Context: an optimization exercise on an open-source flow, tuned for small area. The choices shown serve that exercise and are no tape-out recipe.
At most, simulation tests tie the RTL to the original design; equivalence was not proved.
Some runs may be left out. An edit can pass the tests and still lose a function that they never use.
Only the layout flow was run in run 7; the RTL was not checked for function there.
No activity file was given, so power comes from the tool's default toggle rates. No driver is modelled on the clock port, so clocking that relies on it looks cheaper here than on a real chip.

Figure 1. Ports around the boundary (run 1).
Pins as bars across the die edge, other pins in gray.
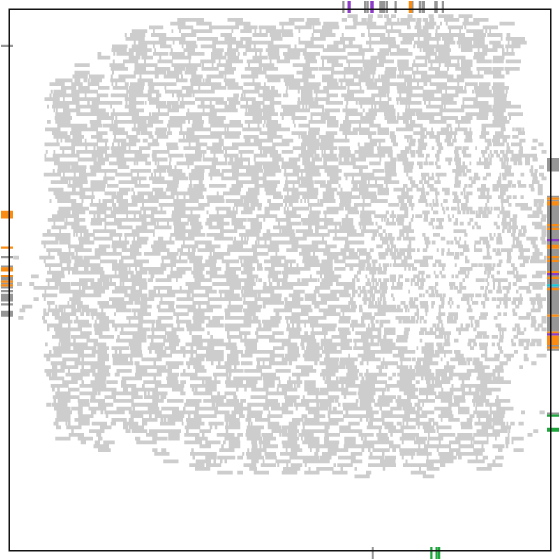
Figure 2. Clock tree branches (run 1).
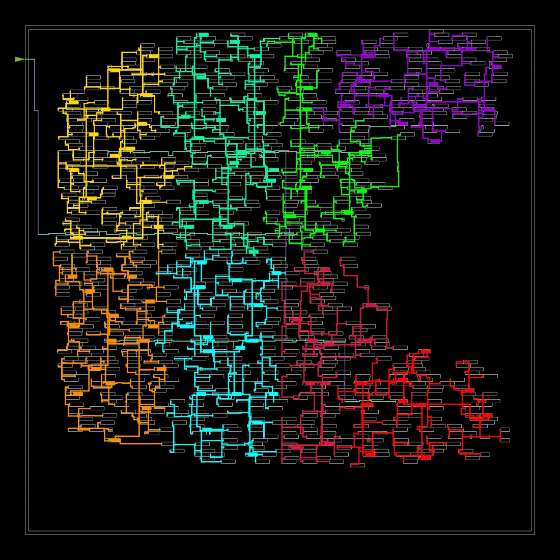
Figure 3. Wiring by layer (run 1).
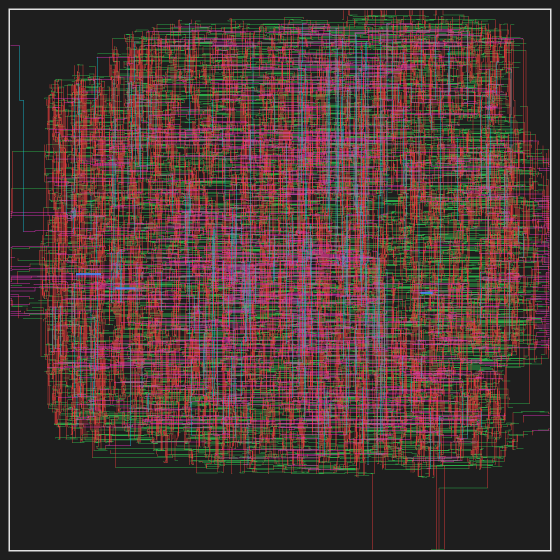
File: design.v
`timescale 1ns / 1ps
module MUX21(D1, D2, S, Y );
    input         S;
    input  [31:0] D1, D2;
    output [31:0] Y;
    assign Y = S ? D2:D1;
endmodule
`timescale 1ns / 1ps
module FlipFlop(
   input  clk , reset,
   input  [7:0] d,
   output reg [7:0] q
   );
    always @(posedge clk)
    begin
    if (reset == 1'b1)
        begin
        q <= 1'b0;
        end
    else
        begin
        q <= d;
        end
    end
endmodule
`timescale 1ns / 1ps
module ImmGen(InstCode ,ImmOut);
input [31:0] InstCode;
output reg [31:0] ImmOut;
always @(InstCode)
    begin
    case (InstCode [6:0])
    7'b0000011 :
        ImmOut = {InstCode [31]? {20{1 'b1 }}:20 'b0 , InstCode [31:20]};
    7'b0010011 :
        ImmOut = {InstCode [31]? {20{1 'b1 }}:20 'b0 , InstCode [31:20]};
    7'b0100011 :
        ImmOut = {InstCode [31]? {20{1 'b1 }}:20 'b0 , InstCode [31:25] , InstCode [11:7]};
    7'b0010111 :
        ImmOut = {InstCode [31:12] , 12'b0};
    default :
        ImmOut = {32'b0};
    endcase
    end
endmodule
`timescale 1ns / 1ps
module RegFile(
  input clk, reset, rg_wrt_en,
  input [4:0] rg_wrt_addr, 
  input [4:0] rg_rd_addr1,
  input [4:0] rg_rd_addr2, 
  input [31:0] rg_wrt_data,
  output wire [31:0] rg_rd_data1,
  output wire [31:0] rg_rd_data2
);
    reg [31:0] reg16 [31:0];   
    integer i;
    always@(posedge clk) begin
        if(reset) begin
            for(i=0; i<32; i= i+1) 
                reg16[i] <= 32'b0;
        end
        else
            if(rg_wrt_en)
                reg16[rg_wrt_addr] <= rg_wrt_data;
    end
    assign rg_rd_data1 = reg16[rg_rd_addr1];
    assign rg_rd_data2 = reg16[rg_rd_addr2];
endmodule
`timescale 1ns / 1ps
module alu_32(
    input [31:0] A_in, B_in,  
    input [3:0] ALU_Sel,  
    output [31:0] ALU_Out,  
    output reg Carry_Out,
    output Zero,  
    output reg Overflow  
);
    reg [31:0] ALU_Result;
    reg [32:0] temp;
    reg [32:0] twos_com;  
    assign ALU_Out = ALU_Result;  
    assign Zero = (ALU_Result == 0);  
    always @(*)
    begin
        Overflow = 1'b0;
        Carry_Out = 1'b0;
        temp = 33'b0;
        twos_com = 33'b0;
        case (ALU_Sel)
        4'b0000:  
            ALU_Result = A_in & B_in;
        4'b0001:  
            ALU_Result = A_in | B_in;
        4'b0010:  
        begin
            ALU_Result = $signed(A_in) + $signed(B_in);
            temp = {1'b0, A_in } + {1'b0, B_in };
            Carry_Out = temp[32];
            if ((A_in[31] & B_in[31] & ~ALU_Out[31]) |
            (~A_in[31] & ~B_in[31] & ALU_Out[31]))
                Overflow = 1'b1;
            else
                Overflow = 1'b0;
        end
        4'b0110:  
        begin
            ALU_Result = $signed(A_in) - $signed(B_in);
            twos_com = ~(B_in) + 1'b1;
            if ((A_in[31] & twos_com[31] & ~ALU_Out[31]) |
            (~A_in[31] & ~twos_com[31] & ALU_Out[31]))
                Overflow = 1'b1;
            else
                Overflow = 1'b0;
        end
        4'b0111:  
            ALU_Result = ($signed(A_in) < $signed(B_in)) ? 32'd1 : 32'd0;
        4'b1100:  
            ALU_Result = ~(A_in | B_in);
        4'b1111:  
            ALU_Result = (A_in == B_in) ? 32'd1 : 32'd0;
        default:
            ALU_Result = A_in + B_in;
        endcase
    end
endmodule
`timescale 1ns / 1ps
module Controller(
    Opcode,
    ALUSrc, MemtoReg, RegWrite, MemRead, MemWrite,
    ALUOp
    );
    input [6:0] Opcode;
    output reg ALUSrc;
    output reg MemtoReg;
    output reg RegWrite;
    output reg MemRead;
    output reg MemWrite;
    output reg [1:0] ALUOp;  
    always@(*)
        case(Opcode)          
            7'b0000011 : 
                begin                   
                     MemtoReg = 1'b1;
                     MemWrite = 1'b0;
                     MemRead = 1'b1;
                     ALUSrc = 1'b1;
                     RegWrite = 1'b1;
                     ALUOp = 2'b01;
                end
        7'b0100011 : 
                begin                   
                     MemtoReg = 1'b0;
                     MemWrite = 1'b1;
                     MemRead = 1'b0;
                     ALUSrc = 1'b1;
                     RegWrite = 1'b0;
                     ALUOp = 2'b01;
                 end 
        7'b0010011 : 
                begin                   
                     MemtoReg = 1'b0;
                     MemWrite = 1'b0;
                     MemRead = 1'b0;
                     ALUSrc = 1'b1;
                     RegWrite = 1'b1;
                     ALUOp = 2'b00;
                end
        7'b0110011 :
                begin                    
                     MemtoReg = 1'b0;
                     MemWrite = 1'b0;
                     MemRead = 1'b0;
                     ALUSrc = 1'b0;
                     RegWrite = 1'b1;
                     ALUOp = 2'b10;
                end
        default    :
                begin                    
                     MemtoReg = 1'b0;
                     MemWrite = 1'b0;
                     MemRead = 1'b0;
                     ALUSrc = 1'b0;
                     RegWrite = 1'b0;
                     ALUOp = 2'b00;
                end                   
        endcase    
endmodule  
`timescale 1ns / 1ps
module ALUController(
    ALUOp, Funct7, Funct3, Operation
    );
    input  [1:0] ALUOp;
    input  [6:0] Funct7;
    input  [2:0] Funct3;
    output [3:0] Operation;  
    reg [3:0] Operation;   
    always@(*) 
    begin
        case({Funct3,ALUOp})
            5'b11110 : Operation = 4'b0000;      
            5'b11010 : Operation = 4'b0001;      
            5'b10010 : Operation = 4'b1100;      
            5'b01010 : Operation = 4'b0111;      
            5'b00010 : 
                if(Funct7 == 7'h00)              
                   Operation = 4'b0010; 
                else if (Funct7 == 7'h20)        
                   Operation = 4'b0110;
                else                             
                   Operation = 4'b0000;
            5'b11100 : Operation = 4'b0000;      
            5'b11000 : Operation = 4'b0001;      
            5'b10000 : Operation = 4'b1100;      
            5'b01000 : Operation = 4'b0111;      
            5'b00000 : Operation = 4'b0010;      
            5'b01001 : Operation = 4'b0010;      
            default  : Operation = 4'b0000;      
        endcase
    end
endmodule  
`timescale 1ns / 1ps
module data_path #(
    parameter PC_W = 8,        
    parameter INS_W = 32,      
    parameter RF_ADDRESS = 5,  
    parameter DATA_W = 32,     
    parameter DM_ADDRESS = 9,  
    parameter ALU_CC_W = 4     
 )(
    input                  clk ,     
    input                  reset,    
    input                  reg_write,    
    input                  mem2reg,      
    input                  alu_src,      
    input                  mem_write,    
    input                  mem_read,     
    input  [ALU_CC_W-1:0]  alu_cc,       
    output          [6:0]  opcode,       
    output          [6:0]  funct7,       
    output          [2:0]  funct3,       
    output   [DATA_W-1:0]  alu_result,   
    output          [5:0]  imem_addr,    
    input     [INS_W-1:0]  imem_data,    
    output          [6:0]  dmem_addr,    
    output   [DATA_W-1:0]  dmem_wdata,   
    output                 dmem_we,      
    input    [DATA_W-1:0]  dmem_rdata    
 );
    wire  [PC_W-1:0]  pc, pc_next;
    wire  [INS_W-1:0] Instruction;
    wire  [DATA_W-1:0] reg1;
    wire  [DATA_W-1:0] reg2;
    wire  [DATA_W-1:0] SrcB;
    wire  [DATA_W-1:0] ExtImm;
    wire  [DATA_W-1:0] DataMem_Read;
    wire  [DATA_W-1:0] WriteBack_Data;
    wire  [DATA_W-1:0] l_alu_result;
    assign pc_next = pc + 4;
    FlipFlop FF( .clk(clk), .reset(reset), .d(pc_next), .q(pc));
    assign imem_addr = pc[7:2];
    assign Instruction = imem_data;
    assign opcode = Instruction[6:0];
    assign funct3 = Instruction[14:12];
    assign funct7 = Instruction[31:25];
    RegFile RF( 
         .clk           (clk),
         .reset         (reset),
         .rg_wrt_en     (reg_write),
         .rg_wrt_addr   (Instruction[11:11-RF_ADDRESS+1]),
         .rg_rd_addr1   (Instruction[19:19-RF_ADDRESS+1]),
         .rg_rd_addr2   (Instruction[24:24-RF_ADDRESS+1]),
         .rg_wrt_data   (WriteBack_Data),
         .rg_rd_data1   (reg1),
         .rg_rd_data2   (reg2) );
    MUX21 M1( .D1(reg2), .D2(ExtImm), .S(alu_src), .Y(SrcB) );
    ImmGen IG( .InstCode(Instruction), .ImmOut(ExtImm) );
    alu_32 ALU( .A_in(reg1), .B_in(SrcB), .ALU_Sel(alu_cc),
    .ALU_Out(alu_result), .Carry_Out(), .Zero(), .Overflow() );
    assign dmem_addr = alu_result[DM_ADDRESS-1:2];
    assign dmem_wdata = reg2;
    assign dmem_we = mem_write & ~reset;
    assign DataMem_Read = dmem_rdata;
    MUX21 M2( .D1(alu_result), .D2(DataMem_Read), .S(mem2reg), .Y(WriteBack_Data) );
endmodule
`timescale 1ns / 1ps
module processor
(
    input clk, reset,
    output [5:0]  imem_addr,
    input  [31:0] imem_data,
    output [6:0]  dmem_addr,
    output [31:0] dmem_wdata,
    output        dmem_we,
    input  [31:0] dmem_rdata,
    output        result_valid,
    output [31:0] Result
);
    wire reg_write;
    wire mem2reg;
    wire alu_src;
    wire mem_write;
    wire mem_read;
    wire [3:0] alu_cc;
    wire [6:0] opcode, funct7;
    wire [2:0] funct3;
    wire [1:0] alu_op;
     Controller controller( .Opcode(opcode), .ALUSrc(alu_src), .MemtoReg(mem2reg),
     .MemWrite(mem_write), .MemRead(mem_read), .RegWrite(reg_write), .ALUOp(alu_op) );
     ALUController ALU_controller( .ALUOp(alu_op), .Funct3(funct3), 
     .Funct7(funct7), .Operation(alu_cc) );
     data_path datapath(  .clk(clk), .reset(reset), .reg_write(reg_write), .mem2reg(mem2reg),
     .alu_src(alu_src), .mem_write(mem_write), .mem_read(mem_read), .alu_cc(alu_cc),
     .opcode(opcode), .funct3(funct3), .funct7(funct7), .alu_result(Result),
     .imem_addr(imem_addr), .imem_data(imem_data), .dmem_addr(dmem_addr),
     .dmem_wdata(dmem_wdata), .dmem_we(dmem_we), .dmem_rdata(dmem_rdata) );
    assign result_valid = ~reset;
endmodule  
File: run.sh
#!/bin/bash
# synth_recipe.tcl (not shown) runs the flow's synth.tcl, then flattens the netlist and writes it again
# the make line also repeats each setting of config.mk as NAME=value (left out here)
make -C /OpenROAD-flow-scripts/flow DESIGN_CONFIG=/design/flow/config.mk WORK_HOME=/design/flow/orfs CLKGATE_MAP_FILE= SYNTH_SCRIPT=/design/flow/synth_recipe.tcl finish
File: config.mk
export PLATFORM = sky130hd
export DESIGN_NAME = processor
export DESIGN_NICKNAME = processor
export VERILOG_FILES = /design/flow/design.v
export SDC_FILE = /design/flow/constraint.sdc
export NUM_CORES = 8
export LEC_CHECK = 0
export CAP_MARGIN = 20
export CORE_MARGIN = 2
export CORE_UTILIZATION = 40
export SLEW_MARGIN = 20
File: constraint.sdc
create_clock -name core_clock -period 11.0 [get_ports {clk}]
set_input_delay 2.2000 -clock core_clock [delete_from_list [all_inputs] [get_ports {clk}]]
set_output_delay 2.2000 -clock core_clock [all_outputs]
set_load 0.01 [all_outputs]
==> summary.txt, run 1 <==
Deepest clock path buffer count = 3
Synth Net Count = 4389
Placeable Area = 147500 um^2
Setup TNS = 0 ns
Global placer's final weighted congestion = 0.9524
Ratio of cells with drive above 1 in the final layout = 0.2807
CP arrival = 8.32 ns
Detailed Routing Iterations Pass 1 = 6
Total power per unit cell area = 157.8 nW/um^2
CP Buf/Inv Count = 5
Max Slew Vio Count = 0
Inverters = 101
Top-area cell type share of the netlist area = 0.5178
Synth async-reset ratio = 0
Kind of critical path = input pin to output port
H-tree depth = 3
CP required = 8.80 ns
GRT met3 Usage = 0.09226
Area taken by multi-input logic gates = 26670 um^2
Seq Cell Count = 1030
Tap cell count = 1930
DIE HEIGHT = 389.3 um
TritonCTS clock tree = yes
Post-synthesis mux area share = 0.2618
Mapped Cells = 4200
Vias in the first global route = 40540
Met2 routed WL = 100100 um
Routed vias = 41140
Critical path endpoint category = output port
Non-CTS buffers = 314
Crit path max-delay cell type = clkdlybuf4s50_1
Initial Utilization = 0.4026
Area leader, netlist = edfxtp_1
Crit path max-delay family = buffers and inverters
Die Width = 389.3 um
GRT met2 Usage = 0.4432
Fill cells = 12980
Seq/Total Area, Yosys = 0.5198
Final nets = 4390
Status = timing/DRC/antenna clean
Met1 WL = 83510 um
Met3 wire length = 30720 um
Largest family of logic cells by synthesized area = multiplexers
RSZ-0062 raised after global routing = false
Highest metal used = met5
Initial antenna violation count = 11
GRT Total Usage = 0.2959
# rows = 141
Buffering overhead = 0.04634
Total grt overflow = 0
Crit path from = imem_data[20]
Syn avg cell area = 14.14 um^2
Post-Synth XOR/XNOR Area = 0.01121
Crit Reg-Reg Endpoint = datapath.RF.reg16[10][28]
Sequential fraction of total cell area = 0.4614
Clk slew on worst S/H paths = 0.06 ns
Hold buffer count at cts = 0
Peak supply drop = 0.0001282 V
Area contributors post-synth = edfxtp_1 (52%), mux4_2 (24%), nor2_1 (5.4%)
Synth cell types = 96
Wire length per cell = 36.14 um
Clock buf count = 126
Setup-failing EPs final = 0
Die area = 151600 um^2
Fin crit share = 0.9567
EDFF count, synth = 1024
Fmax = 95.02 MHz
Number of multi-input logic gates = 2643
Post-DP HPWL = 133000 um
Area Overhead vs Synth = 12.67%
Min setup slack post-route = 0.4760 ns
Vias/cell = 6.603
Commonest non-fill, non-tap cell in the layout = edfxtp_1
Post-CTS Setup Bufs = 0
Max incr delay on CP = 0.62 ns
Slew @ Worst Pin = 1.037 ns
Residual DRC count = 0
IO Pins = 145
Hold path endpoint = datapath.FF.q[2]
Tmin final = 10.52 ns
Drt first-iter violations = 6416
HP Class = register to register
CP Cell Sequence = buf_8 -> buf_12 -> buf_12 -> mux4_2 -> mux4_2 -> mux2_2 -> o21ai_0 -> ha_1 -> nor4_1 -> buf_4 -> a21boi_0 -> nor4b_1 -> and3_1 -> o211a_1 -> xor2_1 -> a21oi_1 -> o21ai_0 -> clkdlybuf4s50_1
Yosys warns = 6
First-pass GRT wire length = 314800 um
Worst-Skew Late Latency = 0.74 ns
Most frequent cells in the layout = edfxtp_1 (1024), nor2_1 (849), mux4_2 (640)
Post-synthesis simple-gate area fraction = 0.1023
Ys flop type = edfxtp_1
Worst reg2reg setup slack = 4.73 ns
Pleak = 22.64 nW
Post-synthesis compound-gate area fraction = 0.04020
Num CTS Buffers = 111
Post-place setup slack = 0.5423 ns
Total Wirelength = 225200 um
Largest net degree at the start of global routing = 93
Resized Gates After CTS = 0
Global Route met1 Usage = 0.4009
Max_cap viols = 0
Adder-Cell Fraction of Synth Area = 0.02617
Clock-cell share of area = 0.05175
Fraction of area in multi-input gates = 0.3986
Hold depth = 1
Ant. Diodes = 5
Port Buf Inserts = 144
Yosys reg bits = 1030
Slew HR = 0.2937
Antenna viol nets, final = 0
Sequential cell area = 30870 um^2
Top cells by instance count after synthesis = edfxtp_1 (1024), nor2_1 (857), mux4_2 (640), clkbuf_1 (254), nor3_1 (219)
Final Hold Vio Count = 0
Crit start category = input pin
Source of the worst hold timing path = datapath.FF.q[2]
Worst clock skew = 0.04234 ns
Mapped cell area = 59380 um^2
Count leader, synth = edfxtp_1
Crit-path max FO = 45
Back to the opening pictures, Figure 1:
port	color	pins	direction	edge
dmem_wdata	orange	32	output	20 east, 10 west, 2 north
dmem_addr	purple	7	output	4 north, 3 east
dmem_we	cyan	1	output	east
imem_addr	green	6	output	3 south, 3 east
all pins by edge	93 east, 26 west, 22 north, 4 south

Back to the opening pictures, Figure 2:
CTS root buf: clkbuf_16
Num Clock Sinks: 1030

Back to the opening pictures, Figure 3:
layer	color	wire length
metal 2	red	100 mm
metal 4	cyan	10900 um
metal 3	magenta	30.7 mm
metal 1	green	83.5 mm
metal 5	blue	36.8 um

[run 1: flip-flops by register name, summed over array words and instances, names as in the netlist]
signal             count
datapath.RF.reg16   1024
datapath.FF.q          6
[run 1: how the worst max path moves through the flow]
stage / depth (start not counted) / endpoint / slack (ns)
3_5_place_dp: 15 / Result[15] / 0.54
3_3_place_gp: 16 / Result[17] / 0.55
6_report: 18 / Result[27] / 0.48
5_1_grt: 18 / Result[27] / 0.14
2_1_floorplan: 16 / Result[31] / 1.90
4_1_cts: 15 / Result[15] / 0.52
[run 1: stage by stage]
step           instances  cell area [um^2]  total power [mW]  hold WS, ns
2_1_floorplan       4200             59380             6.063       0.4691
3_3_place_gp        6007             63140             6.890       0.4796
3_5_place_dp        6011             63250             6.910       0.4771
4_1_cts             6219             66710             10.50       0.4936
5_1_grt             6226             66890             10.84       0.5255
6_report            6231             66910             10.56       0.5005
[run 1: power breakdown]
group / leakage, nW / switching [mW] / internal, mW / total [mW]
combinational: 10.3 / 1.52 / 0.890 / 2.41
sequential: 10.6 / 0.0636 / 4.44 / 4.50
clock: 1.69 / 1.64 / 2.01 / 3.65
==> run 2: changes to the inputs <==
==> design.v (replaced) <==
`timescale 1ns / 1ps
module processor
(
    input clk, reset,
    output [5:0]  imem_addr,
    input  [31:0] imem_data,
    output [6:0]  dmem_addr,
    output [31:0] dmem_wdata,
    output        dmem_we,
    input  [31:0] dmem_rdata,
    output        result_valid,
    output [31:0] Result
);
    wire [31:0] w = imem_data;
    reg  [10:0] cnt;
    wire [4:0]  c = cnt[4:0];
    wire        last = &c;
    wire        first = ~|c;
    assign imem_addr = cnt[10:5];
    always @(posedge clk)
        if (reset) cnt <= 11'd0;
        else       cnt <= cnt + 11'd1;
    reg clr;
    always @(posedge clk)
        clr <= reset | (clr & ~last);
    wire is_r  = w[6:0] == 7'b0110011;
    wire is_i  = w[6:0] == 7'b0010011;
    wire is_l  = w[6:0] == 7'b0000011;
    wire is_s  = w[6:0] == 7'b0100011;
    wire ls    = is_l | is_s;
    wire [2:0] f3 = w[14:12];
    wire [6:0] f7 = w[31:25];
    wire op_sub = ~ls & is_r & (f3 == 3'd0) & (f7 == 7'h20);
    wire op_add = ls ? (f3 == 3'd2) : ((f3 == 3'd0) & (~is_r | (f7 == 7'h00)));
    wire op_slt = ~ls & (f3 == 3'd2);
    wire op_nor = ~ls & (f3 == 3'd4);
    wire op_or  = ~ls & (f3 == 3'd6);
    wire alu_src = ls | is_i;
    wire wr_rd  = is_r | is_i | is_l;
    reg  [4:0] rd_prev;
    reg        wb_en;
    reg  [31:0] s;           
    wire wd = s[0] & ~clr;
    reg  [1023:0] rf;
    wire [31:0] rin;         
    genvar k;
    generate
        for (k = 0; k < 32; k = k + 1) begin : g_ring
            wire we = clr | (wb_en & (rd_prev == k));
            assign rin[k] = we ? wd : rf[32*k];
            always @(posedge clk)
                rf[32*k +: 32] <= {rin[k], rf[32*k+1 +: 31]};
        end
    endgenerate
    wire a  = rin[w[19:15]];
    wire r2 = rin[w[24:20]];
    reg imm;
    always @(*) begin
        if (c >= 5'd11)            imm = w[31];
        else if (is_s && c < 5'd5) imm = w[7 + c];
        else                       imm = w[20 + c];
    end
    wire b   = alu_src ? imm : r2;
    wire inv = op_sub | op_slt;
    wire bb  = b ^ inv;
    reg  carry;
    wire cin  = first ? inv : carry;
    wire sum  = a ^ bb ^ cin;
    wire cout = (a & bb) | (a & cin) | (bb & cin);
    always @(posedge clk) carry <= cout;
    wire alu = (op_add | op_sub) ? sum :
               op_slt ? 1'b0 :
               op_or  ? (a | b) :
               op_nor ? ~(a | b) :
               (a & b);
    wire lt = a ^ bb ^ cout;
    wire slt_fix = op_slt & lt & last;
    wire ld_cap = is_l & last;
    always @(posedge clk) begin
        if (ld_cap) s <= dmem_rdata;
        else        s <= {alu, s[31:2], s[1] | slt_fix};
    end
    reg [31:1] d;
    always @(posedge clk) d <= {r2, d[31:2]};
    always @(posedge clk)
        if (last) begin
            rd_prev <= w[11:7];
            wb_en   <= wr_rd;
        end
    assign Result       = {alu, s[31:2], s[1] | slt_fix};
    assign result_valid = last & ~reset;
    assign dmem_addr    = s[9:3];
    assign dmem_wdata   = {r2, d[31:1]};
    assign dmem_we      = is_s & last & ~reset;
endmodule
--- a/config.mk
+++ b/config.mk
@@ -9,3 +9,6 @@
 export CORE_MARGIN = 2
 export CORE_UTILIZATION = 40
+export CTS_BUF_LIST = sky130_fd_sc_hd__clkbuf_16
+export CTS_CLUSTER_DIAMETER = 100
+export CTS_CLUSTER_SIZE = 32
 export SLEW_MARGIN = 20
==> run 2 against run 1 <==
Worst setup slack improved by 1.6 ns. Utilization increased by 0.28 points. Count of clock-buffer cells in the layout decreased by 81. Sequential share of layout area increased by 31 points. Clock skew decreased by 0.011 ns. First-iteration DRC count decreased by 92%. Largest power group unchanged.
==> summary.txt, run 2 <==
Status = timing/DRC/antenna clean
Setup-failing EPs final = 0 (unchanged)
CP arrival = 6.71 ns (-1.61 ns)
Crit Reg-Reg Endpoint = s[0]
Max_cap viols = 0 (unchanged)
Antenna viol nets, final = 0 (unchanged)
Crit path max-delay cell type = clkdlybuf4s50_1
Port Buf Inserts = 144 (unchanged)
Detailed Routing Iterations Pass 1 = 5 (-1)
Max Slew Vio Count = 0 (unchanged)
Die Width = 255.9 um (-34%)
Hold WS = 0.3044 ns (-0.1961 ns)
Deepest clock path buffer count = 3 (unchanged)
GRT met2 Usage = 0.1777 (-0.2655)
Met1 WL = 18680 um (-78%)
Mapped Cells = 1573 (-63%)
Top cells by instance count after synthesis = dfxtp_1 (1100), nor2_1 (47), buf_4 (40), nand2_1 (38), mux2_2 (36)
Largest net degree at the start of global routing = 40 (-57%)
Largest regs = rf x1024, s x32, d x31
CP required = 8.80 ns (about the same)
Pleak = 11.06 nW (-51%)
Highest metal used = met5
Source of the worst hold timing path = rf[31]
Top-area cell type share of the netlist area = 0.8679 (+0.3501)
Initial Utilization = 0.4037 (+0.001072)
Yosys warns = 1 (-5)
Most frequent cells in the layout = dfxtp_1 (1100), clkdlybuf4s50_1 (144), nor2_1 (47)
EDFF count, synth = 6 (-99%)
Ys flop type = dfxtp_1
Seq/Total Area, Yosys = 0.8750 (+0.3552)
Synth cell types = 75 (-22%)
Min setup slack post-route = 2.087 ns (+1.611 ns)
Tot Pwr = 6.096 mW (-42%)
RSZ-0062 raised after global routing = false
Crit start category = input pin
Resized Gates After CTS = 0 (unchanged)
Post-place setup slack = 2.049 ns (+1.506 ns)
Global placer's final weighted congestion = 0.8107 (-15%)
DIE HEIGHT = 255.9 um (-34%)
Total power per unit cell area = 212.5 nW/um^2 (+35%)
Number of flip-flops under the largest register name = 1024 (unchanged)
Met2 routed WL = 16390 um (-84%)
Total grt overflow = 0 (unchanged)
Post-CTS Setup Bufs = 0 (unchanged)
Kind of critical path = input pin to output port
Routed vias = 10810 (-74%)
Synth Net Count = 1644 (-63%)
# rows = 92 (-35%)
Area leader, netlist = dfxtp_1
Syn avg cell area = 16.13 um^2 (+14%)
Total Wirelength = 38090 um (-83%)
TritonCTS clock tree = yes
Ratio of cells with drive above 1 in the final layout = 0.06070 (-0.2200)
GRT Total Usage = 0.1163 (-0.1795)
Final Instance Area = 28690 um^2 (-57%)
Hold depth = 0 (-1)
DP Cell Count = 2492 (-59%)
CP Cell Sequence = clkdlybuf4s50_1 -> nor2_1 -> nand2_1 -> o221a_2 -> a221oi_1 -> a211oi_1 -> a221oi_2 -> xnor2_1 -> fa_1 -> o41ai_1 -> clkdlybuf4s50_1
Residual DRC count = 0 (unchanged)
Placeable Area = 62850 um^2 (-57%)
Yosys reg bits = 1106 (+7.4%)
Num Clock Sinks = 1106 (+7.4%)
Clk slew on worst S/H paths = 0.10 ns (+0.04 ns)
Max incr delay on CP = 0.68 ns (+0.06 ns)
Crit-path max FO = 10 (-78%)
Global Route met1 Usage = 0.1624 (-0.2385)
Most flop-heavy register = rf
HP Class = register to register
DP Area = 27470 um^2 (-57%)
GRT met3 Usage = 0.03139 (-0.06087)
Crit path max-delay family = compound AO/OA/AOI/OAI gates
Ant. Diodes = 0 (-5)
Worst-Skew Late Latency = 0.60 ns (-0.14 ns)
Wire length per cell = 14.98 um (-59%)
Area Overhead vs Synth = 13.07%
Met3 wire length = 2233 um (-93%)
Final Hold Vio Count = 0 (unchanged)
Drt first-iter violations = 485 (-92%)
Vias in the first global route = 10780 (-73%)
R2R Path Start = rd_prev[2]
CP Buf/Inv Count = 2 (-3)
Slew @ Worst Pin = 0.7415 ns (-0.2957 ns)
First-pass GRT wire length = 60220 um (-81%)
IO Pins = 145 (unchanged)
Hold buffer count at cts = 0 (unchanged)
Count leader, synth = dfxtp_1
Fmax = 112.2 MHz (+18%)
Slew HR = 0.5050 (+0.2112)
Worst clock skew = 0.03096 ns (-0.01137 ns)
Fin crit share = 0.8102 (-0.1465)
Synth async-reset ratio = 0 (unchanged)
==> run 2: report_power, final <==
part           total, mW  switching [mW]  internal (mW)
Sequential          4.06          0.0201           4.04
Clock               1.86            1.10          0.756
Combinational      0.178          0.0746          0.104
==> run 2: kinds of logic after synthesis <==
family / Yosys count / share of synthesized area
AND/OR/NAND/NOR: 177 / 0.03669
flip-flops: 1106 / 0.8750
multiplexers: 68 / 0.03062
buffers and inverters: 98 / 0.02086
AO/OA/AOI/OAI: 109 / 0.03033
adder cells (fa/ha/maj): 5 / 0.003058
XOR/XNOR: 10 / 0.003452
==> run 2: worst max-delay path by stage <==
stage	from	endpoint	slack [ns]	cells after the start
after floorplan	imem_data[3]	Result[0]	3.72	11
after global placement	imem_data[21]	Result[0]	2.10	11
after detailed placement	imem_data[21]	Result[0]	2.05	11
after CTS	imem_data[21]	Result[0]	2.03	11
after global routing	imem_data[21]	Result[0]	1.70	11
final	imem_data[21]	Result[0]	2.09	11
==> run 2: cell type report <==
type | instances | area [um^2]
fill | 5560 | 34160
sequential | 1106 | 22200
multi-input combinational | 369 | 2649
timing repair buffer | 150 | 1486
clock buffer | 45 | 1126
tap | 846 | 1059
clock inverter | 6 | 90.09
inverter | 21 | 78.83
Figure 4. Selected gate families (run 2).
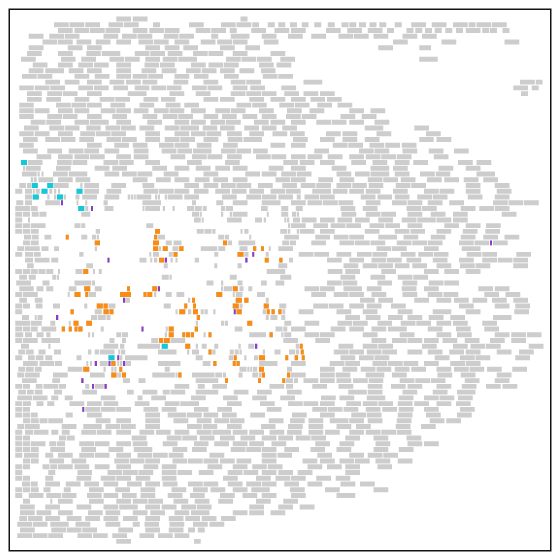
family	color	cells
aoi and oai cells	orange	87
inv cells	purple	21
xor and xnor cells	cyan	10

Figure 5. Port wiring (run 2).
Bar = 100 um.
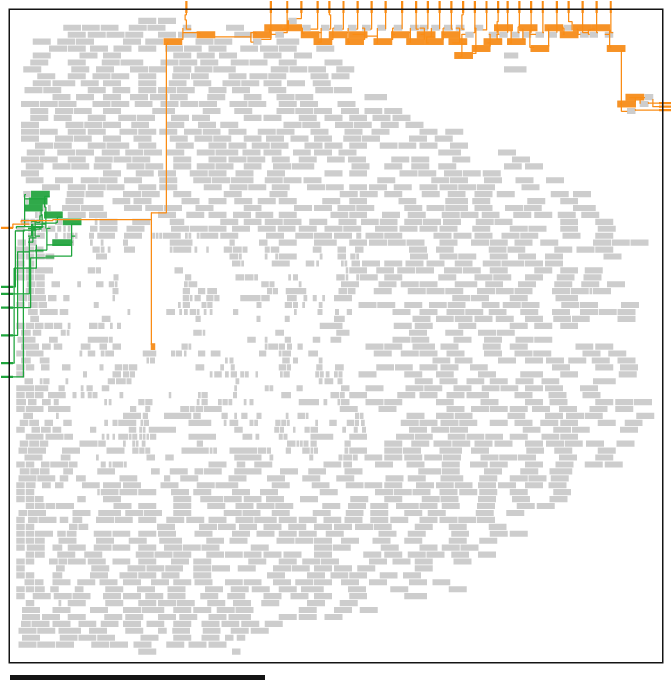
port	color	bits	direction	edge	end cells	buffers	wire
dmem_wdata	orange	32	output	28 north, 3 east, 1 west	32	32	715 um
imem_addr	green	6	output	west	6	6	427 um

Figure 6. Clock tree branches (run 2).
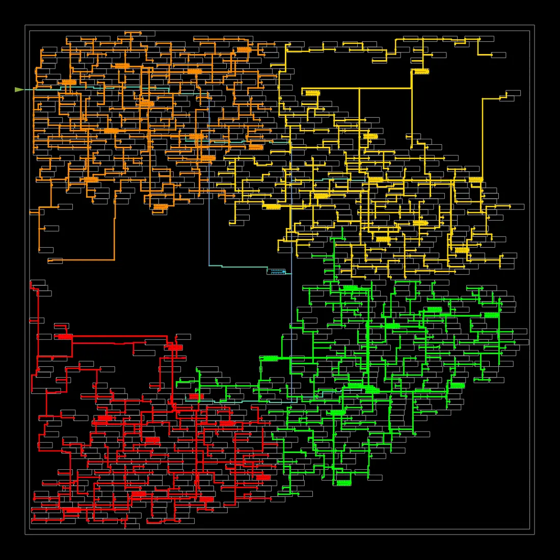
H-tree depth: 2
Seq Cell Count: 1106
Num CTS Buffers: 42

==> run 3: changes to the inputs <==
--- a/config.mk
+++ b/config.mk
@@ -9,6 +9,3 @@
 export CORE_MARGIN = 2
 export CORE_UTILIZATION = 40
-export CTS_BUF_LIST = sky130_fd_sc_hd__clkbuf_16
-export CTS_CLUSTER_DIAMETER = 100
-export CTS_CLUSTER_SIZE = 32
 export SLEW_MARGIN = 20
==> run 3 against run 2 <==
Utilization increased by 3.5 points. Power rose by 26%. Register-to-register slack gained 0.03 ns. Count of clock-buffer cells in the layout rose by 94. Via count is 4.0% higher. Sequential power about the same. Clock skew fell by 0.0094 ns. Global-route usage increased by 0.57 points. First-iteration DRC count shrank 6.0%. Die area is the same. Sequential share of layout area down 5.5 points. Critical path type unchanged.
==> summary.txt, run 3 <==
Max incr delay on CP = 0.68 ns (about the same)
GRT met2 Usage = 0.1844 (+0.006718)
Total power per unit cell area = 249.3 nW/um^2 (+17%)
Comb. pwr = 178 uW (about the same)
Hold buffer count at cts = 0 (unchanged)
Top power group = sequential cells
Largest net degree at the start of global routing = 40 (unchanged)
Mapped cell area = 25370 um^2
Deepest clock path buffer count = 3 (unchanged)
Commonest non-fill, non-tap cell in the layout = dfxtp_1
Crit start category = input pin
Power Clock = 3.46 mW (+86%)
CP Cell Sequence = clkdlybuf4s50_1 -> nor2_1 -> nand2_1 -> o221a_2 -> a221oi_1 -> a211oi_1 -> a221oi_2 -> xnor2_1 -> fa_1 -> o41ai_1 -> clkdlybuf4s50_1
Worst Setup EP = Result[0]
Crit. path cell count = 11 (unchanged)
Most frequent cells in the layout = dfxtp_1 (1100), clkdlybuf4s50_1 (144), clkbuf_16 (100)
Number of non-filler instances in the completed layout = 2676
Combinational share of power = 0.023 (-0.006)
Worst-Skew Late Latency = 0.63 ns (+0.03 ns)
Setup TNS = 0 ns
Gr busiest metal = met2
Tot Pwr = 7.695 mW (+26%)
DIE HEIGHT = 255.9 um (unchanged)
CP Buf/Inv Count = 2 (unchanged)
Area Overhead vs Synth = 21.66%
CTS root buf = clkbuf_16
Mapped Cells = 1573 (unchanged)
Ratio of cells with drive above 1 in the final layout = 0.1208 (+0.06014)
Most flop-heavy register = rf
Port Buf Inserts = 144 (unchanged)
Highest metal used = met4
Fmax = 112.6 MHz (+0.34%)
Seq/Total Area, Yosys = 0.8750 (unchanged)
Hold path endpoint = rf[897]
Area leader, netlist = dfxtp_1
Yosys reg bits = 1106 (unchanged)
Fill cells = 5339 (-4.0%)
Fin crit share = 0.8075 (-0.002735)
Max Slew Vio Count = 0 (unchanged)
Global Route met1 Usage = 0.1637 (+0.001327)
R2R Path Start = wb_en
Sequential power share = 0.528 (-0.138)
Max_cap viols = 0 (unchanged)
Post-place setup slack = 2.049 ns (unchanged)
Syn avg cell area = 16.13 um^2 (unchanged)
Hold depth = 0 (unchanged)
Post-DP HPWL = 24950 um
CP required = 8.80 ns (about the same)
Met3 wire length = 2376 um (+6.4%)
Critical path endpoint category = output port
Synth cell types = 75 (unchanged)
R2R depth = 11
Final Instance Area = 30870 um^2 (+7.6%)
Sw Share = 0.1974 (+0.0006342)
Setup-failing EPs final = 0 (unchanged)
Crit path from = imem_data[21]
Min setup slack post-route = 2.118 ns (+0.03009 ns)
Residual DRC count = 0 (unchanged)
GRT met3 Usage = 0.03912 (+0.007724)
Antenna viol nets, final = 0 (unchanged)
Crit Reg-Reg Endpoint = s[0]
DP Area = 27470 um^2 (unchanged)
Pleak = 12.14 nW (+9.8%)
Crit-path max FO = 10 (unchanged)
Final Hold Vio Count = 0 (unchanged)
Number of flip-flops under the largest register name = 1024 (unchanged)
Initial Utilization = 0.4037 (unchanged)
Ys flop type = dfxtp_1
Post-CTS Setup Bufs = 0 (unchanged)
Total grt overflow = 0 (unchanged)
Worst clock skew = 0.02160 ns (-0.009366 ns)
Hold WS = 0.3187 ns (+0.01428 ns)
Die area = 65460 um^2
Yosys warns = 1 (unchanged)
Met2 routed WL = 17050 um (+4.0%)
Status = timing/DRC/antenna clean
# rows = 92 (unchanged)
Kind of critical path = input pin to output port
Top cells by instance count after synthesis = dfxtp_1 (1100), nor2_1 (47), buf_4 (40), nand2_1 (38), mux2_2 (36)
HP Class = register to register
Vias in the first global route = 11480 (+6.5%)
Resized Gates After CTS = 0 (unchanged)
Clk slew on worst S/H paths = 0.06 ns (-0.04 ns)
Initial antenna violation count = 1
Worst reg2reg setup slack = 6.44 ns
Clock power share = 0.449 (+0.144)
Num CTS Buffers = 99 (+140%)
Psw = 1.519 mW (+27%)
Die Width = 255.9 um (unchanged)
Top-area cell type share of the netlist area = 0.8679 (unchanged)
P_int = 6.176 mW (+26%)
Largest regs = rf x1024, s x32, d x31
Crit path max-delay family = compound AO/OA/AOI/OAI gates
Synth Net Count = 1644 (unchanged)
Final core occ = 0.4912
Detailed Routing Iterations Pass 1 = 5 (unchanged)
Global placer's final weighted congestion = 0.8107 (unchanged)
DP Cell Count = 2492 (unchanged)
Area contributors post-synth = dfxtp_1 (87%), mux2_2 (1.6%), buf_4 (1.2%)
Peak supply drop = 0.0001510 V
Crit path max-delay cell type = clkdlybuf4s50_1
IO Pins = 145 (unchanged)
P_seq = 4.06 mW (about the same)
Source of the worst hold timing path = rf[898]
Placeable Area = 62850 um^2 (unchanged)
Synth async-reset ratio = 0 (unchanged)
CP arrival = 6.68 ns (-0.03 ns)
Tmin final = 8.882 ns
RSZ-0062 raised after global routing = false
Most frequent CP cell = clkdlybuf4s50_1
Drt first-iter violations = 456 (-6.0%)
Vias/cell = 4.202
Num Clock Sinks = 1106 (unchanged)
TritonCTS clock tree = yes
EDFF count, synth = 6 (unchanged)
Final nets = 1818
Slew @ Worst Pin = 0.7178 ns (-0.02370 ns)
H-tree depth = 3 (+1)
Met1 WL = 19290 um (+3.3%)
Slew HR = 0.5208 (+0.01582)
First-pass GRT wire length = 62820 um (+4.3%)
Count leader, synth = dfxtp_1
[run 3: changes by cell type in the layout (fill, tap and decap cells not counted)]
cell	change
clkinv_4	+1
inv_12	-1
clkinv_1	-1
clkbuf_8	+23
clkbuf_1	+16
clkbuf_16	+55
inv_6	+6
diode_2	+1
clkinv_16	-1
clkinvlp_4	+4
bufinv_16	+8
clkinv_2	+18
inv_8	+5
inv_1	-1
[run 3: area by class of cell]
type / instances / area [um^2] / area share
Sequential cell: 1106 / 22200 / 0.7192
Tap cell: 846 / 1059 / 0.03429
Clock inverter: 44 / 514.2 / 0.01666
Antenna cell: 1 / 2.502 / 0.00008106
Clock buffer: 139 / 2879 / 0.09326
Inverter: 21 / 78.83 / 0.002554
Timing Repair Buffer: 150 / 1486 / 0.04815
Multi-Input combinational cell: 369 / 2649 / 0.08581
[run 3: cells by family after synthesis]
kind of cell | share of synthesized area
adder cells (fa/ha/maj) | 0.003058
AO/OA/AOI/OAI | 0.03033
AND/OR/NAND/NOR | 0.03669
flip-flops | 0.8750
XOR/XNOR | 0.003452
multiplexers | 0.03062
buffers and inverters | 0.02086
Figure 7. Wiring by layer (run 3).
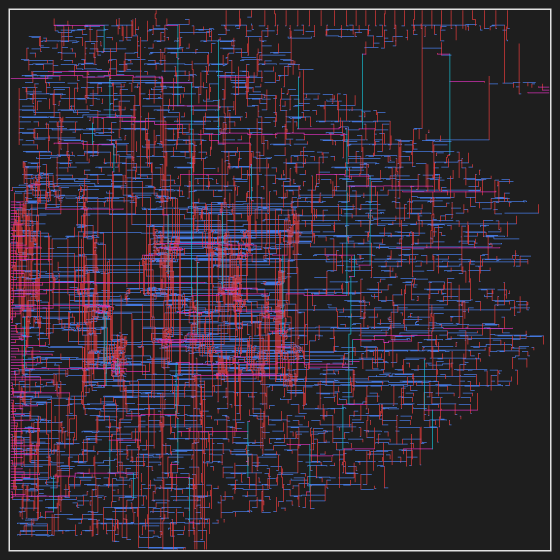
routed vias: 11240
wire length per cell: 14.85 um
Total Wirelength: 39750 um
GRT Total Usage: 0.1221

Figure 8. Selected gate families (run 3).
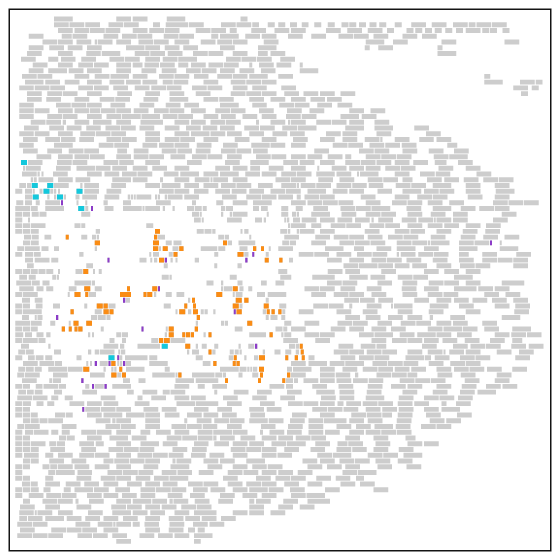
family	color	cells
inv cells	purple	21
xor and xnor cells	cyan	10
aoi and oai cells	orange	87

Figure 9. Ports around the boundary (run 3).
Pins as bars across the die edge, other pins in gray.
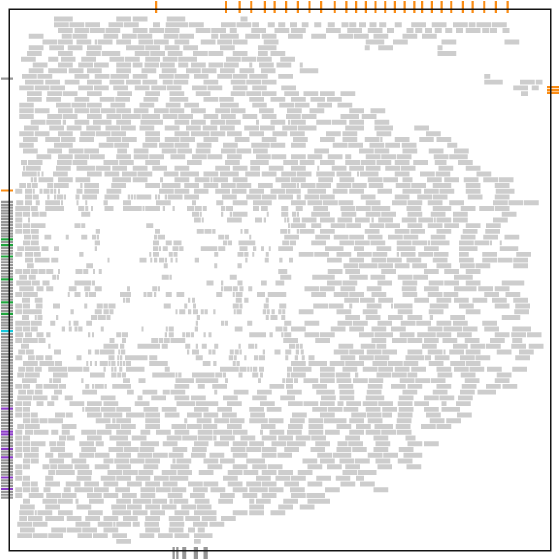
port	color	pins	direction	edge
dmem_addr	purple	7	output	west
imem_addr	green	6	output	west
dmem_wdata	orange	32	output	28 north, 3 east, 1 west
dmem_we	cyan	1	output	west
all pins by edge	106 west, 28 north, 8 south, 3 east

==> run 4: changes to the inputs <==
==> flow/run.sh (new file) <==
#!/bin/bash
# Standard ORFS flow with small port buffers and a leaner clock tree.
set -euo pipefail
export BUFFER_PORTS_ARGS="-buffer_cell sky130_fd_sc_hd__buf_1"
export CTS_ARGS="-sink_clustering_enable -repair_clock_nets -dont_use_dummy_load -buf_list sky130_fd_sc_hd__buf_4 -sink_clustering_size 12 -sink_clustering_max_diameter 40"

bash standard.sh > standard.log 2>&1
==> standard.sh (new file) <==
#!/bin/bash
# synth_recipe.tcl (not shown) runs the flow's synth.tcl, then flattens the netlist and writes it again
# the make line also repeats each setting of config.mk as NAME=value (left out here)
make -C /OpenROAD-flow-scripts/flow DESIGN_CONFIG=/design/flow/config.mk WORK_HOME=/design/flow/orfs CLKGATE_MAP_FILE= SYNTH_SCRIPT=/design/flow/synth_recipe.tcl "${@:-finish}"
removed: run.sh
==> run 4 against run 3 <==
Count of clock-buffer cells in the layout is 25 lower. Register-to-register slack lost 0.12 ns. Worst setup slack improved by 0.80 ns. Largest power group unchanged. Utilization shrank 5.4 points. Critical endpoint unchanged. Synthesized area did not move. Power down 25%. Global-route usage hardly changed. Clock skew up 0.048 ns.
==> summary.txt, run 4 <==
Drt first-iter violations = 503 (+10%)
Max incr delay on CP = 0.59 ns (-0.09 ns)
Placeable Area = 62850 um^2 (unchanged)
Max Slew Vio Count = 0 (unchanged)
Crit path from = imem_data[21]
Setup TNS = 0 ns (unchanged)
Synth cell types = 75 (unchanged)
Slew @ Worst Pin = 0.8126 ns (+0.09475 ns)
Global placer's final weighted congestion = 0.8113 (about the same)
Top cells by instance count after synthesis = dfxtp_1 (1100), nor2_1 (47), buf_4 (40), nand2_1 (38), mux2_2 (36)
R2R Path Start = rd_prev[0]
DIE HEIGHT = 255.9 um (unchanged)
Gr busiest metal = met2
Top-area cell type share of the netlist area = 0.8679 (unchanged)
Power Clock = 1.61 mW (-53%)
Largest regs = rf x1024, s x32, d x31
Antenna viol nets, final = 0 (unchanged)
Synth Net Count = 1644 (unchanged)
CP required = 8.80 ns (about the same)
GRT met2 Usage = 0.1852 (+0.0008303)
Pleak = 10.64 nW (-12%)
Yosys reg bits = 1106 (unchanged)
DP Area = 26580 um^2 (-3.3%)
Die Width = 255.9 um (unchanged)
Count leader, synth = dfxtp_1
Crit. path cell count = 11 (unchanged)
Total grt overflow = 0 (unchanged)
Seq/Total Area, Yosys = 0.8750 (unchanged)
TritonCTS clock tree = yes
Top power group = sequential cells
Comb. pwr = 121 uW (-32%)
Setup-failing EPs final = 0 (unchanged)
Met1 WL = 18700 um (-3.1%)
CP arrival = 5.89 ns (-0.79 ns)
Status = timing/DRC/antenna clean
Total power per unit cell area = 210.7 nW/um^2 (-15%)
GRT met3 Usage = 0.04100 (+0.001882)
Initial antenna violation count = 4 (+3)
GRT Total Usage = 0.1218 (-0.0002646)
Met3 wire length = 2569 um (+8.1%)
Residual DRC count = 0 (unchanged)
Mapped Cells = 1573 (unchanged)
Most frequent cells in the layout = dfxtp_1 (1100), buf_1 (144), buf_4 (121)
Syn avg cell area = 16.13 um^2 (unchanged)
Initial Utilization = 0.4037 (unchanged)
Final Hold Vio Count = 0 (unchanged)
Worst reg2reg setup slack = 6.32 ns (-0.12 ns)
Number of flip-flops under the largest register name = 1024 (unchanged)
IO Pins = 145 (unchanged)
Post-CTS Setup Bufs = 0 (unchanged)
Total Wirelength = 39380 um (-0.93%)
Hold depth = 0 (unchanged)
Deepest clock path buffer count = 3 (unchanged)
Psw = 1.178 mW (-22%)
Ys flop type = dfxtp_1
Vias/cell = 4.230 (+0.66%)
Hold buffer count at cts = 0 (unchanged)
Crit start category = input pin
Vias in the first global route = 11500 (+0.16%)
Final nets = 1834 (+0.88%)
Detailed Routing Iterations Pass 1 = 5 (unchanged)
R2R depth = 11 (unchanged)
Tmin final = 8.086 ns (-0.7963 ns)
Kind of critical path = input pin to output port
Final Instance Area = 27450 um^2 (-11%)
EDFF count, synth = 6 (unchanged)
HP Class = register to register
Fill cells = 5718 (+7.1%)
Crit path max-delay cell type = o41ai_1
Max_cap viols = 0 (unchanged)
Crit path max-delay family = compound AO/OA/AOI/OAI gates
P_seq = 4.06 mW (about the same)
Global Route met1 Usage = 0.1605 (-0.003229)
Yosys warns = 1 (unchanged)
CP Buf/Inv Count = 2 (unchanged)
Die area = 65460 um^2 (unchanged)
Post-DP HPWL = 25280 um (+1.3%)
Slew HR = 0.4572 (-0.06363)
Crit-path max FO = 10 (unchanged)
Worst clock skew = 0.06996 ns (+0.04837 ns)
Highest metal used = met5
Clock power share = 0.278 (-0.171)
Ratio of cells with drive above 1 in the final layout = 0.09597 (-0.02486)
Wire length per cell = 15.08 um (+1.5%)
Worst Setup EP = Result[0]
Area Overhead vs Synth = 8.181%
Peak supply drop = 0.0001467 V (-2.9%)
RSZ-0062 raised after global routing = false
Clk slew on worst S/H paths = 0.10 ns (+0.04 ns)
Met2 routed WL = 16940 um (-0.65%)
P_int = 4.605 mW (-25%)
Resized Gates After CTS = 0 (unchanged)
Worst-Skew Late Latency = 0.79 ns (+0.16 ns)
Fmax = 123.7 MHz (+9.8%)
Area contributors post-synth = dfxtp_1 (87%), mux2_2 (1.6%), buf_4 (1.2%)
# rows = 92 (unchanged)
## run 4: cell counts after synthesis
No cell type changed its count.
## run 4: per-stage QoR
step	cells	hold slack, ns	power, mW	setup slack, ns	utilization
floorplan	1573	0.3096	4.242	3.719	-
finish	2612	0.2589	5.783	2.914	0.4367
CTS	2607	0.2534	5.887	2.775	0.4365
global placement	2493	0.3099	4.270	2.802	0.4229
detailed placement	2493	0.3121	4.270	2.782	0.4229
global route	2612	0.2507	6.067	2.510	0.4367
## run 4: cell families (layout without fill, tap and decap cells)
kind of cell	Yosys count	in the layout	synth area share
fa+ha+maj	5	5	0.003058
other cells	0	5	0
xor+xnor	10	10	0.003452
compound gates	109	109	0.03033
simple gates	177	177	0.03669
flops	1106	1106	0.8750
buf+inv	98	286	0.02086
mux	68	68	0.03062
## run 4: area by class of cell
type / instances / area, um^2 / share of cell area
Antenna cell: 5 / 12.51 / 0.0004558
Inverter: 21 / 78.83 / 0.002872
Clock buffer: 114 / 855.8 / 0.03118
Multi-Input combinational cell: 369 / 2649 / 0.09650
Timing Repair Buffer: 151 / 593.1 / 0.02161
Sequential cell: 1106 / 22200 / 0.8088
Tap cell: 846 / 1059 / 0.03856
Figure 10. Port wiring (run 4).
Bar = 100 um.
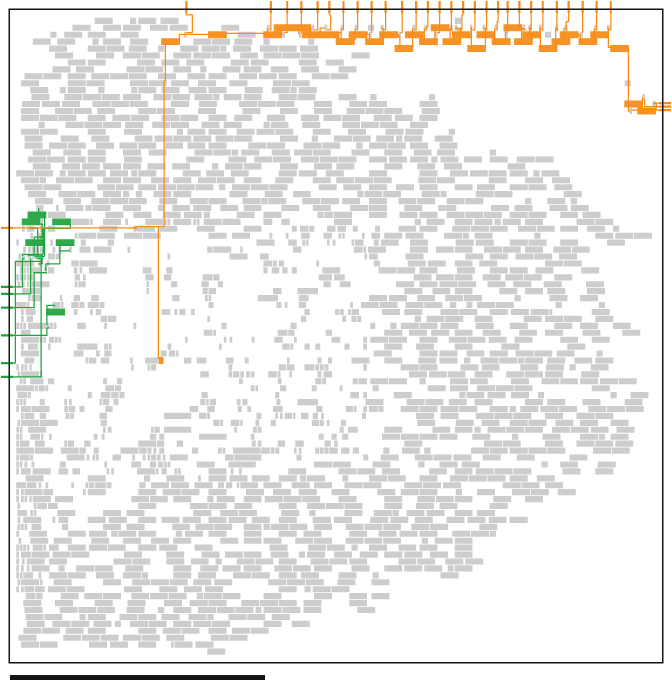
port	color	bits	direction	edge	end cells	buffers	wire
imem_addr	green	6	output	west	6	6	340 um
dmem_wdata	orange	32	output	28 north, 3 east, 1 west	32	32	697 um

Figure 11. Selected gate families (run 4).
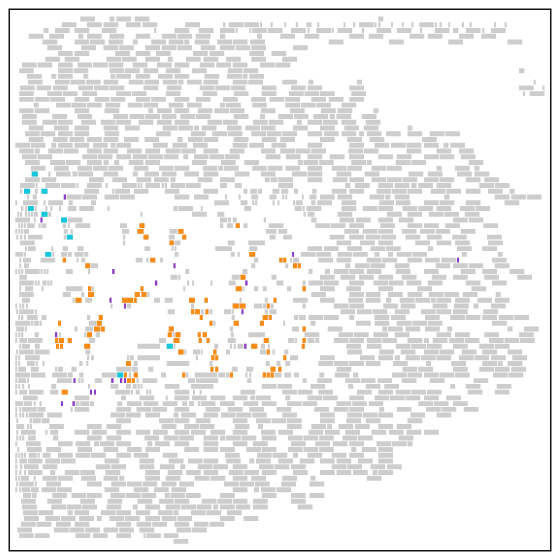
family	color	cells
inv cells	purple	21
aoi and oai cells	orange	87
xor and xnor cells	cyan	10

Figure 12. Clock tree branches (run 4).
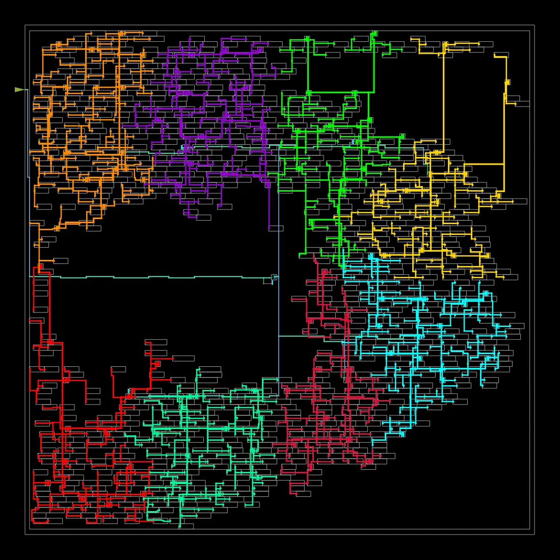
CTS root buf: buf_4
Num CTS Buffers: 114
Num Clock Sinks: 1106
H-tree depth: 3

==> run 5: changes to the inputs <==
==> flow/run.sh (replaced) <==
#!/bin/bash
# Standard ORFS flow with smaller port buffers and a leaner clock tree.
set -euo pipefail
export BUFFER_PORTS_ARGS="-buffer_cell sky130_fd_sc_hd__buf_1"
export CTS_ARGS="-sink_clustering_enable -repair_clock_nets -dont_use_dummy_load -buf_list sky130_fd_sc_hd__clkbuf_16 -sink_clustering_size 32 -sink_clustering_max_diameter 100"
bash standard.sh > standard.log 2>&1
--- a/config.mk
+++ b/config.mk
@@ -6,4 +6,5 @@
 export NUM_CORES = 8
 export LEC_CHECK = 0
+export ABC_AREA = 1
 export CAP_MARGIN = 20
 export CORE_MARGIN = 2
==> run 5 against run 4 <==
Still clean on timing, DRC and antenna. Routed wire length shrank 3.1%. Combinational power grew 8%. Via count is 4.7% higher. Maximum frequency grew 5.5%. Critical endpoint unchanged.
==> summary.txt, run 5 <==
Adder-Cell Fraction of Synth Area = 0.003039 (-0.00001843)
Drt first-iter violations = 680 (+35%)
Post-synthesis compound-gate area fraction = 0.002990 (-0.02734)
RSZ-0062 raised after global routing = false
Max incr delay on CP = 0.66 ns (+0.07 ns)
CP required = 8.80 ns (about the same)
Final nets = 2036 (+11%)
EDFF count, synth = 6 (unchanged)
Min setup slack post-route = 3.338 ns (+0.4240 ns)
Final Hold Vio Count = 0 (unchanged)
DP Area = 26710 um^2 (+0.50%)
Ys flop type = dfxtp_1
P_int = 4.779 mW (+3.8%)
Detailed Routing Iterations Pass 1 = 4 (-1)
Worst Setup EP = Result[0]
Peak supply drop = 0.0001941 V (+32%)
Area Overhead vs Synth = 8.769%
Setup-failing EPs final = 0 (unchanged)
Highest metal used = met5
Resized Gates After CTS = 0 (unchanged)
Status = timing/DRC/antenna clean
Slew @ Worst Pin = 0.9771 ns (+0.1645 ns)
Met2 routed WL = 15720 um (-7.2%)
Met1 WL = 19900 um (+6.4%)
Post-CTS Setup Bufs = 0 (unchanged)
Pleak = 11.52 nW (+8.3%)
Gr busiest metal = met1
Met3 wire length = 1892 um (-26%)
Slew HR = 0.3479 (-0.1093)
TritonCTS clock tree = yes
DP Cell Count = 2767 (+11%)
Psw = 1.161 mW (-1.4%)
Worst reg2reg setup slack = 7.46 ns (+1.14 ns)
Initial antenna violation count = 1 (-3)
Largest regs = rf x1024, s x32, d x31
R2R Path Start = rd_prev[2]
Total grt overflow = 0 (unchanged)
Wire length per cell = 13.59 um (-9.9%)
Clk slew on worst S/H paths = 0.10 ns (about the same)
Crit path max-delay cell type = clkinv_1
Ant. Diodes = 0 (-5)
Crit path from = imem_data[20]
CP arrival = 5.46 ns (-0.43 ns)
Number of non-filler instances in the completed layout = 2809 (+7.5%)
Mapped Cells = 1844 (+17%)
Tmin final = 7.662 ns (-0.4240 ns)
Final core occ = 0.4402 (+0.003424)
Global Route met1 Usage = 0.1723 (+0.01180)
Residual DRC count = 0 (unchanged)
Placeable Area = 63080 um^2 (+0.37%)
R2R depth = 15 (+4)
Area contributors post-synth = dfxtp_1 (86%), nand2_1 (4.7%), nand3_1 (3.1%)
HP Class = register to register
# rows = 92 (unchanged)
Hold depth = 0 (unchanged)
Ratio of cells with drive above 1 in the final layout = 0.02955 (-0.06642)
Syn avg cell area = 13.84 um^2 (-14%)
Hold WS = 0.2551 ns (-0.003834 ns)
Post-synthesis mux area share = 0 (-0.03062)
Fill cells = 5817 (+1.7%)
Antenna viol nets, final = 0 (unchanged)
Vias/cell = 4.117 (-2.7%)
Tot Pwr = 5.940 mW (+2.7%)
Num Clock Sinks = 1106 (unchanged)
Yosys warns = 1 (unchanged)
Crit start category = input pin
Seq/Total Area, Yosys = 0.8697 (-0.005275)
Count leader, synth = dfxtp_1
Setup TNS = 0 ns (unchanged)
Post-Synth XOR/XNOR Area = 0.0006862 (-0.002766)
Total power per unit cell area = 213.9 nW/um^2 (+1.5%)
IO Pins = 145 (unchanged)
Worst-Skew Late Latency = 0.60 ns (-0.19 ns)
Initial Utilization = 0.4047 (+0.0009663)
Max_cap viols = 0 (unchanged)
Kind of critical path = input pin to output port
Hold buffer count at cts = 0 (unchanged)
GRT Total Usage = 0.1167 (-0.005105)
Top-area cell type share of the netlist area = 0.8627 (-0.005232)
GRT met2 Usage = 0.1714 (-0.01384)
Total Wirelength = 38170 um (-3.1%)
Global placer's final weighted congestion = 0.8316 (+2.5%)
Fmax = 130.5 MHz (+5.5%)
==> run 5: cell count changes in the layout (fill, tap and decap cells not counted), moves of 7 or more <==
cell,delta
clkbuf_16,+42
a31oi_1,-8
buf_4,-117
nand3_1,+140
nand2_1,+282
inv_1,+63
a21oi_1,-24
mux2i_1,-27
nand2b_1,-17
nor2b_1,-7
mux2_2,-36
==> run 5: power by group through the flow <==
stage | registers (mW) | clock network (mW) | logic, mW
floorplan | 4.16 | 0 | 0.104
global placement | 4.15 | 0 | 0.132
detailed placement | 4.16 | 0 | 0.133
CTS | 4.06 | 1.83 | 0.133
global route | 4.07 | 1.98 | 0.148
finish | 4.06 | 1.75 | 0.131
==> run 5: cell type report <==
type	instances	area (um^2)	share of cell area
repair buffers	148	570.5	0.02055
clock buffers	42	1051	0.03785
well taps	846	1059	0.03812
multi-input cells	576	2542	0.09157
inverters	91	341.6	0.01230
flip-flops and latches	1106	22200	0.7996
==> run 5: critical path: cells and delay by family <==
kind            cells  cell delay, ns
fa+ha+maj           1            0.41
compound gates      1            0.33
buf+inv             3            1.46
simple gates        8            0.86
xor+xnor            1            0.19
Figure 13. Port wiring (run 5).
Bar = 100 um.
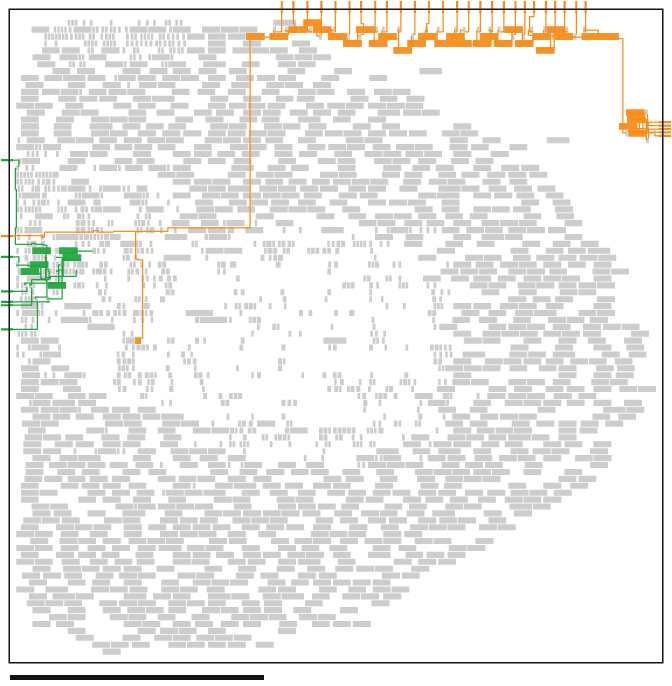
port	color	bits	direction	edge	end cells	buffers	wire
dmem_wdata	orange	32	output	26 north, 5 east, 1 west	32	32	781 um
imem_addr	green	6	output	west	6	6	281 um

Figure 14. Clock tree branches (run 5).
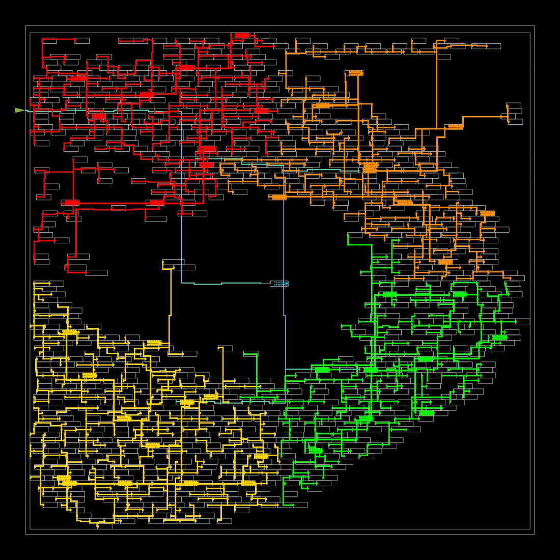
Num CTS Buffers: 42
H-tree depth: 2
CTS root buf: clkbuf_16

Figure 15. Selected gate families (run 5).
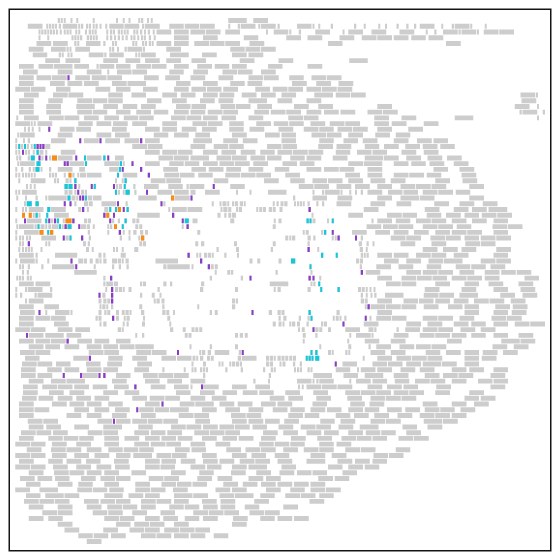
family	color	cells	most used
nor cells	cyan	60	nor2_1
inv cells	purple	91	inv_1
aoi and oai cells	orange	12	o21ai_0

==> run 6: changes to the inputs <==
--- a/config.mk
+++ b/config.mk
@@ -6,5 +6,4 @@
 export NUM_CORES = 8
 export LEC_CHECK = 0
-export ABC_AREA = 1
 export CAP_MARGIN = 20
 export CORE_MARGIN = 2
==> run 6 against run 5 <==
Critical path depth down 3. Hold slack better by 0.0033 ns. Synthesized cell count down 15%. Clock power about the same. Clock skew up 0.0079 ns. Die area down 0.59%. Power down 0.28%. Via count down 7.9%. Non-clock buffer count up 3. Combinational power down 8%. Sequential share of layout area up 0.39 points. Critical path type unchanged. Critical endpoint unchanged. Largest power group unchanged. Highest routed layer unchanged.
==> summary.txt, run 6 <==
Top cells by instance count after synthesis = dfxtp_1 (1100), nor2_1 (47), buf_4 (40), nand2_1 (38), mux2_2 (36)
Gr busiest metal = met2
Total Wirelength = 38560 um (+1.0%)
Commonest non-fill, non-tap cell in the layout = dfxtp_1
Initial antenna violation count = 2 (+1)
Met3 wire length = 2209 um (+17%)
Worst clock skew = 0.06846 ns
Top-area cell type share of the netlist area = 0.8679 (+0.005232)
Residual DRC count = 0 (unchanged)
Final nets = 1762 (-13%)
Synth async-reset ratio = 0
GRT met3 Usage = 0.02803
Mapped cell area = 25370 um^2
EDFF count, synth = 6 (unchanged)
Tmin final = 8.075 ns (+0.4124 ns)
CP Cell Sequence = buf_1 -> nand2b_1 -> nand2b_1 -> o221a_2 -> a221oi_1 -> a211oi_1 -> a221oi_2 -> xnor2_1 -> fa_1 -> o41ai_1 -> buf_1
Fmax = 123.8 MHz (-5.1%)
Worst-Skew Late Latency = 0.60 ns (about the same)
Adder-Cell Fraction of Synth Area = 0.003057 (+0.00001843)
TritonCTS clock tree = yes
Global placer's final weighted congestion = 0.8113 (-2.4%)
Post-synthesis compound-gate area fraction = 0.03033 (+0.02734)
Max_cap viols = 0 (unchanged)
Most frequent cells in the layout = dfxtp_1 (1100), buf_1 (144), nor2_1 (47)
HP Class = register to register
CP Buf/Inv Count = 2 (-1)
Num CTS Buffers = 42 (unchanged)
Met1 WL = 18850 um (-5.3%)
Hold WS = 0.2584 ns (+0.003318 ns)
Status = timing/DRC/antenna clean
Crit path max-delay cell type = o41ai_1
Post-DP HPWL = 25280 um
CTS root buf = clkbuf_16
Num Clock Sinks = 1106 (unchanged)
Synth Net Count = 1644
Wire length per cell = 15.21 um (+12%)
Hold depth = 0 (unchanged)
Syn avg cell area = 16.13 um^2 (+17%)
Met2 routed WL = 16670 um (+6.1%)
IO Pins = 145 (unchanged)
GRT met2 Usage = 0.1855 (+0.01407)
Total grt overflow = 0 (unchanged)
Clk slew on worst S/H paths = 0.10 ns (about the same)
Max incr delay on CP = 0.59 ns (-0.07 ns)
RSZ-0062 raised after global routing = false
Crit-path max FO = 10
DP Area = 26580 um^2 (-0.50%)
Yosys reg bits = 1106
Die area = 65460 um^2
Routed vias = 10650
Fin crit share = 0.7340
Crit start category = input pin
Port Buf Inserts = 144
Placeable Area = 62850 um^2 (-0.36%)
Global Route met1 Usage = 0.1603 (-0.01195)
Number of flip-flops under the largest register name = 1024
Hold buffer count at cts = 0 (unchanged)
Antenna viol nets, final = 0 (unchanged)
Pleak = 10.61 nW (-7.9%)
Crit. path cell count = 11 (-3)
Tot Pwr = 5.924 mW (-0.28%)
Post-synthesis simple-gate area fraction = 0.03669
Vias/cell = 4.203 (+2.1%)
Post-Synth XOR/XNOR Area = 0.003452 (+0.002766)
Area contributors post-synth = dfxtp_1 (87%), mux2_2 (1.6%), buf_4 (1.2%)
GRT Total Usage = 0.1177 (+0.0009589)
Max Slew Vio Count = 0
Detailed Routing Iterations Pass 1 = 4 (unchanged)
Area Overhead vs Synth = 8.901%
Crit path max-delay family = compound AO/OA/AOI/OAI gates
CP arrival = 5.87 ns (+0.41 ns)
Vias in the first global route = 10890
Seq/Total Area, Yosys = 0.8750 (+0.005275)
Initial Utilization = 0.4037 (-0.0009663)
Largest family of logic cells by synthesized area = simple AND/OR/NAND/NOR gates
Largest net degree at the start of global routing = 46
Yosys warns = 1 (unchanged)
Kind of critical path = input pin to output port
Total power per unit cell area = 214.4 nW/um^2 (+0.21%)
Drt first-iter violations = 481 (-29%)
First-pass GRT wire length = 60450 um
Slew @ Worst Pin = 0.8270 ns (-0.1501 ns)
Deepest clock path buffer count = 3
Final Hold Vio Count = 0 (unchanged)
H-tree depth = 2 (unchanged)
Final Instance Area = 27630 um^2
Count leader, synth = dfxtp_1
Post-synthesis mux area share = 0.03062 (+0.03062)
Resized Gates After CTS = 0 (unchanged)
Area leader, netlist = dfxtp_1
Ant. Diodes = 0 (unchanged)
Setup-failing EPs final = 0 (unchanged)
Synth cell types = 75
Ys flop type = dfxtp_1
DIE HEIGHT = 255.9 um
Largest regs = rf x1024, s x32, d x31
Setup TNS = 0 ns (unchanged)
Peak supply drop = 0.0001315 V (-32%)
Ratio of cells with drive above 1 in the final layout = 0.05743 (+0.02788)
R2R depth = 11 (-4)
Slew HR = 0.4476 (+0.09966)
Die Width = 255.9 um
Most flop-heavy register = rf
Post-CTS Setup Bufs = 0 (unchanged)
Critical path endpoint category = output port
Mapped Cells = 1573 (-15%)
Highest metal used = met5
CP required = 8.80 ns (about the same)
-- run 6: area by class of cell --
type                    instances  area [um^2]
well taps                     846         1059
repair buffers                151        593.1
flip-flops and latches       1106        22200
inverters                      21        78.83
clock buffers                  42         1051
fillers                      5640        35220
multi-input cells             369         2649
-- run 6: cells by family after synthesis --
logic type,after synthesis
AND/OR/NAND/NOR,177
adder cells (fa/ha/maj),5
flip-flops,1106
multiplexers,68
AO/OA/AOI/OAI,109
buffers and inverters,98
XOR/XNOR,10
-- run 6: where the power goes --
group | switching (mW) | total [mW] | internal, mW
Combinational | 0.0736 | 0.121 | 0.0475
Clock | 1.05 | 1.75 | 0.691
Sequential | 0.0198 | 4.06 | 4.04
Total | 1.15 | 5.92 | 4.78
-- run 6: through the flow --
step                  util  instances  setup WS, ns
floorplan                -       1573         3.719
global placement    0.4229       2493         2.802
detailed placement  0.4229       2493         2.782
CTS                 0.4396       2535         2.775
global route        0.4396       2535         2.510
finish              0.4396       2535         2.925
-- run 6: final timing paths --
path               end  slack, ns           from
max          Result[0]       2.93  imem_data[21]
min             rf[94]       0.26         rf[95]
max reg2reg       s[0]       6.23     rd_prev[2]
min reg2reg     rf[94]       0.26         rf[95]
Figure 16. Port wiring (run 6).
Bar = 100 um.
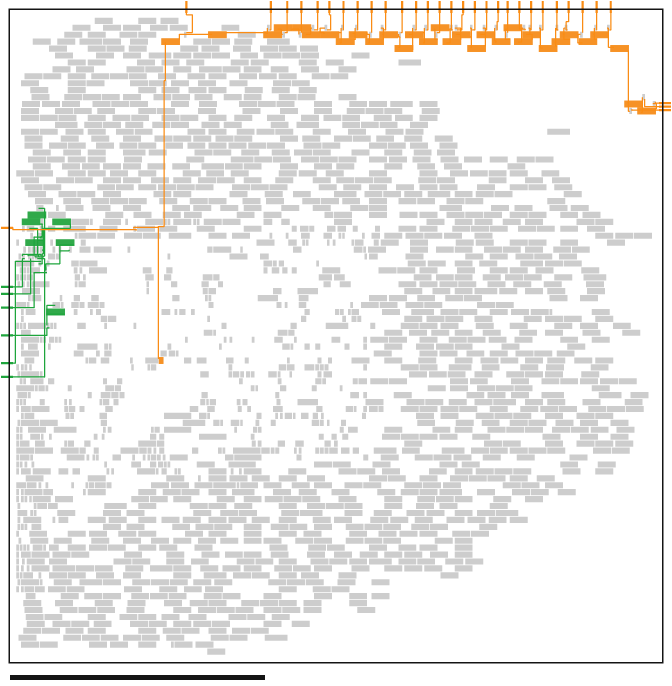
port	color	bits	direction	edge	end cells	buffers	wire
dmem_wdata	orange	32	output	28 north, 3 east, 1 west	32	32	699 um
imem_addr	green	6	output	west	6	6	343 um

Figure 17. Clock tree branches (run 6).
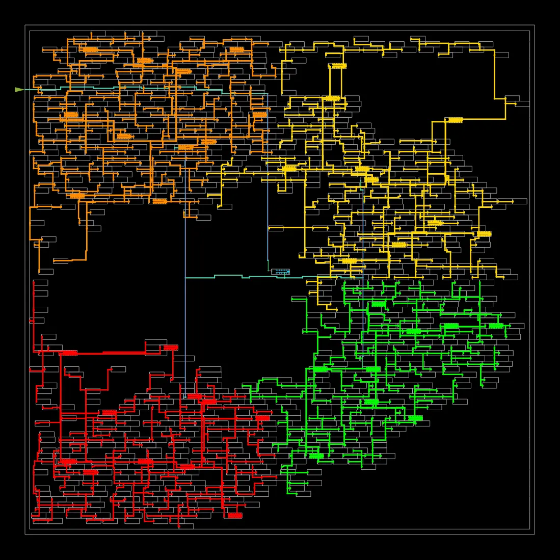

Figure 18. Placed standard cells (run 6).
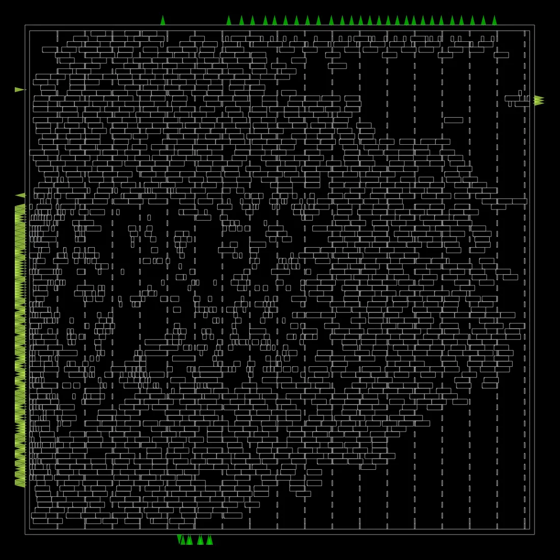
final core occ: 0.4396
# rows: 92
sequential fraction of total cell area: 0.8035

==> run 7: changes to the inputs <==
--- a/design.v
+++ b/design.v
@@ -61,18 +61,16 @@
         else                       imm = w[20 + c];
     end
-    wire b   = alu_src ? imm : r2;
-    wire inv = op_sub | op_slt;
-    wire bb  = b ^ inv;
+    wire b     = alu_src ? imm : r2;
+    wire inv   = op_sub | op_slt;
+    wire arith = op_add | inv;
+    wire bb    = b ^ inv;
     reg  carry;
-    wire cin  = first ? inv : carry;
-    wire sum  = a ^ bb ^ cin;
-    wire cout = (a & bb) | (a & cin) | (bb & cin);
-    always @(posedge clk) carry <= cout;
+    wire cin   = arith ? (first ? inv : carry) : (op_or | op_nor);
+    wire sum   = a ^ bb ^ cin;
+    wire maj   = (a & bb) | (a & cin) | (bb & cin);
+    always @(posedge clk) carry <= maj;
     wire alu = (op_add | op_sub) ? sum :
-               op_slt ? 1'b0 :
-               op_or  ? (a | b) :
-               op_nor ? ~(a | b) :
-               (a & b);
-    wire lt = a ^ bb ^ cout;
+               op_slt ? 1'b0 : (maj ^ op_nor);
+    wire lt = a ^ bb ^ maj;
     wire slt_fix = op_slt & lt & last;
     wire ld_cap = is_l & last;
==> run 7 against run 6 <==
Count of clock-buffer cells in the layout up 1. Maximum frequency fell by 6.3%. Via count is 6.2% lower. Routed wire length shrank 8.3%. Synthesized cell count down 4.3%. Sequential power barely moved.
==> summary.txt, run 7 <==
Clock power share = 0.299 (+0.004)
Wire length per cell = 14.34 um (-5.7%)
Routed vias = 9998 (-6.2%)
Final nets = 1701 (-3.5%)
Top cells by instance count after synthesis = dfxtp_1 (1100), nor2_1 (46), buf_4 (39), mux2_2 (32), nand2_1 (31)
IO Pins = 145 (unchanged)
Total grt overflow = 0 (unchanged)
Ratio of cells with drive above 1 in the final layout = 0.06511 (+0.007680)
Vias in the first global route = 9873 (-9.3%)
Power Clock = 1.77 mW (about the same)
Setup-failing EPs final = 0 (unchanged)
Post-DP HPWL = 22860 um (-9.6%)
Crit start category = input pin
GRT Total Usage = 0.1115 (-0.006135)
Mapped cell area = 25080 um^2 (-1.2%)
Crit path max-delay family = simple AND/OR/NAND/NOR gates
Post-Synth XOR/XNOR Area = 0.003143 (-0.0003084)
Seq/Total Area, Yosys = 0.8853 (+0.01035)
Tot Pwr = 5.932 mW (+0.15%)
Largest net degree at the start of global routing = 38 (-17%)
Max incr delay on CP = 0.60 ns (about the same)
CTS root buf = clkbuf_16
Largest regs = rf x1024, s x32, d x31
Deepest clock path buffer count = 3 (unchanged)
R2R Path Start = cnt[0]
Comb. pwr = 107 uW (-12%)
CP required = 8.80 ns (about the same)
Hold buffer count at cts = 0 (unchanged)
Placeable Area = 61830 um^2 (-1.6%)
Number of flip-flops under the largest register name = 1024 (unchanged)
Adder-Cell Fraction of Synth Area = 0.003094 (+0.00003615)
P_int = 4.785 mW (+0.20%)
TritonCTS clock tree = yes
Fill cells = 5442 (-3.5%)
Sequential power share = 0.683 (-0.002)
Kind of critical path = input pin to output port
Total Wirelength = 35370 um (-8.3%)
Post-synthesis simple-gate area fraction = 0.03074 (-0.005953)
Final Instance Area = 27360 um^2 (-0.97%)
Drt first-iter violations = 483 (+0.42%)
Critical path endpoint category = output port
Top power group = sequential cells
Hold WS = 0.2476 ns (-0.01082 ns)
Initial antenna violation count = 1 (-1)
First-pass GRT wire length = 55340 um (-8.5%)
CP Buf/Inv Count = 3 (+1)
Final core occ = 0.4426 (+0.002936)
Die area = 64710 um^2 (-1.2%)
Crit path max-delay cell type = or4b_2
Area contributors post-synth = dfxtp_1 (88%), mux2_2 (1.4%), buf_4 (1.2%)
Detailed Routing Iterations Pass 1 = 4 (unchanged)
Most frequent cells in the layout = dfxtp_1 (1100), buf_1 (144), nor2_1 (46)
Initial Utilization = 0.4056 (+0.001895)
Final Hold Vio Count = 0 (unchanged)
Top-area cell type share of the netlist area = 0.8782 (+0.01026)
Port Buf Inserts = 144 (unchanged)
Crit path from = imem_data[3]
Vias/cell = 4.054 (-3.5%)
Post-synthesis compound-gate area fraction = 0.02145 (-0.008872)
Fmax = 116.0 MHz (-6.3%)
Ys flop type = dfxtp_1
DP Cell Count = 2422 (-2.8%)
Area leader, netlist = dfxtp_1
DP Area = 26280 um^2 (-1.1%)
Most flop-heavy register = rf
HP Class = register to register
CP arrival = 6.42 ns (+0.55 ns)
# rows = 91 (-1.1%)
Yosys reg bits = 1106 (unchanged)
Source of the worst hold timing path = rf[287]
Status = timing/DRC/antenna clean
Tmin final = 8.621 ns (+0.5468 ns)
Total power per unit cell area = 216.8 nW/um^2 (+1.1%)
Num Clock Sinks = 1106 (unchanged)
## run 7: cell count changes in the layout (fill, tap and decap cells not counted), moves of 4 or more
cell / before / now
nand2b_1: 17 / 5
o21ai_0: 11 / 19
inv_1: 21 / 13
a31oi_1: 9 / 2
a22oi_1: 6 / 0
mux4_2: 4 / 13
mux2_2: 36 / 32
a311oi_1: 5 / 1
nand2_1: 38 / 31
## run 7: final timing paths
| kind | cells after the start | end | slack, ns |
|---|---|---|---|
| setup / recovery | 16 | Result[31] | 2.38 |
| hold reg to reg | 0 | rf[286] | 0.25 |
| hold / removal | 0 | rf[286] | 0.25 |
| setup reg to reg | 14 | s[31] | 6.43 |
## run 7: per-layer routing
metal	vias up	GRT usage	routed length (um)
li1	5012	-	-
met4	0	0.04017	918
met2	242	0.1682	14850
met3	57	0.02776	2068
met1	4687	0.1558	17530
met5	-	0	0
## run 7: cell type report
type	instances	area, um^2	area share
inverters	13	48.80	0.001783
clock buffers	43	1076	0.03932
well taps	837	1047	0.03827
diodes	1	2.502	0.00009145
flip-flops and latches	1106	22200	0.8114
repair buffers	149	578.1	0.02113
multi-input cells	317	2409	0.08802
Figure 19. Ports around the boundary (run 7).
Pins as bars across the die edge, other pins in gray.
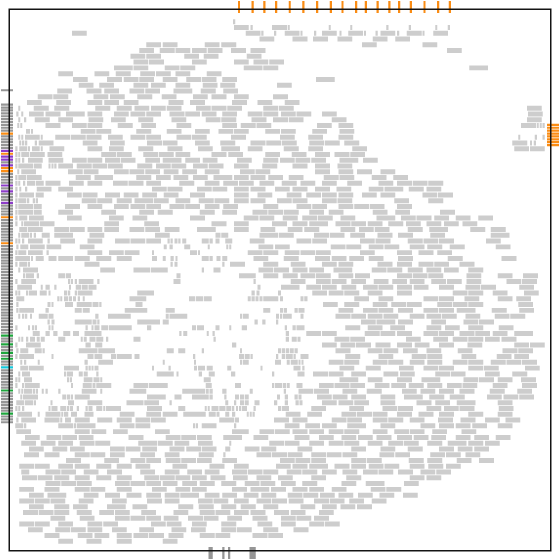
port	color	pins	direction	edge
dmem_we	cyan	1	output	west
imem_addr	green	6	output	west
dmem_wdata	orange	32	output	18 north, 8 east, 6 west
dmem_addr	purple	7	output	west
all pins by edge	112 west, 18 north, 8 east, 7 south

Figure 20. Clock tree branches (run 7).
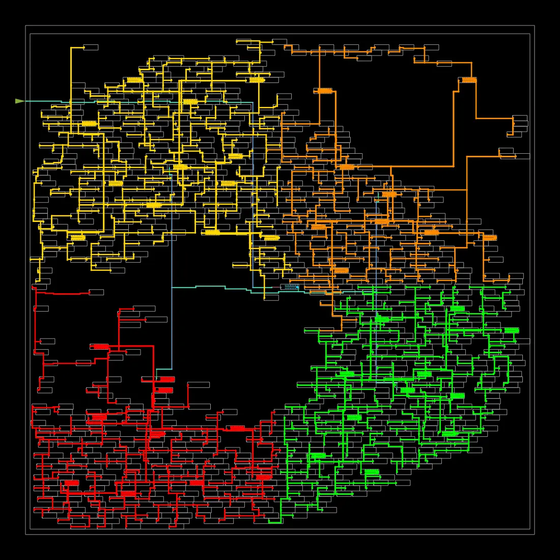
Num CTS Buffers: 43

Figure 21. Selected gate families (run 7).
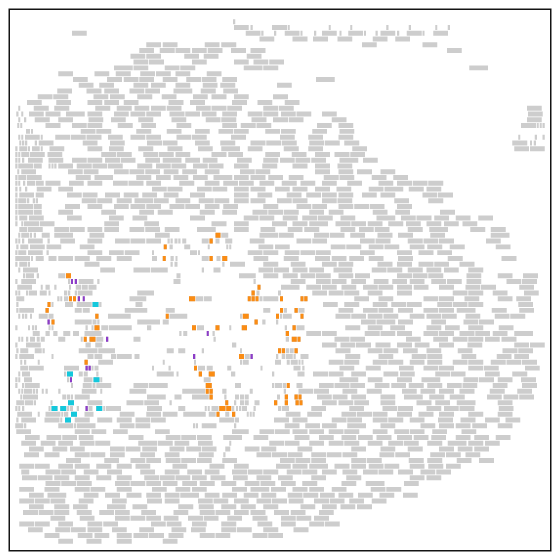
family	color	cells	most used
aoi and oai cells	orange	64	a21oi_1
xor and xnor cells	cyan	9	xor2_1
inv cells	purple	13	inv_1

==> run 8: changes to the inputs <==
--- a/design.v
+++ b/design.v
@@ -42,17 +42,27 @@
     reg  [31:0] s;           
     wire wd = s[0] & ~clr;
+    wire [3:0] Pn;
+    wire [7:0] Qn;
+    genvar k;
+    generate
+        for (k = 0; k < 4; k = k + 1) begin : g_p
+            assign Pn[k] = ~(clr | (wb_en & (rd_prev[1:0] == k)));
+        end
+        for (k = 0; k < 8; k = k + 1) begin : g_q
+            assign Qn[k] = ~(clr | (rd_prev[4:2] == k));
+        end
+    endgenerate
     reg  [1023:0] rf;
     wire [31:0] rin;         
-    genvar k;
     generate
         for (k = 0; k < 32; k = k + 1) begin : g_ring
-            wire we = clr | (wb_en & (rd_prev == k));
-            assign rin[k] = we ? wd : rf[32*k];
+            ring_in u_in (.h(rf[32*k]), .d(wd), .pn(Pn[k%4]), .qn(Qn[k/4]), .y(rin[k]));
             always @(posedge clk)
                 rf[32*k +: 32] <= {rin[k], rf[32*k+1 +: 31]};
         end
     endgenerate
-    wire a  = rin[w[19:15]];
-    wire r2 = rin[w[24:20]];
+    wire a, r2;
+    mux32 u_ra (.x(rin), .s(w[19:15]), .y(a));
+    mux32 u_rb (.x(rin), .s(w[24:20]), .y(r2));
     reg imm;
     always @(*) begin
@@ -75,8 +85,12 @@
     wire slt_fix = op_slt & lt & last;
     wire ld_cap = is_l & last;
-    always @(posedge clk) begin
-        if (ld_cap) s <= dmem_rdata;
-        else        s <= {alu, s[31:2], s[1] | slt_fix};
-    end
+    wire [31:0] s_sh = {alu, s[31:2], s[1] | slt_fix};
+    wire [31:0] s_nx;
+    generate
+        for (k = 0; k < 16; k = k + 1) begin : g_s
+            mux2x2 u_s (.a(s_sh[2*k +: 2]), .b(dmem_rdata[2*k +: 2]), .s(ld_cap), .y(s_nx[2*k +: 2]));
+        end
+    endgenerate
+    always @(posedge clk) s <= s_nx;
     reg [31:1] d;
     always @(posedge clk) d <= {r2, d[31:2]};
@@ -92,2 +106,28 @@
     assign dmem_we      = is_s & last & ~reset;
 endmodule
+module ring_in(input h, input d, input pn, input qn, output y);
+    assign y = ~(pn | qn) ? d : h;
+endmodule
+module mux2x2(input [1:0] a, input [1:0] b, input s, output [1:0] y);
+    assign y = s ? b : a;
+endmodule
+module mux2(input a, input b, input s, output y);
+    assign y = s ? b : a;
+endmodule
+module mux4(input [3:0] x, input [1:0] s, output y);
+    assign y = x[s];
+endmodule
+module mux32(input [31:0] x, input [4:0] s, output y);
+    wire [7:0] m;
+    wire [1:0] n;
+    genvar i;
+    generate
+        for (i = 0; i < 8; i = i + 1) begin : g_l1
+            mux4 u (.x(x[4*i +: 4]), .s(s[1:0]), .y(m[i]));
+        end
+        for (i = 0; i < 2; i = i + 1) begin : g_l2
+            mux4 u (.x(m[4*i +: 4]), .s(s[3:2]), .y(n[i]));
+        end
+    endgenerate
+    mux2 u_l3 (.a(n[0]), .b(n[1]), .s(s[4]), .y(y));
+endmodule
--- a/config.mk
+++ b/config.mk
@@ -10,2 +10,4 @@
 export CORE_UTILIZATION = 40
 export SLEW_MARGIN = 20
+export SYNTH_HIERARCHICAL = 1
+export SYNTH_MINIMUM_KEEP_SIZE = 0
==> run 8 against run 7 <==
Still clean. Synthesized cell count shrank 5.9%. Cell area shrank 1.1%. Worst setup slack gained 0.16 ns. Via count shrank 3.1%. Final cell count shrank 4.6%. Combinational power shrank 44%. Synthesized area shrank 1.2%. Non-clock buffer count shrank 3. Global-route usage shrank 1.1 points. Maximum frequency grew 1.9%. Sequential share of layout area grew 0.92 points. Power shrank 1.8%. Critical path type unchanged. Highest routed layer unchanged.
==> summary.txt, run 8 <==
Yosys reg bits = 1106 (unchanged)
Crit path max-delay family = compound AO/OA/AOI/OAI gates
# rows = 91 (unchanged)
TritonCTS clock tree = yes
Sequential cell area = 22200 um^2 (unchanged)
Number of flip-flops under the largest register name = 1024 (unchanged)
Hold path endpoint = rf[214]
Placeable Area = 61480 um^2 (-0.55%)
Post-synthesis simple-gate area fraction = 0.01888 (-0.01186)
Crit Reg-Reg Endpoint = s[0]
Largest regs = rf x1024, s x32, d x31
Fmax = 118.2 MHz (+1.9%)
P_int = 4.733 mW (-1.1%)
Ratio of cells with drive above 1 in the final layout = 0.06739 (+0.002284)
Area taken by multi-input logic gates = 2182 um^2 (-9.4%)
Sequential fraction of total cell area = 0.8206 (+0.009231)
Total Wirelength = 32140 um (-9.1%)
Total grt overflow = 0 (unchanged)
R2R Path Start = rd_prev[2]
Crit path max-delay cell type = o41ai_1
Deepest clock path buffer count = 3 (unchanged)
CP required = 8.80 ns (about the same)
Max Slew Vio Count = 0
Wire length per cell = 13.66 um (-4.8%)
CP Buf/Inv Count = 3 (unchanged)
Comb. pwr = 60.1 uW (-44%)
Die area = 63970 um^2 (-1.1%)
Post-synthesis compound-gate area fraction = 0.01237 (-0.009087)
CP Cell Sequence = buf_1 -> mux4_2 -> mux4_2 -> mux2_4 -> inv_1 -> a31oi_1 -> a31oi_1 -> nor3_1 -> a31oi_1 -> o211ai_1 -> fa_1 -> o41ai_1 -> buf_1
Critical path endpoint category = output port
Detailed Routing Iterations Pass 1 = 5 (+1)
Post-DP HPWL = 21050 um (-7.9%)
First-pass GRT wire length = 49630 um (-10%)
Routed vias = 9686 (-3.1%)
Fill cells = 5460 (+0.33%)
DP Area = 25990 um^2 (-1.1%)
Kind of critical path = input pin to output port
Top-area cell type share of the netlist area = 0.8885 (+0.01033)
Vias in the first global route = 9240 (-6.4%)
Hold WS = 0.2644 ns (+0.01680 ns)
Area contributors post-synth = dfxtp_1 (89%), mux4_2 (1.8%), mux2_1 (1.5%)
CTS root buf = clkbuf_16
Seq/Total Area, Yosys = 0.8958 (+0.01041)
Largest net degree at the start of global routing = 33 (-13%)
Post-Synth XOR/XNOR Area = 0.001767 (-0.001377)
Seq Cell Count = 1106 (unchanged)
Mapped cell area = 24790 um^2 (-1.2%)
Crit. path cell count = 13 (-3)
Clock buf count = 42 (-2.3%)
Tmin final = 8.462 ns (-0.1595 ns)
Non-CTS buffers = 146 (-2.0%)
Final Instance Area = 27050 um^2 (-1.1%)
Sequential power share = 0.691 (+0.008)
Most frequent cells in the layout = dfxtp_1 (1100), buf_1 (144), nor2_1 (45)
R2R depth = 16 (+2)
Buffering overhead = 0.02053 (-0.0005921)
RSZ-0062 raised after global routing = false
Final nets = 1631 (-4.1%)
Initial Utilization = 0.4031 (-0.002488)
GRT Total Usage = 0.1002 (-0.01130)
DP Cell Count = 2306 (-4.8%)
Worst reg2reg setup slack = 5.67 ns (-0.76 ns)
Area leader, netlist = dfxtp_1
Crit path from = imem_data[20]
Top cells by instance count after synthesis = dfxtp_1 (1100), nor2_1 (45), buf_4 (41), mux2_1 (32), mux2_2 (32)
Syn avg cell area = 17.50 um^2
Vias/cell = 4.116 (+1.5%)
Num Clock Sinks = 1106 (unchanged)
Worst Setup EP = Result[0]
Hold depth = 0 (unchanged)
Source of the worst hold timing path = rf[215]
Crit start category = input pin
Top power group = sequential cells
Port Buf Inserts = 144 (unchanged)
Setup-failing EPs final = 0 (unchanged)
Number of multi-input logic gates = 247 (-22%)
Ys flop type = dfxtp_1
Most flop-heavy register = rf
CP arrival = 6.26 ns (-0.16 ns)
Hold buffer count at cts = 0 (unchanged)
IO Pins = 145 (unchanged)
Final Hold Vio Count = 0 (unchanged)
HP Class = register to register
Inverters = 17 (+4)
Clock power share = 0.299 (about the same)
Max incr delay on CP = 0.83 ns (+0.23 ns)
Adder-Cell Fraction of Synth Area = 0.003130 (+0.00003639)
Power Clock = 1.74 mW (about the same)
Status = timing/DRC/antenna clean
Tot Pwr = 5.828 mW (-1.8%)
Ant. Diodes = 5 (+4)
Total power per unit cell area = 215.4 nW/um^2 (-0.64%)
Tap cell count = 790 (-5.6%)
Drt first-iter violations = 441 (-8.7%)
Clock-cell share of area = 0.03885 (-0.0004774)
==> run 8: cell types whose count changed after synthesis, sizes merged, moves of 4 or more <==
cell    previous run  this run
clkbuf            14         2
inv               13        17
nand2             31         9
mux2i             25         8
nand2b             5         0
a21oi             28         6
mux4              13        20
a31oi              2        17
o21ai             20         8
nand3             16         8
buf               55        44
mux2              35        66
==> run 8: logic make-up after synthesis <==
kind of cell | Yosys count
multiplexers | 94
buffers and inverters | 63
adder cells (fa/ha/maj) | 5
flip-flops | 1106
AO/OA/AOI/OAI | 47
AND/OR/NAND/NOR | 96
XOR/XNOR | 5
==> run 8: routing by layer <==
layer	track usage	wire length, um	vias up
li1	-	-	4781
met1	0.1482	16370	4622
met2	0.1405	13080	200
met3	0.02405	1574	83
met4	0.04007	1110	0
met5	0	0	-
==> run 8: per-module statistics from Yosys (local to each module, per instance), excerpt <==
module     flip-flops and latches  copies in the design  area, um^2
mux2x2                          0                    16       22.52
ring_in                         0                    32       15.01
mux2                            0                     2       15.01
mux4                            0                    20       22.52
processor                    1106                     1       23460
Figure 22. Wiring by layer (run 8).
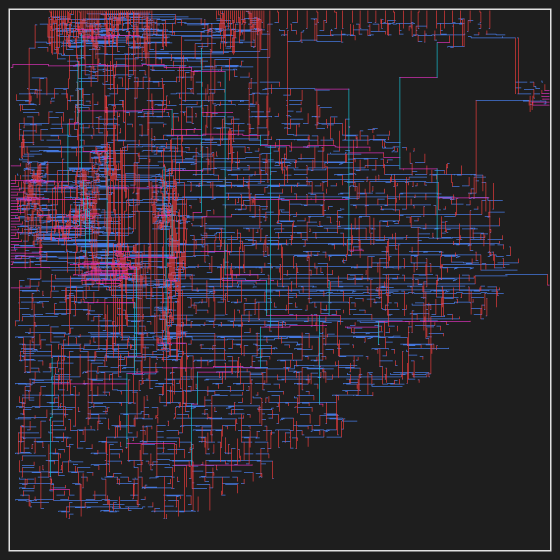
layer	color	wire length
metal 2	red	13100 um
metal 1	blue	16400 um
metal 4	cyan	1110 um
metal 3	magenta	1570 um

Figure 23. Selected gate families (run 8).
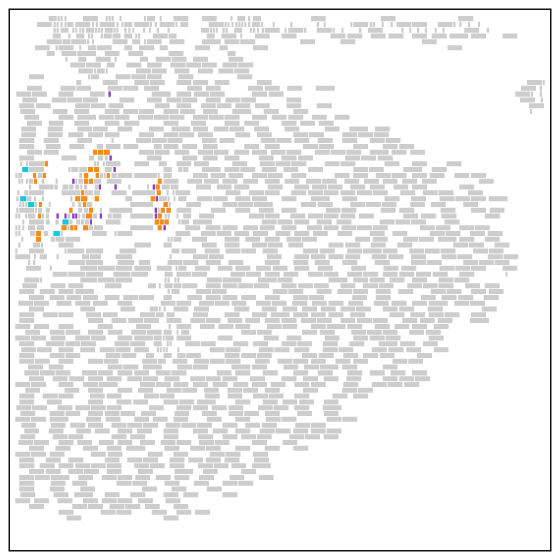
commonest non-fill, non-tap cell in the layout: dfxtp_1
fraction of area in multi-input gates: 0.08065

Figure 24. Clock tree branches (run 8).
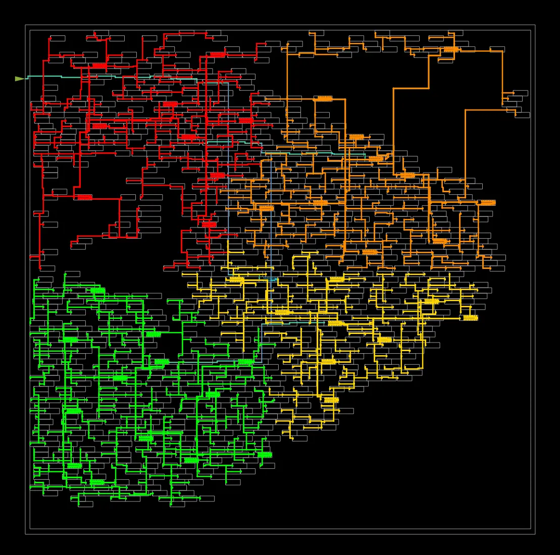
Num CTS Buffers: 42

==> what the ideal ports hide <==
The results above use ideal ports. As a check the final layouts listed here were re-extracted and re-timed, cells and wires unchanged.
Step 1, drivers: a clkbuf_16 drives clk and a buf_2 each remaining input, both assumed.
Step 2 times the ports against the registers' clock, not the clock port: input delays grow and output delays shrink by t, the midpoint of the rising clock arrivals with the driver on.
Slacks: no drivers / after step 1 / after step 2; pairs: no drivers / after step 1.
run | t (ns) | setup slack, ns | worst register clock-pin slew, ns
run 1 | 0.794 | 0.476 / 0.413 / 0.413 | 0.07 / 0.07
run 2 | 0.641 | 2.087 / 2.041 / 2.041 | 0.11 / 0.11
run 3 | 0.684 | 2.118 / 2.071 / 2.071 | 0.07 / 0.07
run 4 | 0.792 | 2.914 / 2.855 / 2.855 | 0.11 / 0.11
run 5 | 0.629 | 3.338 / 3.295 / 3.295 | 0.11 / 0.11
run 6 | 0.622 | 2.925 / 2.867 / 2.867 | 0.11 / 0.11
run 7 | 0.621 | 2.379 / 2.355 / 2.355 | 0.11 / 0.11
run 8 | 0.621 | 2.538 / 2.495 / 2.495 | 0.11 / 0.11
After both steps every run listed still meets setup and hold. For run 1, which loses most, drivers alone change the setup slack by -0.063 ns; drivers and shift together by -0.063 ns.
